This design comes from an exercise in tuning for small area and a short achievable clock period on the open sky130 flow, not from production work.
Where RTL was checked, it was by simulation tests only, not by an equivalence proof against the original.
Some runs may be left out. An edit can pass the tests and still lose a function that they never use.
For run 4, only the layout was checked, not whether the RTL still works.
Power is estimated from default activity; no workload was simulated.

$ cat flow/config.mk
export PLATFORM = sky130hd
export DESIGN_NAME = SCPU_v1
export DESIGN_NICKNAME = SCPU_v1
export VERILOG_FILES = /design/flow/design.v
export SDC_FILE = /design/flow/constraint.sdc
export NUM_CORES = 4
export LEC_CHECK = 0
export CAP_MARGIN = 20
export CORE_MARGIN = 2
export CORE_UTILIZATION = 25
export PLACE_DENSITY = 0.4
export SLEW_MARGIN = 20
$ cat flow/constraint.sdc
create_clock -name core_clock -period 30.0 [get_ports {clk}]
set_input_delay 6.0000 -clock core_clock [delete_from_list [all_inputs] [get_ports {clk}]]
set_output_delay 6.0000 -clock core_clock [all_outputs]
set_load 0.01 [all_outputs]
$ cat flow/design.v
`timescale 1ns / 1ps
module SCPU_v1( 	input [31:0] inst_in, Data_in,
						input clk, reset,
						output MemW,
						output [31:0] Addr_out, Data_out, PC_out,
						input [4:0] test_reg_index,
						output [31:0] test_reg_result
					);
	wire [5:0] op = inst_in[31:26];
	wire [5:0] fn = inst_in[5:0];
	wire [4:0] rs = inst_in[25:21];
	wire [4:0] rt = inst_in[20:16];
	wire [4:0] rd = inst_in[15:11];
	wire [15:0] imm = inst_in[15:0];
	wire rtype  = (op == 6'd0);
	wire r_alu  = rtype & fn[5];              
	wire r_jr   = rtype & ~fn[5] & fn[3];     
	wire r_sh   = rtype & ~fn[5] & ~fn[3];    
	wire i_alu  = ~op[5] & op[3];             
	wire lw     = op[5] & ~op[3];
	wire sw     = op[5] & op[3];
	wire jal    = ~op[5] & ~op[3] & ~op[2] & op[1] & op[0];
	wire jmp    = ~op[5] & ~op[3] & ~op[2] & op[1];   
	wire br     = ~op[5] & ~op[3] & op[2];            
	wire [31:0] A, B;
	reg [31:0] PC;
	wire [31:0] pc4 = {PC[31:2] + 30'd1, PC[1:0]};
	wire we = rtype | i_alu | lw | jal;
	wire [4:0] wa = rtype ? rd : (jal ? 5'd31 : rt);
	wire [2:0] f3 = rtype ? fn[2:0] : op[2:0];
	wire sub = rtype ? fn[1] : op[1];
	wire sext = ~op[2];
	wire [31:0] immx = {{16{sext & imm[15]}}, imm};
	wire [31:0] opB = rtype ? B : immx;
	wire [31:0] sum = A + (opB ^ {32{sub}}) + {31'd0, sub};
	wire lt = (A[31] ^ opB[31]) ? A[31] : sum[31];
	wire is_slt = rtype ? fn[3] : 1'b1;
	reg [31:0] logic_res;
	always @* begin
		case (f3[1:0])
			2'b00: logic_res = A & opB;
			2'b01: logic_res = A | opB;
			2'b10: logic_res = A ^ opB;
			default: logic_res = rtype ? ~(A | opB) : {imm, 16'h0};
		endcase
	end
	wire left = ~fn[1];
	wire [31:0] sh_in, sh_out, sh_res;
	genvar g;
	generate
		for (g = 0; g < 32; g = g + 1) begin : g_rev
			assign sh_in[g]  = left ? B[31-g] : B[g];
			assign sh_res[g] = left ? sh_out[31-g] : sh_out[g];
		end
	endgenerate
	assign sh_out = sh_in >> inst_in[10:6];
	reg [31:0] res;
	always @* begin
		if (lw)
			res = Data_in;
		else if (jal | r_jr)
			res = pc4;
		else if (r_sh)
			res = sh_res;
		else if (f3[2])
			res = logic_res;
		else if (f3[1] & is_slt)
			res = {31'd0, lt};
		else
			res = sum;
	end
	wire eq = (A == B);
	wire taken = br & (eq ^ op[0]);
	wire [31:0] br_tgt = {pc4[31:2] + {{14{imm[15]}}, imm}, PC[1:0]};
	reg [31:0] pc_next;
	always @* begin
		if (jmp)
			pc_next = {PC[31:28], inst_in[25:0], 2'b00};
		else if (r_jr)
			pc_next = A;
		else if (taken)
			pc_next = br_tgt;
		else
			pc_next = pc4;
	end
	always @(posedge clk)
		if (reset)
			PC <= 32'h0;
		else
			PC <= pc_next;
	Regs Regs(.clk(clk), .rst(reset), .we(we),
	          .reg_Rs_addr_A(rs), .reg_Rt_addr_B(rt), .reg_Wt_addr(wa),
	          .wdata(res), .rdata_A(A), .rdata_B(B),
	          .test_reg_index(test_reg_index), .test_reg_result(test_reg_result));
	assign PC_out = PC;
	assign MemW = sw;
	assign Addr_out = A + {16'h0, imm};
	assign Data_out = B;
endmodule
module Regs(input clk, rst, we,
            input [4:0] reg_Rs_addr_A, reg_Rt_addr_B, reg_Wt_addr,
            input [31:0] wdata,
            output [31:0] rdata_A, rdata_B,
            input [4:0] test_reg_index,
            output [31:0] test_reg_result);
  reg [31:0] register [1:31];
  wire [31:0] wd = rst ? 32'h0 : wdata;
  genvar i;
  generate
    for (i = 1; i < 32; i = i + 1) begin : g_reg
      always @(posedge clk)
        if (rst || (we && reg_Wt_addr == i))
          register[i] <= wd;
    end
  endgenerate
  reg [31:0] ra, rb, rt;
  integer k;
  always @* begin
    ra = 32'h0; rb = 32'h0; rt = 32'h0;
    for (k = 1; k < 32; k = k + 1) begin
      ra = ra | ({32{reg_Rs_addr_A == k}} & register[k]);
      rb = rb | ({32{reg_Rt_addr_B == k}} & register[k]);
      rt = rt | ({32{test_reg_index == k}} & register[k]);
    end
  end
  assign rdata_A = ra;
  assign rdata_B = rb;
  assign test_reg_result = rt;
endmodule
$ cat flow/run.sh
#!/bin/bash
# synth_recipe.tcl (not shown) runs the flow's synth.tcl, then flattens the netlist and writes it again
# the make line also repeats each setting of config.mk as NAME=value (left out here)
make -C /OpenROAD-flow-scripts/flow DESIGN_CONFIG=/design/flow/config.mk WORK_HOME=/design/flow/orfs CLKGATE_MAP_FILE= SYNTH_SCRIPT=/design/flow/synth_recipe.tcl finish
### Pin map, run 1

Pins as bars across the die edge, other pins in gray.
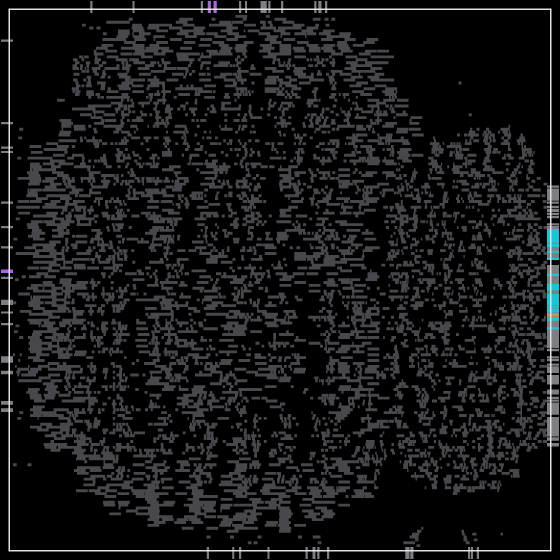
`Data_in` -> cyan  # pins 32, direction input, edge right
`test_reg_index` -> purple  # pins 5, direction input, edge 3 top, 2 left
`reset` -> orange  # pins 1, direction input, edge right
die width: 508 microns
IO Port Bufs: 199
Die Y: 508 microns

### Placement by cell class, run 1

Scale bar: 200 microns.
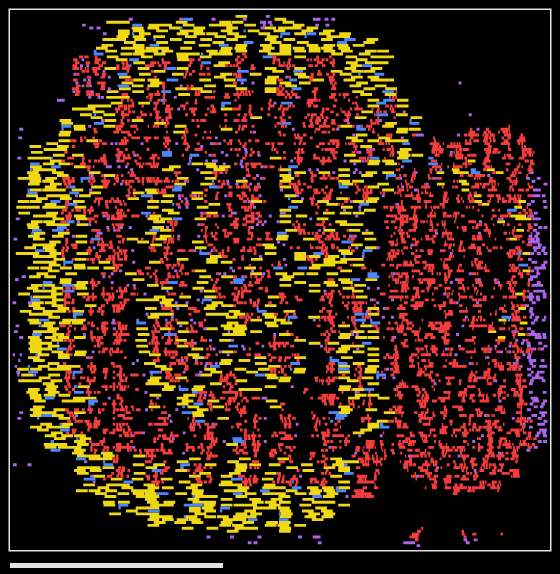
clock drivers and dummy loads -> blue  # cells 236, share of their area 6.1%
all other logic -> red  # cells 4530, share of their area 45%
flip-flops -> yellow  # cells 1024, share of their area 43%
other buffers and delay cells -> purple  # cells 546, share of their area 6.4%

### Sequential cells colored by netlist name, run 1

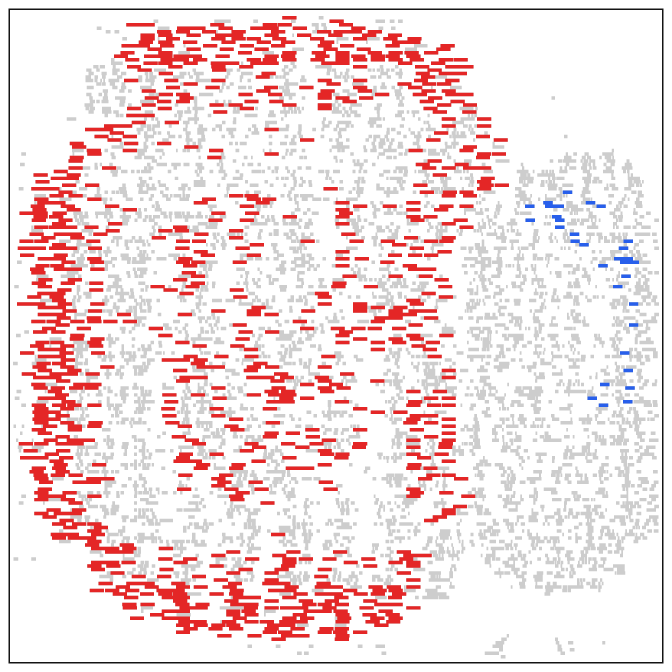
`PC` -> blue  # sequential cells 32
`Regs.register` -> red  # sequential cells 992

### Full-chip view from the flow's report step, run 1

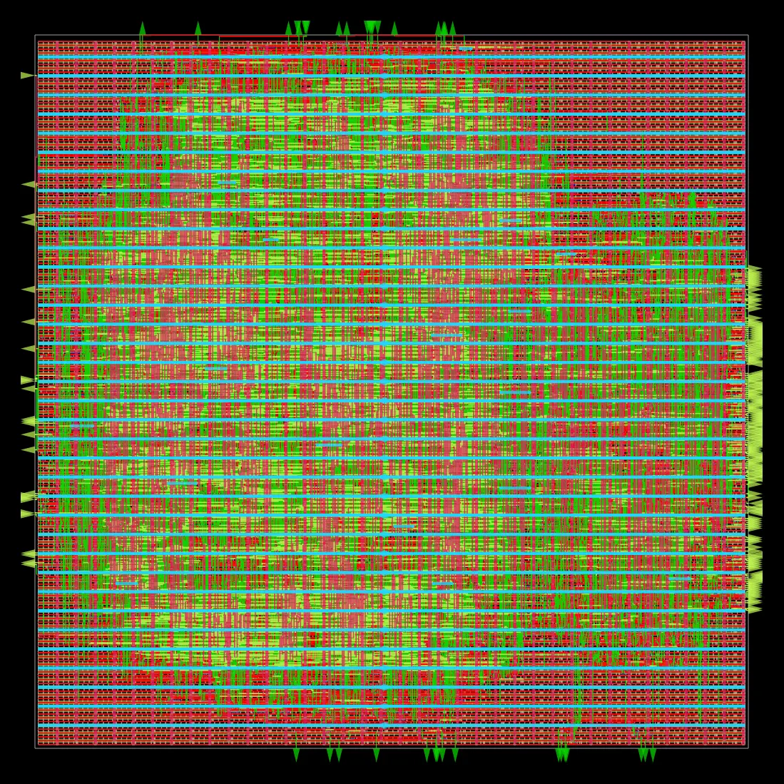
final std cells w/o fill: 9748
final instance area: 75800 sq um
Finished Core Util: 30.1%

[run 1: cell usage after synthesis (17+ instances only)]
cell type	instances
xnor2_1	112
o211ai_1	23
nand2b_1	22
nor3_1	72
dfxtp_1	32
a2111o_1	18
o21a_1	23
a211oi_1	46
buf_6	17
or4_1	46
nand2_1	318
a221oi_1	103
a21o_1	41
clkbuf_1	368
buf_2	78
or3_1	27
a2111oi_0	139
nor4_1	41
a222oi_1	61
a21oi_1	186
o21ai_0	175
a22o_1	90
o22ai_1	32
mux2_2	22
ha_1	140
nand4_1	182
and2_1	27
and4_1	44
nor2_1	275
mux4_2	21
inv_1	112
and3_1	534
edfxtp_1	992
nor3b_1	17
buf_1	35
nand3_1	372
nand3b_1	27
xor2_1	53
a22oi_1	790
mux2i_1	34
[run 1: sequential cells by signal, indices dropped and copies added, names as in the netlist]
name,cells
Regs.register,992
PC,32
[run 1: per-stage QoR]
step	instances	power, uW
floorplan	6065	2370
global placement	9448	3140
detailed placement	9448	3110
CTS	9684	4740
global route	9694	4870
finish	9748	4820
==> results.sh, run 1 <==
export IMPL_detailed_place_hpwl_microns=354000
export IMPL_arrival_ps=14480
export IMPL_mostFrequentLayoutCell="edfxtp_1"
export IMPL_r2r_end="Regs.register[7][28]"
export IMPL_htree_num_levels=4
export IMPL_n_antenna_cell=64
export IMPL_worst_setup_path_start_kind="primary input"
export IMPL_grt_met1_usage_pct=46.9
export IMPL_ir_drop_mv=0.0558
export IMPL_die_area_sq_um=258000
export IMPL_synthXorXnorAreaFrac_pct=2.28
export IMPL_rows=184
export IMPL_cp_slowest_stage_delay_ps=980
export IMPL_maxSlewHeadroom_pct=9.18
export IMPL_synth_mux_area_share_pct=1.78
export IMPL_critPathCapture="Addr_out[24]"
export IMPL_multi_input_area_share_pct=41.8
export IMPL_grt_pass1_wl_microns=668000
export IMPL_drt_iter0_drc=15500
export IMPL_hp_class="reg -> reg"
export IMPL_final_antenna_net_count=0
export IMPL_yosysUniqueCellTypes=106
export IMPL_buf_share_pct=6.02
export IMPL_clock_cell_area_share_pct=5.74
export IMPL_multi_input_gates=4415
export IMPL_ys_warn_count=3
export IMPL_endpoint_kind="output pin"
export IMPL_clockPowerShare_pct=34.2
export IMPL_hold_path_depth=2
export IMPL_grt_pass1_vias=64200
export IMPL_reg2reg_setup_slack_ps=22270
export IMPL_grt_overflow_total=0
export IMPL_leakagePower_uw=0.0280
export IMPL_min_delay_start="PC[0]"
export IMPL_highest_layer="met5"
export IMPL_ys_seq_elements=1024
export IMPL_inverters=115
export IMPL_grtUsageMet3_pct=16.1
export IMPL_tapCellCount=3348
export IMPL_rsz0062_at_grt="false"
export IMPL_synth_top_area_share_pct=46.9
export IMPL_nNetsFinal=6446
export IMPL_antenna_found_initial=78
export IMPL_fin_crit_sh_pct=68.3
export IMPL_seq_cells=1024
export IMPL_core_sq_um=252000
export IMPL_slowest_stage="clkdlybuf4s50_1"
export IMPL_holdPathEnd="PC[0]"
export IMPL_wirelength_microns=525000
export IMPL_startpoint="inst_in[22]"
export IMPL_syn_mean_instance_area_sq_um=10.5
export IMPL_cap_violations=0
export IMPL_ys_seq_area_share_pct=47.9
export IMPL_globalRoute_busiestLayer="met2"
export IMPL_cp_top_family="simple AND/OR/NAND/NOR gates"
export IMPL_drc=0
export IMPL_clkSlewWorstSetupHoldPaths_ps=50
export IMPL_status="timing/DRC/antenna clean"
export IMPL_n_clock_buffer=152
export IMPL_syn_to_final_growth_pct=19.5
export IMPL_cp_depth=22
export IMPL_drv_slew=0
export IMPL_max_clock_path_buffers=3
export IMPL_cts_tree="yes"
export IMPL_cp_max_fo=24
export IMPL_hold_violations=0
export IMPL_rr_startpoint="Regs.register[11][0]"
export IMPL_dominant_cells="multi-input gates"
export IMPL_power_leader="sequential cells"
export IMPL_crit_chain="clkdlybuf4s50_1 > and3b_1 > buf_4 > nand3_1 > nand4_1 > nor4_1 > nand3_1 > ha_1 > fa_1 > a21o_1 > a21oi_1 > o21bai_1 > a21oi_1 > o21bai_1 > a211o_1 > a2111oi_0 > o311ai_0 > a21o_1 > and2_0 > nand4_1 > xnor2_1 > clkdlybuf4s50_1"
export IMPL_crit_buf_inv=3
export IMPL_final_seq_area_sq_um=30400
export IMPL_use_met2_pct=55.2
export IMPL_synth_area_leaders="edfxtp_1 47%, a22oi_1 9.3%, and3_1 5.3%"
export IMPL_required_ps=24000
export IMPL_met2_length_microns=212000
export IMPL_gp_congestion=1.07
export IMPL_cts_buffers=130
export IMPL_start_util_pct=25.2
export IMPL_wl_met3_microns=72100
export IMPL_synth_compound_area_share_pct=22.5
export IMPL_wire_per_inst_microns=53.9
export IMPL_syn_nets=6279
export IMPL_intPower_uw=3020
export IMPL_multi_input_area_sq_um=31700
export IMPL_p_per_area_nw_per_um2=63.5
export IMPL_post_cts_resized=0
export IMPL_p_sw_uw=1800
export IMPL_clkSinkCount=1024
export IMPL_async_flop_share_pct=0
--- run 2 (changed files replaced; the others as in run 1) ---
removed: flow/run.sh
==> flow/design.v <==
`timescale 1ns / 1ps
module SCPU_v1( 	input [31:0] inst_in, Data_in,
						input clk, reset,
						output MemW,
						output [31:0] Addr_out, Data_out, PC_out,
						input [4:0] test_reg_index,
						output [31:0] test_reg_result
					);
	wire [5:0] op = inst_in[31:26];
	wire [5:0] fn = inst_in[5:0];
	wire [4:0] rs = inst_in[25:21];
	wire [4:0] rt = inst_in[20:16];
	wire [4:0] rd = inst_in[15:11];
	wire [15:0] imm = inst_in[15:0];
	wire rtype  = (op == 6'd0);
	wire r_alu  = rtype & fn[5];              
	wire r_jr   = rtype & ~fn[5] & fn[3];     
	wire r_sh   = rtype & ~fn[5] & ~fn[3];    
	wire i_alu  = ~op[5] & op[3];             
	wire lw     = op[5] & ~op[3];
	wire sw     = op[5] & op[3];
	wire jal    = ~op[5] & ~op[3] & ~op[2] & op[1] & op[0];
	wire jmp    = ~op[5] & ~op[3] & ~op[2] & op[1];   
	wire br     = ~op[5] & ~op[3] & op[2];            
	wire [31:0] A, B;
	reg [31:0] PC;
	wire [31:0] pc4 = {PC[31:2] + 30'd1, PC[1:0]};
	wire we = rtype | i_alu | lw | jal;
	wire [4:0] wa = rtype ? rd : (jal ? 5'd31 : rt);
	wire [2:0] f3 = rtype ? fn[2:0] : op[2:0];
	wire sub = rtype ? fn[1] : op[1];
	wire sext = ~op[2];
	wire [31:0] immx = {{16{sext & imm[15]}}, imm};
	wire [31:0] opB = i_alu ? immx : B;
	wire [31:0] adA = br ? pc4 : A;
	wire [31:0] adB = br ? {{14{imm[15]}}, imm, 2'b00} : (opB ^ {32{sub}});
	wire [31:0] sum = adA + adB + {31'd0, sub};
	wire lt = (A[31] ^ opB[31]) ? A[31] : sum[31];
	wire is_slt = rtype ? fn[3] : 1'b1;
	reg [31:0] logic_res;
	always @* begin
		case (f3[1:0])
			2'b00: logic_res = A & opB;
			2'b01: logic_res = A | opB;
			2'b10: logic_res = A ^ opB;
			default: logic_res = rtype ? ~(A | opB) : {imm, 16'h0};
		endcase
	end
	wire [31:0] sh_res;
	sll32 shifter(.A(B), .sa(inst_in[10:6]), .left(~fn[1]), .res(sh_res));
	reg [31:0] res;
	always @* begin
		if (lw)
			res = Data_in;
		else if (jal | r_jr)
			res = pc4;
		else if (r_sh)
			res = sh_res;
		else if (f3[2])
			res = logic_res;
		else if (f3[1] & is_slt)
			res = {31'd0, lt};
		else
			res = sum;
	end
	wire eq = ~|(A ^ opB);   
	wire taken = br & (eq ^ op[0]);
	reg [31:0] pc_next;
	always @* begin
		if (jmp)
			pc_next = {PC[31:28], inst_in[25:0], 2'b00};
		else if (r_jr)
			pc_next = A;
		else if (taken)
			pc_next = sum;
		else
			pc_next = pc4;
	end
	always @(posedge clk)
		if (reset)
			PC <= 32'h0;
		else
			PC <= pc_next;
	reg [31:0] register [1:31];
	wire [31:0] wd = reset ? 32'h0 : res;
	wire [32*31-1:0] R;
	genvar k;
	generate
		for (k = 1; k < 32; k = k + 1) begin : g_reg
			always @(posedge clk)
				if (reset || (we && wa == k))
					register[k] <= wd;
			assign R[32*k-1 -: 32] = register[k];
		end
	endgenerate
	wire [31:0] An, Bn, Tn;
	Regs port_a(.addr(rs), .R(R), .rdata_n(An));
	Regs port_b(.addr(rt), .R(R), .rdata_n(Bn));
	Regs port_t(.addr(test_reg_index), .R(R), .rdata_n(Tn));
	assign A = ~An;
	assign B = ~Bn;
	assign test_reg_result = ~Tn;
	assign PC_out = PC;
	assign MemW = sw;
	agen addr_gen(.An(An), .imm(imm), .Y(Addr_out));
	assign Data_out = B;
endmodule
module ao222n(input a, b, c, d, e, f, output y);
  assign y = ~((a & b) | (c & d) | (e & f));
endmodule
module l_nand4(input a, b, c, d, output y); assign y = ~(a & b & c & d); endmodule
module l_nand3(input a, b, c, output y); assign y = ~(a & b & c); endmodule
module l_nor3(input a, b, c, output y); assign y = ~(a | b | c); endmodule
module rbit(input [30:0] s, input [30:0] r, output on);
  wire [10:0] y;
  genvar i;
  generate
    for (i = 0; i < 10; i = i + 1) begin : g
      ao222n u(.a(s[3*i]), .b(r[3*i]), .c(s[3*i+1]), .d(r[3*i+1]),
               .e(s[3*i+2]), .f(r[3*i+2]), .y(y[i]));
    end
  endgenerate
  assign y[10] = ~(s[30] & r[30]);
  wire z0, z1, z2;
  l_nand4 n0(.a(y[0]), .b(y[1]), .c(y[2]), .d(y[3]), .y(z0));
  l_nand4 n1(.a(y[4]), .b(y[5]), .c(y[6]), .d(y[7]), .y(z1));
  l_nand3 n2(.a(y[8]), .b(y[9]), .c(y[10]), .y(z2));
  l_nor3  n3(.a(z0), .b(z1), .c(z2), .y(on));
endmodule
module Regs(input [4:0] addr, input [32*31-1:0] R, output [31:0] rdata_n);
  wire [30:0] s;
  genvar i, b;
  generate
    for (i = 0; i < 31; i = i + 1) begin : d
      assign s[i] = (addr == i + 1);
    end
    for (b = 0; b < 32; b = b + 1) begin : bb
      wire [30:0] rr;
      for (i = 0; i < 31; i = i + 1) begin : x
        assign rr[i] = R[32*i+b];
      end
      rbit u(.s(s), .r(rr), .on(rdata_n[b]));
    end
  endgenerate
endmodule
module l_nand2(input a, b, output y); assign y = ~(a & b); endmodule
module l_nor2(input a, b, output y); assign y = ~(a | b); endmodule
module l_o21ai(input a1, a2, b1, output y); assign y = ~((a1 | a2) & b1); endmodule
module l_a21oi(input a1, a2, b1, output y); assign y = ~((a1 & a2) | b1); endmodule
module l_mux2i(input a0, a1, s, output y); assign y = ~(s ? a1 : a0); endmodule
module agen(input [31:0] An, input [15:0] imm, output [31:0] Y);
  wire [31:0] A = ~An;
  wire [15:0] imm_n = ~imm;
  wire [15:0] G0, T0, G1, T1, G2, T2, G3, T3, G4;
  wire [15:0] x = ~(An[15:0] ^ imm);
  genvar i;
  generate
    for (i = 0; i < 16; i = i + 1) begin : l0
      l_nor2  g(.a(An[i]), .b(imm_n[i]), .y(G0[i]));    
      l_nand2 t(.a(An[i]), .b(imm_n[i]), .y(T0[i]));    
    end
    for (i = 0; i < 16; i = i + 1) begin : l1
      if (i >= 1) begin : c
        l_a21oi g(.a1(T0[i]), .a2(G0[i-1]), .b1(G0[i]), .y(G1[i]));
        l_nand2 t(.a(T0[i]), .b(T0[i-1]), .y(T1[i]));
      end else begin : p
        assign G1[i] = ~G0[i];
        assign T1[i] = ~T0[i];
      end
    end
    for (i = 0; i < 16; i = i + 1) begin : l2
      if (i >= 2) begin : c
        l_o21ai g(.a1(T1[i]), .a2(G1[i-2]), .b1(G1[i]), .y(G2[i]));
        l_nor2  t(.a(T1[i]), .b(T1[i-2]), .y(T2[i]));
      end else begin : p
        assign G2[i] = ~G1[i];
        assign T2[i] = ~T1[i];
      end
    end
    for (i = 0; i < 16; i = i + 1) begin : l3
      if (i >= 4) begin : c
        l_a21oi g(.a1(T2[i]), .a2(G2[i-4]), .b1(G2[i]), .y(G3[i]));
        l_nand2 t(.a(T2[i]), .b(T2[i-4]), .y(T3[i]));
      end else begin : p
        assign G3[i] = ~G2[i];
        assign T3[i] = ~T2[i];
      end
    end
    for (i = 0; i < 16; i = i + 1) begin : l4
      if (i >= 8) begin : c
        l_o21ai g(.a1(T3[i]), .a2(G3[i-8]), .b1(G3[i]), .y(G4[i]));
      end else begin : p
        assign G4[i] = ~G3[i];
      end
    end
  endgenerate
  assign Y[0] = x[0];
  assign Y[15:1] = x[15:1] ^ G4[14:0];
  wire c16 = G4[15];
  wire [15:0] P;
  assign P[0] = 1'b1;
  generate
    for (i = 1; i < 16; i = i + 1) begin : pp
      assign P[i] = &A[16+i-1:16];
    end
    for (i = 0; i < 16; i = i + 1) begin : hi
      l_mux2i m(.a0(An[16+i]), .a1(~(A[16+i] ^ P[i])), .s(c16), .y(Y[16+i]));
    end
  endgenerate
endmodule
module mx2i(input a, b, s, output y);
  assign y = ~(s ? b : a);
endmodule
module sll32(input [31:0] A, input [4:0] sa, input left, output [31:0] res);
  wire [4:0] r = left ? (5'd0 - sa) : sa;    
  wire [31:0] x [0:5];
  assign x[0] = A;
  genvar k, i;
  generate
    for (k = 0; k < 5; k = k + 1) begin : st
      for (i = 0; i < 32; i = i + 1) begin : b
        mx2i m(.a(x[k][i]), .b(x[k][(i + (1 << k)) % 32]), .s(r[k]), .y(x[k+1][i]));
      end
    end
  endgenerate
  wire [31:0] mask = left ? (32'hffffffff << sa) : (32'hffffffff >> sa);
  assign res = ~x[5] & mask;    
endmodule
==> flow/flow/run.sh <==
#!/bin/bash
# Layout flow: the standard ORFS flow (standard.sh, unchanged synthesis),
# with these changes to how the layout is made:
#  - repair_timing aims for setup slack of SETUP_MARGIN ns instead of 0, so the
#    resizer keeps optimising the critical paths past the 30 ns constraint;
#  - port buffers are buf_2 (the resizer upsizes those on critical paths).
# The SDC, the clock period and the I/O delays are the standard flow's, unchanged.
# Each ORFS step writes its own log under orfs/logs/; make's output goes to
# flow_make.log in the work folder.
set -euo pipefail
SETUP_MARGIN=${SETUP_MARGIN:-15}
CTS="-sink_clustering_enable -repair_clock_nets -dont_use_dummy_load -sink_clustering_size 20 -sink_clustering_max_diameter 80"
bash standard.sh "SETUP_SLACK_MARGIN=$SETUP_MARGIN" "CTS_ARGS=$CTS" \
  "BUFFER_PORTS_ARGS=-buffer_cell sky130_fd_sc_hd__buf_2" finish > flow_make.log 2>&1
==> flow/standard.sh <==
#!/bin/bash
# synth_recipe.tcl (not shown) runs the flow's synth.tcl, then flattens the netlist and writes it again
# the make line also repeats each setting of config.mk as NAME=value (left out here)
make -C /OpenROAD-flow-scripts/flow DESIGN_CONFIG=/design/flow/config.mk WORK_HOME=/design/flow/orfs CLKGATE_MAP_FILE= SYNTH_SCRIPT=/design/flow/synth_recipe.tcl "${@:-finish}"
==> flow/config.mk <==
export PLATFORM = sky130hd
export DESIGN_NAME = SCPU_v1
export DESIGN_NICKNAME = SCPU_v1
export VERILOG_FILES = /design/flow/design.v
export SDC_FILE = /design/flow/constraint.sdc
export NUM_CORES = 4
export LEC_CHECK = 0
export CAP_MARGIN = 20
export CORE_MARGIN = 2
export CORE_UTILIZATION = 45
export PLACE_DENSITY = 0.55
export SLEW_MARGIN = 20
export SYNTH_HIERARCHICAL = 1
### Pin map, run 2

Pins as bars across the die edge, other pins in gray.
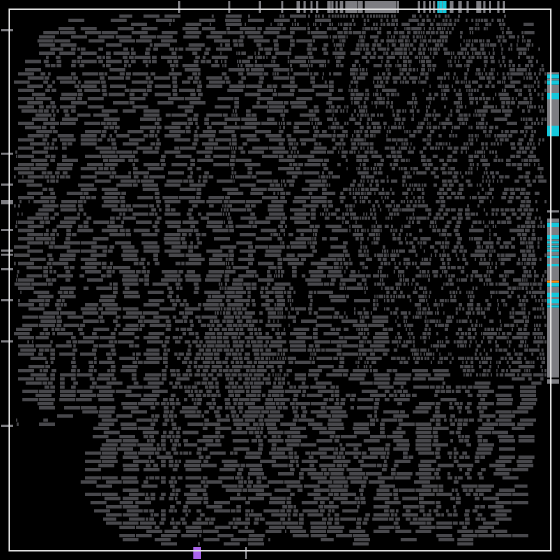
`reset` -> orange  # pins 1, direction input, edge right
`Data_in` -> cyan  # pins 32, direction input, edge 28 right, 4 top
`test_reg_index` -> purple  # pins 5, direction input, edge bottom
die width: 356 microns
Die Y: 356 microns

### Full-chip view from the flow's report step, run 2

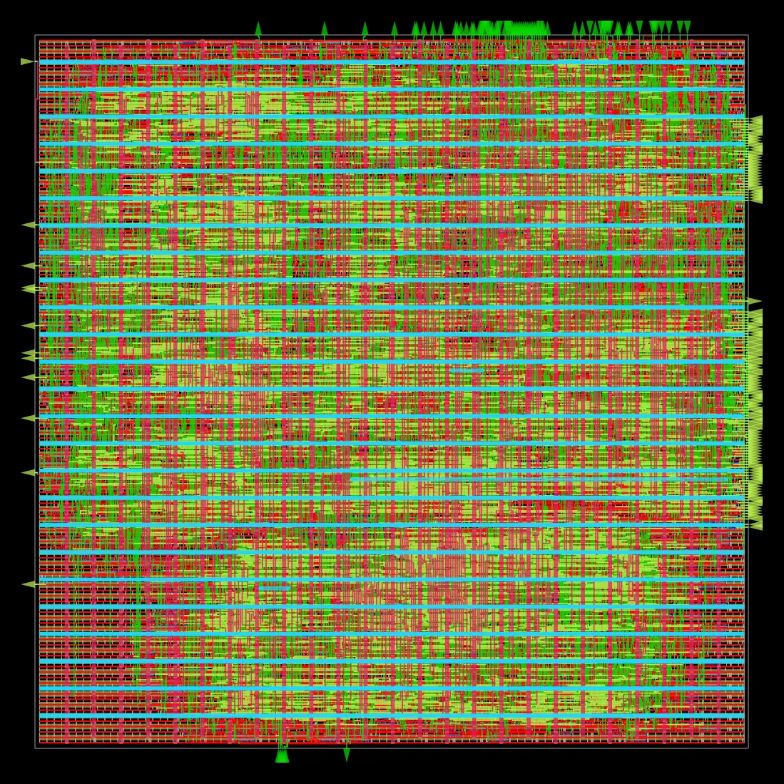
final instance area: 65900 sq um
Finished Core Util: 53.4%

==> run 2 against run 1 <==
Against the previous run:
- still clean on timing, DRC and antenna
- register-to-register slack gained 960 ps
- via count down 22%
- combinational power barely moved
- final area shrank 13%
- die area fell by 51%
- total power shrank 17%
- largest cell class is now flip-flops and latches
- largest power group unchanged
- highest routed layer unchanged
==> results.sh, run 2 <==
export IMPL_seq_cells=1024
export IMPL_hold_violations=0
export IMPL_start_util_pct=45.2
export IMPL_drv_slew=0
export IMPL_core_sq_um=123000
export IMPL_htree_num_levels=3
export IMPL_gr_usage_all_layers_pct=44.6
export IMPL_dp_cells=6433
export IMPL_rows=129
export IMPL_rsz0062_at_grt="true"
export IMPL_top_register="register"
export IMPL_status="timing/DRC/antenna clean"
export IMPL_synth_cells=4525
export IMPL_detailed_place_hpwl_microns=183000
export IMPL_synth_commonest_cells="992 x edfxtp_1, 961 x a222oi_1, 322 x nand2_1"
export IMPL_grt_met1_usage_pct=57.1
export IMPL_hp_class="reg -> reg"
export IMPL_die_area_sq_um=127000
export IMPL_cts_tree="yes"
export IMPL_use_met2_pct=62.1
export IMPL_synth_top_family_by_area="compound AO/OA/AOI/OAI gates"
export IMPL_grtUsageMet3_pct=19.0
export IMPL_post_synth_top_area_cell="edfxtp_1"
export IMPL_buf_share_pct=7.53
export IMPL_yosysUniqueCellTypes=92
export IMPL_fin_crit_sh_pct=52.3
export IMPL_maxSlewHeadroom_pct=13.3
export IMPL_finalCriticalPeriod_ps=15700
export IMPL_cts_root_buf="clkbuf_16"
export IMPL_endpoint_kind="output pin"
export IMPL_synth_area_leaders="edfxtp_1 53%, a222oi_1 17%, mux2i_1 3.2%"
export IMPL_cap_violations=0
export IMPL_postCtsSetupBuffers=106
export IMPL_clkSlewWorstSetupHoldPaths_ps=60
export IMPL_n_antenna_cell=11
export IMPL_syn_mean_instance_area_sq_um=12.3
export IMPL_n_clock_buffer=69
export IMPL_wire_per_inst_microns=44.3
export IMPL_grt_overflow_total=0
export IMPL_syn_to_final_growth_pct=18.0
export IMPL_leakagePower_uw=0.0233
export IMPL_worst_setup_path_start_kind="primary input"
export IMPL_synth_top_area_share_pct=53.3
export IMPL_multi_input_area_sq_um=26100
export IMPL_multi_input_area_share_pct=39.5
export IMPL_p_per_area_nw_per_um2=60.4
export IMPL_clkSinkCount=1024
export IMPL_stdcell_count=6693
export IMPL_sh_seq_area_pct=46.1
export IMPL_grt_pass1_wl_microns=395000
export IMPL_ys_seq_area_share_pct=54.5
export IMPL_final_seq_area_sq_um=30400
export IMPL_drc=0
export IMPL_dominant_cells="flip-flops and latches"
export IMPL_arrival_ps=9700
export IMPL_final_antenna_net_count=0
export IMPL_skew_ps=112
export IMPL_synth_compound_area_share_pct=24.5
export IMPL_inverters=179
export IMPL_globalRoute_busiestLayer="met2"
export IMPL_clock_cell_area_share_pct=2.62
export IMPL_antenna_found_initial=9
export IMPL_wirelength_microns=296000
export IMPL_cp_max_fo=8
export IMPL_tapCellCount=1637
export IMPL_max_clock_path_buffers=3
export IMPL_mostFrequentLayoutCell="edfxtp_1"
export IMPL_synth_most_common_cell="edfxtp_1"
export IMPL_io_buffers=199
export IMPL_largestRegisters="register x992, PC x32"
export IMPL_required_ps=24000
export IMPL_gp_congestion=1.03
export IMPL_ys_seq_elements=1024
export IMPL_final_cell_mix="992 x edfxtp_1, 961 x a222oi_1, 288 x nand2_1"
export IMPL_ys_warn_count=9
export IMPL_largest_reg_flops=992
export IMPL_synthXorXnorAreaFrac_pct=2.07
export IMPL_nNetsFinal=5224
export IMPL_async_flop_share_pct=0
export IMPL_grt_pass1_vias=48800
export IMPL_multi_input_gates=3209
export IMPL_grt_max_degree=82
export IMPL_syn_nets=4702
export IMPL_post_cts_resized=199
export IMPL_ir_drop_mv=0.0449
export IMPL_cts_buffers=69
export IMPL_drt_iter0_drc=15500
export IMPL_synth_mux_area_share_pct=3.21
## run 2: metrics by stage
step                instance area (sq um)  power [uW]
floorplan                           56100        2490
global placement                    61000        2960
detailed placement                  61000        2970
CTS                                 65000        3890
global route                        65900        4070
finish                              65900        3980
## run 2: final timing paths
check,startpoint,end,slack [ps],depth (start not counted)
hold reg to reg,PC[28],PC[28],590,1
setup / recovery,inst_in[22],Addr_out[29],14300,16
hold / removal,PC[28],PC[28],590,1
setup reg to reg,register[7][9],register[25][0],23230,18
## run 2: power by group
part / switching (uW) / internal, uW / leakage (uW)
Sequential: 130 / 1790 / 0.0104
Clock: 481 / 408 / 0.000850
Combinational: 801 / 371 / 0.0121
Total: 1410 / 2570 / 0.0233
## run 2: critical path: stages
cell and delay (ps):
buf_12 130, or3b_4 430, buf_4 160, nor2_4 290
buf_12 210, a222oi_1 110, nand4_1 530, nor3_2 100
buf_6 170, inv_2 70, ha_4 130, nor3b_4 330
nand4_4 190, xnor2_2 500, mux2i_1 160, buf_2 170
## run 2: per-layer routing
layer  share of wire [%]  wire length [microns]
met4                 8.4                  25000
met3                  18                  53600
met2                  40                 117000
met1                  34                 100000
met5               0.073                    215
### Sequential cells colored by netlist name, run 2

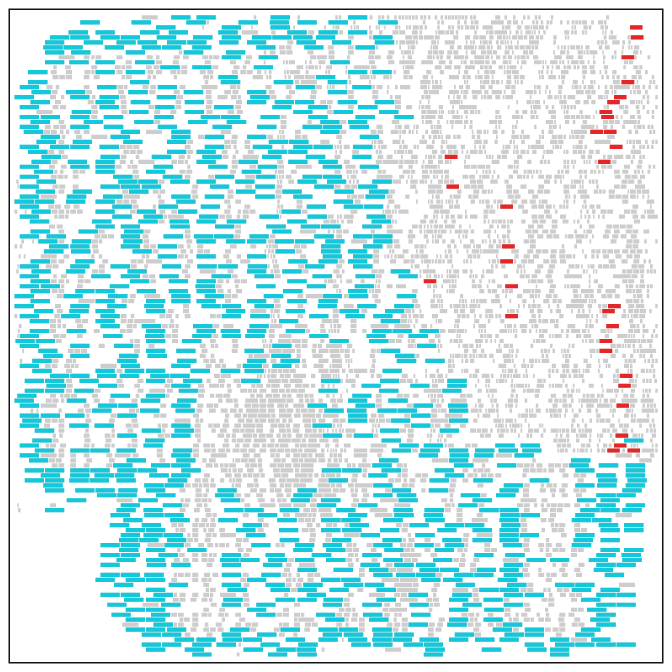

## Run 3: what changed since run 2
--- a/flow/config.mk
+++ b/flow/config.mk
@@ -8,6 +8,6 @@
 export CAP_MARGIN = 20
 export CORE_MARGIN = 2
-export CORE_UTILIZATION = 45
-export PLACE_DENSITY = 0.55
+export CORE_UTILIZATION = 50
+export PLACE_DENSITY = 0.6
 export SLEW_MARGIN = 20
 export SYNTH_HIERARCHICAL = 1
### Sequential cells colored by netlist name, run 3

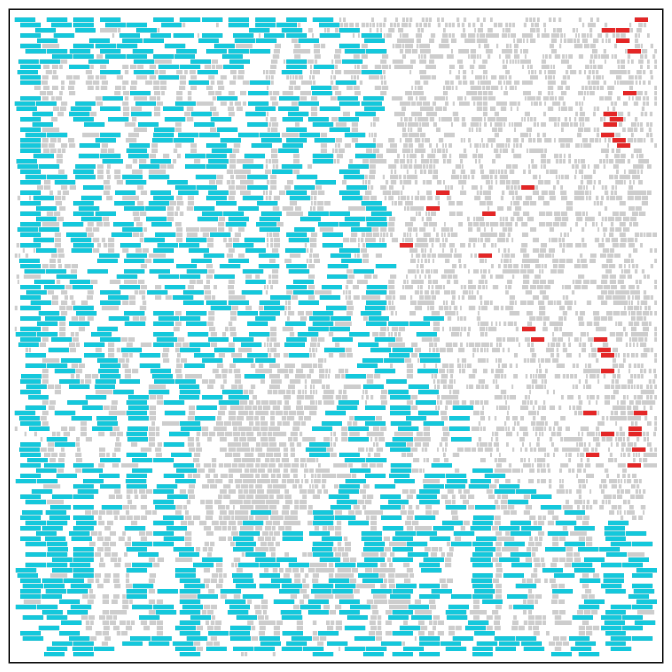
`PC` -> red  # sequential cells 32, where a column on the right
`register` -> cyan  # sequential cells 992, where widely spread

==> run 3 against run 2 <==
Against the previous run:
- still clean on timing, DRC and antenna
- synthesized cell count stayed put
- area after synthesis stayed put
- sequential share of layout area is 0.15 points higher
- clock-buffer cell count is 2 lower
- via count is 0.54% higher
- critical endpoint is now Addr_out[13]
- largest power group unchanged
==> results.sh, run 3 <==
export IMPL_final_seq_area_sq_um=30400
export IMPL_rsz0062_at_grt="true"
export IMPL_wl_met3_microns=54000
export IMPL_leakagePower_uw=0.0234
export IMPL_grt_pass1_wl_microns=389000
export IMPL_ys_warn_count=9
export IMPL_gp_congestion=1.05
export IMPL_async_flop_share_pct=0
export IMPL_clockPowerShare_pct=21.9
export IMPL_endpoint_kind="output pin"
export IMPL_arrival_ps=9670
export IMPL_skew_ps=98.7
export IMPL_ir_drop_mv=0.0589
export IMPL_ys_seq_area_share_pct=54.5
export IMPL_post_cts_resized=210
export IMPL_final_antenna_net_count=0
export IMPL_postCtsSetupBuffers=126
export IMPL_use_met2_pct=66.5
export IMPL_io_buffers=199
export IMPL_synth_area_leaders="edfxtp_1 53%, a222oi_1 17%, mux2i_1 3.2%"
export IMPL_drt_iter0_drc=16400
export IMPL_start_util_pct=50.5
export IMPL_final_cell_mix="992 x edfxtp_1, 961 x a222oi_1, 291 x nand2_1"
export IMPL_pwr_share_seq_pct=48.3
export IMPL_multi_input_area_sq_um=26200
export IMPL_holdPathEnd="PC[31]"
export IMPL_largest_reg_flops=992
export IMPL_required_ps=24000
export IMPL_rows=122
export IMPL_highest_layer="met5"
export IMPL_cp_top_family="simple AND/OR/NAND/NOR gates"
export IMPL_pg_clk_uw=871
export IMPL_fp_dieH_microns=338
export IMPL_post_synth_top_area_cell="edfxtp_1"
export IMPL_ys_seq_elements=1024
export IMPL_status="timing/DRC/antenna clean"
export IMPL_intPower_uw=2560
export IMPL_cp_max_fo=5
export IMPL_p_comb_share_pct=29.8
export IMPL_clkSlewWorstSetupHoldPaths_ps=40
export IMPL_yosysUniqueCellTypes=92
export IMPL_hp_class="reg -> reg"
export IMPL_swShare_pct=35.5
export IMPL_met2_length_microns=113000
export IMPL_cap_violations=0
export IMPL_drv_slew=0
export IMPL_drc=0
export IMPL_ff2ff_path_depth=18
export IMPL_comb_cell_power_uw=1190
export IMPL_wl_met1_microns=96200
export IMPL_htree_num_levels=3
export IMPL_critPathCapture="Addr_out[13]"
export IMPL_finalCriticalPeriod_ps=15670
export IMPL_r2r_end="register[2][0]"
export IMPL_cts_tree="yes"
export IMPL_cts_buffers=67
export IMPL_cp_slowest_stage_delay_ps=670
export IMPL_fin_crit_sh_pct=52.2
export IMPL_synth_commonest_cells="992 x edfxtp_1, 961 x a222oi_1, 322 x nand2_1"
export IMPL_grt_pass1_vias=48400
### Signal metal coverage by tile, run 3

Scale bar: 100 microns. 34 x 34 tiles, from black (low) to pale yellow (high), scaled to the fullest tile. Values are wire area over tile area, all layers added.
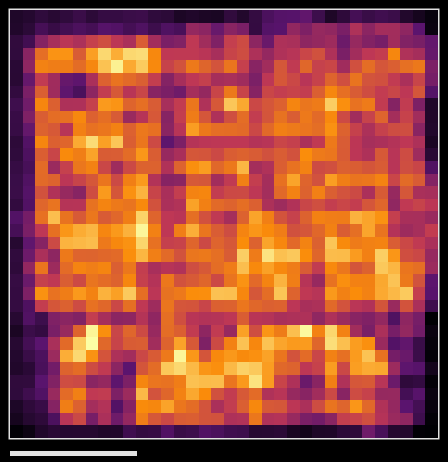
mean over tiles = 0.49
fullest tile = 0.94
tiles over half the peak = 59%
nearly empty tiles = 0.70%
via count: 54900
final wirelength: 291000 microns
drt wl/cell: 44.5 microns
Total GRT Usage: 48.1%

run 3: cell count changes in the layout (fill, tap and decap cells not counted), sizes merged:
cell | before | now
buf | 554 | 565
clkbuf | 76 | 71
diode | 11 | 7
nor2 | 303 | 300
bufbuf | 3 | 2
run 3: area by class of cell:
cell class / instances / share of cell area, %
Sequential cell: 1024 / 46.3
Multi-Input combinational cell: 3206 / 39.9
Timing Repair Buffer: 571 / 7.33
Tap cell: 1488 / 2.83
Clock buffer: 67 / 2.55
Inverter: 179 / 1.03
Antenna cell: 7 / 0.0267
run 3: cells by family after synthesis:
group | after synthesis | synth area share [%]
AND/OR/NAND/NOR | 1192 | 11.2
AO/OA/AOI/OAI | 1597 | 24.5
multiplexers | 179 | 3.21
buffers and inverters | 297 | 2.14
adder cells (fa/ha/maj) | 106 | 2.40
flip-flops | 1024 | 54.5
XOR/XNOR | 130 | 2.07
run 3: through the flow:
step                instances  utilization, %  hold slack (ps)  total power, uW  area (sq um)
floorplan                4525               -              576             2490         56100
global placement         6292            55.0              664             2960         60900
detailed placement       6293            55.0              654             2970         60900
CTS                      6499            58.7              663             3880         65000
global route             6537            59.4              670             4060         65700
finish                   6542            59.4              663             3980         65700
==> run 4: a larger rewrite; changed files in full <==
removed: flow/flow/run.sh
removed: flow/standard.sh
==> flow/design.v <==
`timescale 1ns / 1ps
module SCPU_v1( 	input [31:0] inst_in, Data_in,
						input clk, reset,
						output MemW,
						output [31:0] Addr_out, Data_out, PC_out,
						input [4:0] test_reg_index,
						output [31:0] test_reg_result
					);
	wire RegW, beq, bne, branch;  
	wire [1:0] sourceA, sourceB, destReg, toReg, jump;
	wire [3:0] ALU_op;
	wire zero, overflow;  
	wire [31:0] ALU_in_A, ALU_in_B, res;
	wire [32:0] PC_inc_o, offset_add_o;  
	wire [31:0] addr_ext_o, addr_signext_o, addr_zeroext_o;  
	wire [31:0] addr_shift1_o;  
	wire [27:0] addr_shift2_o;
	wire [4:0] destReg_Mux_out;  
	wire [31:0] toReg_out, sourceB_in_0, sourceA_in_0, branch_mux_o,   jump_mux_o;
	wire ext;
	reg [31:0] PC;
	always @ (posedge clk) begin
		if(reset)
			PC <= 0;
		else
			PC <= jump_mux_o;
	end
	assign PC_out = PC;
	assign Data_out = sourceB_in_0;
	assign Addr_out = res;
	assign addr_shift1_o = addr_ext_o << 2;
	assign addr_shift2_o = {inst_in[25:0], 2'b00};
	assign branch = beq&zero | bne&~zero;
	MUX2T1_32 	branch_Mux(.I0(PC_inc_o[31:0]), .I1(offset_add_o[31:0]), .s(branch), .o(branch_mux_o)),
					extend_mode(.I0(addr_zeroext_o), .I1(addr_signext_o), .s(ext), .o(addr_ext_o));
	MUX4T1_32   sourceA_Mux(.I0(sourceA_in_0), .I1(addr_ext_o),
									.I2(sourceB_in_0), .I3(32'h0), .s(sourceA), .o(ALU_in_A)),
					jump_Mux(.I0(branch_mux_o), .I1({PC_out[31:28], addr_shift2_o}), 
								.I2(sourceA_in_0), .I3(32'h0), .s(jump), .o(jump_mux_o)),
					SourceB_Mux(.I0(sourceB_in_0), .I1(addr_ext_o), 
									.I2(inst_in), .I3(32'h00000400), .s(sourceB), .o(ALU_in_B)),
					ToReg_Mux(.I0(res), .I1(Data_in), 
								 .I2(PC_inc_o[31:0]), .I3(32'h0), .s(toReg), .o(toReg_out));
	MUX4T1_5 	DestReg_Mux(.I0(inst_in[15:11]), .I1(inst_in[20:16]),
									.I2(5'b11111), .I3(5'h0), .s(destReg), .o(destReg_Mux_out));
	Regs Regs(	.clk(clk), .rst(reset), .reg_Rs_addr_A(inst_in[25:21]), .reg_Rt_addr_B(inst_in[20:16]),
					.reg_Wt_addr(destReg_Mux_out), .wdata(toReg_out), .rdata_A(sourceA_in_0), .rdata_B(sourceB_in_0),
					.we(RegW), 
					.test_reg_index(test_reg_index), .test_reg_result(test_reg_result));
	ALU_v1 ALU(	.A(ALU_in_A), .B(ALU_in_B), .ALU_operation(ALU_op), .zero(zero), .overflow(overflow),
				.res(res) );
	controller Controller(	.opcode(inst_in[31:26]), .func(inst_in[5:0]), .ext(ext),
									.inst_in(inst_in),
									.MemW(MemW), .RegW(RegW), .sourceB(sourceB), .sourceA(sourceA),
									.toReg(toReg), .destReg(destReg), .beq(beq), .bne(bne), .jump(jump),
									.ALUopcode(ALU_op) );
	ADC32 	PC_inc(.C0(1'b0), .A(PC_out), .B(32'h00000004), .S(PC_inc_o), .overflow()),
				offset_add(.C0(1'b0), .A(PC_inc_o[31:0]), .B(addr_shift1_o), .S(offset_add_o), .overflow());
	signExt_16T32 signExt_1(.i(inst_in[15:0]), .o(addr_signext_o));
	zeroExt_16T32 zeroExt_1(.i(inst_in[15:0]), .o(addr_zeroext_o));
endmodule
`timescale 1ns / 1ps
module Regs( input clk, rst, we, 
		       input [4:0] reg_Rs_addr_A, reg_Rt_addr_B, reg_Wt_addr, 
		       input [31:0] wdata,
		       output [31:0] rdata_A, rdata_B,
				 input [4:0] test_reg_index,
				 output [31:0] test_reg_result
		    );
	reg [31:0] register [1:31]; 		 
	assign rdata_A = (reg_Rs_addr_A == 0) ? 0 : register[reg_Rs_addr_A];	    
	assign rdata_B = (reg_Rt_addr_B == 0) ? 0 : register[reg_Rt_addr_B];   	 
	assign test_reg_result = 
		(test_reg_index == 0) ? 0 : register[test_reg_index];						 
	always @(negedge clk or posedge rst) 
      begin   
			if (rst==1) begin
				register[1] <= 0; register[2] <= 0; register[3] <= 0;
			register[4] <= 0; register[5] <= 0; register[6] <= 0; register[7] <= 0;
			register[8] <= 0; register[9] <= 0; register[10] <= 0; register[11] <= 0;
			register[12] <= 0; register[13] <= 0; register[14] <= 0; register[15] <= 0;
			register[16] <= 0; register[17] <= 0; register[18] <= 0; register[19] <= 0;
			register[20] <= 0; register[21] <= 0; register[22] <= 0; register[23] <= 0;
			register[24] <= 0; register[25] <= 0; register[26] <= 0; register[27] <= 0;
			register[28] <= 0; register[29] <= 0; register[30] <= 0; register[31] <= 0;
			end  
		   else if ((reg_Wt_addr != 0) && (we == 1)) 
				register[reg_Wt_addr] <= wdata;      			 
	   end
endmodule
`timescale 1ns / 1ps
module ALU_v1( input [3:0] ALU_operation,
					input [31:0] A, B,
					output overflow, zero,
					output [31:0] res
    );
	 wire [32:0] ADC_out;
	 wire [31:0] ADC_B, signalext_out;
	 wire [31:0] and_res, or_res, xor_res, nor_res, srl_res, sll_res, slt_res;
	 wire SLT;
	 and32 and32(.A(A), .B(B), .res(and_res));
	 or32 or32(.A(A), .B(B), .res(or_res));
	 xor32 xor32(.A(A), .B(B), .res(xor_res));
	 nor32 nor32(.A(A), .B(B), .res(nor_res));
	 srl32 srl32(.A(A), .B(B), .res(srl_res));
	 sll32 sll32(.A(A), .B(B), .res(sll_res));
	 SignalExt_32 signalext(.S(ALU_operation[2]), .So(signalext_out));
	 assign ADC_B = signalext_out ^ B;
	 ADC32 adder(.A(A), .B(ADC_B), .C0(ALU_operation[2]), .S(ADC_out), .overflow(overflow));
	 or_bit_32 zeroJudge(.A(res), .o(zero));
	 assign SLT = ~(A[31]^B[31]) & ADC_out[31] | A[31] & ~B[31];
	 assign slt_res = {31'h0, SLT};
	 MUX16T1_32 mux(	.I0(and_res),
							.I1(or_res),
							.I2(ADC_out[31:0]),
							.I3(xor_res),
							.I4(nor_res),
							.I5(srl_res),
							.I6(ADC_out[31:0]),
							.I7(slt_res),
							.I8(sll_res),
							.I9(32'h0),
							.I10(32'h0),
							.I11(32'h0),
							.I12(32'h0),
							.I13(32'h0),
							.I14(32'h0),
							.I15(32'h0),
							.s(ALU_operation),
							.o(res));
endmodule
`timescale 1ns / 1ps
module controller( input [5:0] opcode, func,
						 input [31:0] inst_in,
                   output [3:0] ALUopcode,
						 output RegW, MemW, beq, bne, ext,
						 output [1:0] sourceA, sourceB, toReg, destReg, jump
    );
	wire rtype_ALU, itype_ALU, lw, sw, shift, j, jr,  jal, jalr, nop;
	first_decoder decoder_1(	.opcode(opcode), .func(func), .inst_in(inst_in),
										.rtype_ALU(rtype_ALU), .itype_ALU(itype_ALU),
										.lw(lw), .sw(sw), .shift(shift), .nop(nop),
										.beq(beq), .bne(bne), .j(j), .jr(jr), .jal(jal), .jalr(jalr));
	second_decoder decoder_2(	.func(func), .opcode(opcode), .nop(nop),
										.rtype_ALU(rtype_ALU), .itype_ALU(itype_ALU), .lw(lw), .sw(sw), 
										.beq(beq), .bne(bne), .j(j), .jal(jal), .jr(jr),
										.jalr(jalr), .shift(shift), .ext(ext),
										.RegW(RegW), .sourceB(sourceB), .MemW(MemW), .toReg(toReg), 
										.destReg(destReg), .jump(jump), .sourceA(sourceA), .ALUopcode(ALUopcode));
endmodule
`timescale 1ns / 1ps
module first_decoder( 	input [5:0] opcode, func, input [31:0] inst_in,
								output rtype_ALU, itype_ALU,
								lw, sw, beq, bne, jal, jalr, shift, nop, j, jr
							);
	 assign nop = (inst_in == 32'h0) ? 1 : 0;
	 assign rtype_ALU = (opcode == 6'b000000 && inst_in != 32'h0) ? 1 : 0;
	 assign itype_ALU = (opcode < 6'b010000 && opcode > 6'b000111) ? 1 : 0;
	 assign lw = (opcode == 6'b100011) ? 1 : 0;
	 assign sw = (opcode == 6'b101011) ? 1 : 0;
	 assign beq = (opcode == 6'b000100) ? 1 : 0;
	 assign bne = (opcode == 6'b000101) ? 1 : 0;
	 assign j = (opcode == 6'b000010) ? 1 : 0;
	 assign jr = (opcode == 6'b000000 && func == 6'd8) ? 1 : 0;
	 assign jal = (opcode == 6'b000011) ? 1 : 0;
	 assign jalr = (opcode == 6'b000000 && func == 6'd9) ? 1'b1 : 1'b0;
	 assign shift = (inst_in != 32'h0 && opcode == 6'b000000 && (func == 6'd2 || func == 6'd0)) ? 1'b1 : 1'b0;
endmodule
`timescale 1ns / 1ps
module second_decoder( input [5:0] func, opcode, 
                       input wire rtype_ALU, itype_ALU, lw, sw, j, jr, jal, jalr, shift, beq, bne, nop,
							  output RegW, MemW, ext,
							  output [1:0] sourceA, sourceB, toReg, destReg, jump,
							  output [3:0] ALUopcode
							);
	reg [3:0] ALU_reg;
	reg [1:0] sourceA_reg, sourceB_reg, toReg_reg, destReg_reg, jump_reg;
	always @ * begin
		if(rtype_ALU) begin
			case(func)
				6'h0:  ALU_reg <= 4'b1000;  
				6'd2:  ALU_reg <= 4'b0101;  
				6'd9:  ALU_reg <= 4'b0010;  
				6'd32: ALU_reg <= 4'b0010;  
				6'd34: ALU_reg <= 4'b0110;  
				6'd36: ALU_reg <= 4'b0000;  
				6'd37: ALU_reg <= 4'b0001;  
				6'd38: ALU_reg <= 4'b0011;  
				6'd39: ALU_reg <= 4'b0100;  
				6'd42: ALU_reg <= 4'b0111;  
				default: ALU_reg <= 4'b0010;
			endcase
		end
		else if(itype_ALU) begin
			case(opcode)
				6'h8: ALU_reg <= 4'b0010;  
				6'ha: ALU_reg <= 4'b0111;  
				6'hc: ALU_reg <= 4'b0000;  
				6'hd: ALU_reg <= 4'b0001;  
				6'he: ALU_reg <= 4'b0011;  
				6'hf: ALU_reg <= 4'b1000;  
				default: ALU_reg <= 4'b0010;
			endcase
		end
		else if(beq || bne)
			ALU_reg <= 4'b0110;
		else
			ALU_reg <= 4'b0010;  
	end
	assign ALUopcode = ALU_reg;
	always @ * begin
		if(opcode == 6'hf)  
			sourceA_reg <= 2'b01;
		else if(shift)
			sourceA_reg <= 2'b10;
		else
			sourceA_reg <= 2'b00;
	end
	assign sourceA = sourceA_reg;
	always @ *
		if(lw || sw || (itype_ALU && opcode != 6'h0f))  
			sourceB_reg <= 2'b01;
		else if(shift)
			sourceB_reg <= 2'b10;
		else if(opcode == 6'h0f)
			sourceB_reg <= 2'b11;
		else
			sourceB_reg <= 2'b00;
	assign sourceB = sourceB_reg;
	always @ *
		if(lw)
			toReg_reg <= 2'b01;
		else if(jal | jalr)
			toReg_reg <= 2'b10;
		else
			toReg_reg <= 2'b00;
	assign toReg = toReg_reg;
	always @ *
		if(lw | itype_ALU )
			destReg_reg <= 2'b01;
		else if(jal)
			destReg_reg <= 2'b10;
		else
			destReg_reg <= 2'b00;
	assign destReg = destReg_reg;
	always @ *
		if(j | jal)
			jump_reg <= 2'b01;
		else if(jalr | jr)
			jump_reg <= 2'b10;
		else
			jump_reg <= 2'b00;
	assign jump = jump_reg;		
	assign RegW = lw | itype_ALU | (rtype_ALU & ~nop) | jal ;  
	assign MemW = sw;
	assign ext = (opcode == 6'h8 || opcode == 6'ha || beq || bne) ? 1 : 0;  
endmodule
`timescale 1ns / 1ps
module  MUX2T1_32(input[31:0]I0,
						input[31:0]I1,
						input s,
						output[31:0]o
						 );
	assign o = s?I1:I0;			 
endmodule
`timescale 1ns / 1ps
module   MUX4T1_32(input [1:0]s,
						 input [31:0]I0,
						 input [31:0]I1,
						 input [31:0]I2,
						 input [31:0]I3,						
						 output reg [31:0]o
						 );
		always @ *  
			case(s)
				2'd0: o = I0;
				2'd1: o = I1;
				2'd2: o = I2;
				2'd3: o = I3;
			endcase	
endmodule
`timescale 1ns / 1ps
module   MUX4T1_5(input [1:0]s,
						 input [4:0]I0,
						 input [4:0]I1,
						 input [4:0]I2,
						 input [4:0]I3,						
						 output reg[4:0]o
						 );
		always @ * 
			case(s)
				2'd0: o <= I0;
				2'd1: o <= I1;
				2'd2: o <= I2;
				2'd3: o <= I3;
			endcase	
endmodule
`timescale 1ns / 1ps
module  MUX16T1_32(input [3:0]s,
						 input [31:0]I0,
						 input [31:0]I1,
						 input [31:0]I2,
						 input [31:0]I3,
						 input [31:0]I4,
						 input [31:0]I5,
						 input [31:0]I6,
						 input [31:0]I7,
                   input [31:0]I8,
						 input [31:0]I9,
						 input [31:0]I10,
						 input [31:0]I11,
						 input [31:0]I12,
						 input [31:0]I13,
						 input [31:0]I14,
						 input [31:0]I15,						 
						 output reg [31:0]o
						 );
		always @ *			 
			case(s)
				4'd0: o = I0;
				4'd1: o = I1;
				4'd2: o = I2;
				4'd3: o = I3;
				4'd4: o = I4;
				4'd5: o = I5;
				4'd6: o = I6;
				4'd7: o = I7;
				4'd8: o = I8;
				4'd9: o = I9;
				4'd10: o = I10;
				4'd11: o = I11;
				4'd12: o = I12;
				4'd13: o = I13;
				4'd14: o = I14;
				4'd15: o = I15;
			endcase	
endmodule
`timescale 1ns / 1ps
module ADC32(input [31:0] A, 	 
				 input [31:0] B, 
				 input C0,			
				 output [32:0] S,
				 output overflow
				  );
	wire [31:0] T;
	assign T = A[30:0] + B[30:0] + C0;
	assign S = A + B + C0;
	assign overflow = S[32] ^ T[31];  
endmodule
`timescale 1ns / 1ps
module signExt_16T32(	input [15:0] i,
								output [31:0] o
							);
	assign o = i[15] ? {16'hFFFF,i[15:0]} : {16'h0000,i[15:0]};
endmodule
`timescale 1ns / 1ps
module zeroExt_16T32(	input [15:0] i,
								output[31:0] o
							);
	assign o = {16'h0000,i[15:0]};
endmodule
`timescale 1ns / 1ps
module and32(input [31:0] A,			
				 input [31:0] B,
				 output [31:0] res
				 );
	assign res = A & B;		 
endmodule
`timescale 1ns / 1ps
module or32(input [31:0] A,
				input [31:0] B,
				output [31:0] res
				);
	assign res = A | B;		 
endmodule
`timescale 1ns / 1ps
module xor32(input [31:0] A,
				 input [31:0] B,
				 output [31:0] res
				);
	assign res = A ^ B;		 
endmodule
`timescale 1ns / 1ps
module nor32(input [31:0] A,
				 input [31:0] B,
				 output [31:0] res
				 );
		assign res = ~(A | B);			 
endmodule
`timescale 1ns / 1ps
module sll32(input [31:0] A,
				 input [31:0] B,
				 output [31:0] res
				);	
		assign res = A << B[10:6];
endmodule
`timescale 1ns / 1ps
module srl32(input [31:0] A,
				 input [31:0] B,
				 output [31:0] res
				);	
		assign res = A >> B[10:6];
endmodule
`timescale 1ns / 1ps
module  or_bit_32(input [31:0] A,
						output o
					  );
	wire [31:0] B = 32'h0;
	assign o = A|B ? 0 : 1;		 
endmodule
`timescale 1ns / 1ps
module SignalExt_32(input S,
						  output [31:0]So
						  );
	assign So = {32{S}};			 
endmodule
==> flow/run.sh <==
#!/bin/bash
# synth_recipe.tcl (not shown) runs the flow's synth.tcl, then flattens the netlist and writes it again
# the make line also repeats each setting of config.mk as NAME=value (left out here)
make -C /OpenROAD-flow-scripts/flow DESIGN_CONFIG=/design/flow/config.mk WORK_HOME=/design/flow/orfs CLKGATE_MAP_FILE= SYNTH_SCRIPT=/design/flow/synth_recipe.tcl finish
==> flow/config.mk <==
export PLATFORM = sky130hd
export DESIGN_NAME = SCPU_v1
export DESIGN_NICKNAME = SCPU_v1
export VERILOG_FILES = /design/flow/design.v
export SDC_FILE = /design/flow/constraint.sdc
export NUM_CORES = 4
export LEC_CHECK = 0
export CAP_MARGIN = 20
export CORE_MARGIN = 2
export CORE_UTILIZATION = 25
export PLACE_DENSITY = 0.4
export SLEW_MARGIN = 20
### Placement by cell class, run 4

Scale bar: 200 microns.
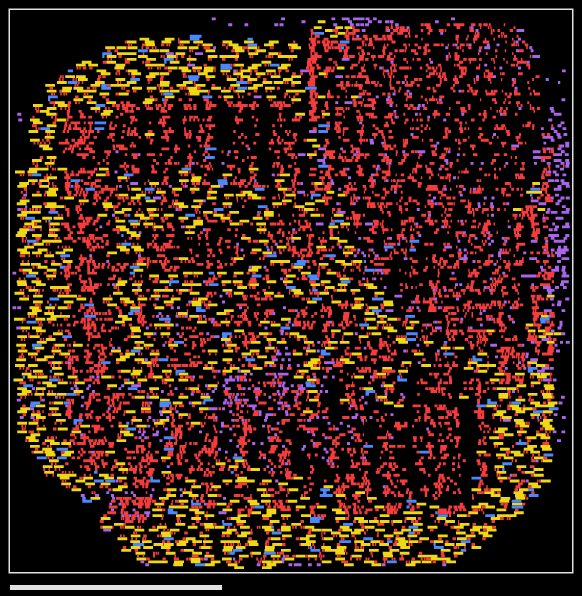
clock drivers and dummy loads -> blue  # cells 238, share of their area 6.0%
other buffers and delay cells -> purple  # cells 767, share of their area 8.7%
all other logic -> red  # cells 6768, share of their area 53%
flip-flops -> yellow  # cells 1024, share of their area 32%

### Sequential cells colored by netlist name, run 4

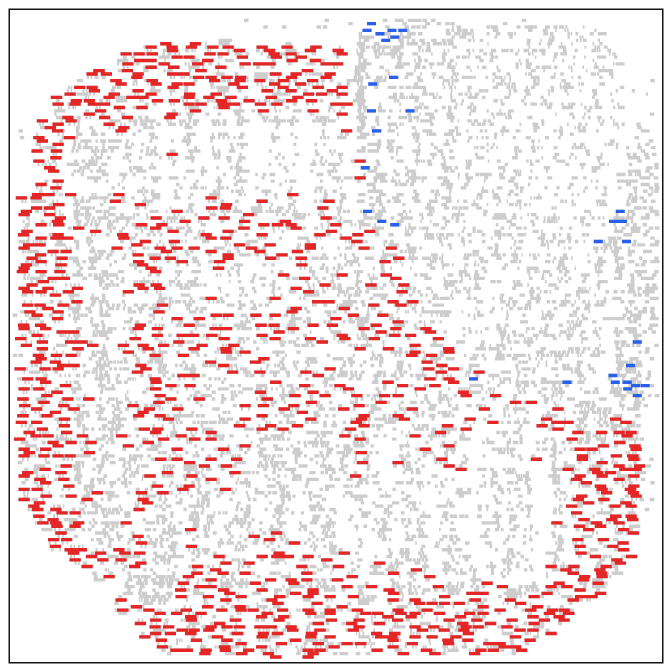
`Regs.register` -> red  # sequential cells 992, where widely spread
`PC` -> blue  # sequential cells 32

==> run 4 against run 3 <==
Against the previous run:
- clock skew down 37 ps
- clock-buffer cell count up 121
- via count up 59%
- core utilization down 29 points
- sequential share of layout area down 16 points
- critical path type is now reg -> out
- largest power group is now combinational cells
==> results.sh, run 4 <==
export IMPL_status="timing/DRC/antenna clean"
export IMPL_top_register="Regs.register"
export IMPL_detailed_place_hpwl_microns=443000
export IMPL_synth_top_family_by_area="compound AO/OA/AOI/OAI gates"
export IMPL_mostFrequentLayoutCell="nand2_1"
export IMPL_seq_power_uw=2360
export IMPL_required_ps=24000
export IMPL_swShare_pct=46.1
export IMPL_clkSinkCount=1024
export IMPL_wl_met3_microns=80300
export IMPL_hold_violations=0
export IMPL_gp_congestion=1.07
export IMPL_syn_nets=8810
export IMPL_cp_depth=27
export IMPL_max_clock_path_buffers=4
export IMPL_leakagePower_uw=0.0360
export IMPL_dp_cells=12200
export IMPL_slowest_stage="or4_1"
export IMPL_synth_commonest_cells="1074 x nand2_1, 992 x dfrtn_1, 785 x o21ai_0"
export IMPL_die_area_sq_um=280000
export IMPL_cp_slowest_stage_delay_ps=760
export IMPL_grt_overflow_total=0
export IMPL_synth_mux_area_share_pct=1.42
export IMPL_io_buffers=199
export IMPL_synth_cells=8611
export IMPL_largestRegisters="Regs.register x992, PC x32"
export IMPL_post_cts_resized=0
export IMPL_cts_tree="yes"
export IMPL_highest_layer="met5"
export IMPL_drc=0
export IMPL_hold_path_depth=2
export IMPL_ys_seq_area_share_pct=36.9
export IMPL_syn_to_final_growth_pct=21.2
export IMPL_hp_class="reg -> reg"
export IMPL_htree_num_levels=4
export IMPL_pg_clk_uw=1800
export IMPL_cts_buffers=141
export IMPL_pwr_share_seq_pct=36.2
export IMPL_rows=192
export IMPL_cp_max_fo=4
export IMPL_grt_met1_usage_pct=53.9
export IMPL_stdcell_count=12600
export IMPL_syn_mean_instance_area_sq_um=8.01
export IMPL_cp_top_family="compound AO/OA/AOI/OAI gates"
export IMPL_async_flop_share_pct=96.9
export IMPL_use_met2_pct=61.5
export IMPL_crit_buf_inv=4
export IMPL_p_total_uw=6520
export IMPL_post_synth_top_area_cell="dfrtn_1"
export IMPL_synth_compound_area_share_pct=29.9
export IMPL_globalRoute_busiestLayer="met2"
export IMPL_fillers=29100
export IMPL_worst_path_most_repeated_cell="a21oi_1"
export IMPL_synthSimpleGateAreaFrac_pct=22.7
export IMPL_wl_met1_microns=243000
export IMPL_gr_usage_all_layers_pct=43.6
export IMPL_synthXorXnorAreaFrac_pct=1.37
export IMPL_wire_per_inst_microns=50.3
export IMPL_clockPowerShare_pct=27.6
export IMPL_synth_area_leaders="dfrtn_1 36%, a22oi_1 6.4%, nand2_1 5.8%"
export IMPL_fp_dieH_microns=529
export IMPL_maxSlewHeadroom_pct=12.1
export IMPL_final_antenna_net_count=0
export IMPL_placed_area_sq_um=78600
export IMPL_synth_most_common_cell="nand2_1"
export IMPL_final_cell_mix="1053 x nand2_1, 992 x dfrtn_1, 782 x o21ai_0"
export IMPL_worst_setup_path_start_kind="flip-flop"
export IMPL_synth_top_area_share_pct=36.0
export IMPL_p_per_area_nw_per_um2=78.0
export IMPL_grt_pass1_vias=79800
export IMPL_cap_violations=0
export IMPL_drt_iter0_drc=16200
export IMPL_grt_max_degree=166
export IMPL_vias=87500
export IMPL_rsz0062_at_grt="false"
export IMPL_yosysUniqueCellTypes=107
export IMPL_clkSlewWorstSetupHoldPaths_ps=50
export IMPL_skew_ps=62.0
export IMPL_comb_cell_power_uw=2370
export IMPL_met2_length_microns=255000
export IMPL_power_leader="combinational cells"
export IMPL_antenna_found_initial=108
export IMPL_grtUsageMet3_pct=17.0
export IMPL_p_sw_uw=3010
export IMPL_drv_slew=0
export IMPL_largest_reg_flops=992
export IMPL_ys_warn_count=7
export IMPL_postCtsSetupBuffers=0
export IMPL_wirelength_microns=633000
export IMPL_arrival_ps=23590
export IMPL_ff2ff_path_depth=31
export IMPL_ys_seq_elements=1024
run 4: changes by cell type after synthesis, sizes merged, moves of 140 or more:
| cell | change |
|---|---|
| a22o | +172 |
| a2111oi | +140 |
| a21oi | +450 |
| a222oi | -917 |
| clkbuf | +633 |
| nor2 | +382 |
| a22oi | +568 |
| and3 | +542 |
| dfrtn | +992 |
| a221oi | +164 |
| edfxtp | -992 |
| nand3 | +165 |
| nand2 | +751 |
| o21ai | +633 |
run 4: path summary, 6_finish.rpt:
path / from / to / slack (ps)
worst min register to register: Regs.register[31][15] / Regs.register[31][15] / 490
max in group asynchronous: reset / Regs.register[21][23] / 7150
worst min-delay path: Regs.register[31][15] / Regs.register[31][15] / 490
worst max-delay path: Regs.register[14][0] / Addr_out[30] / 410
worst max register to register: Regs.register[7][4] / PC[15] / 4980
min in group asynchronous: reset / Regs.register[4][13] / 20370
run 4: layout make-up:
class / count / area [sq um] / share of cell area [%]
well taps: 3686 / 4610 / 5.51
repair buffers: 767 / 6880 / 8.22
inverters: 128 / 485 / 0.581
diodes: 115 / 288 / 0.344
clock buffers: 188 / 4010 / 4.79
clock inverters: 50 / 696 / 0.832
multi-input cells: 6640 / 41200 / 49.3
flip-flops and latches: 1024 / 25500 / 30.5

port drivers added, routing unchanged:
How much do the figures lean on ideal ports? The routed layouts below were timed once more, with nothing changed but the port constraints. Step 1 (the two cells are an assumption about what drives the block):
set clk [get_ports {clk}]
set_driving_cell -lib_cell sky130_fd_sc_hd__clkbuf_16 $clk
set_driving_cell -lib_cell sky130_fd_sc_hd__buf_2 [delete_from_list [all_inputs] $clk]
Step 2 also shifts input and output timing later by t, the mid clock arrival at the registers, as if the neighbouring blocks saw the same clock. Three values: ideal ports, drivers, drivers and shift; two values: the first two.
run | shift t [ns] | slack for setup (ns) | worst setup path at the end
run 1 | 0.920 | 9.519 / 9.496 / 9.496 | input to output
run 2 | 0.745 | 14.303 / 14.075 / 14.075 | input to output
run 3 | 0.730 | 14.326 / 14.155 / 14.155 | input to output
After both steps every run listed still meets setup and hold. The setup slack of run 2, which loses most, moves by -0.228 ns with the drivers and by -0.228 ns with both steps.
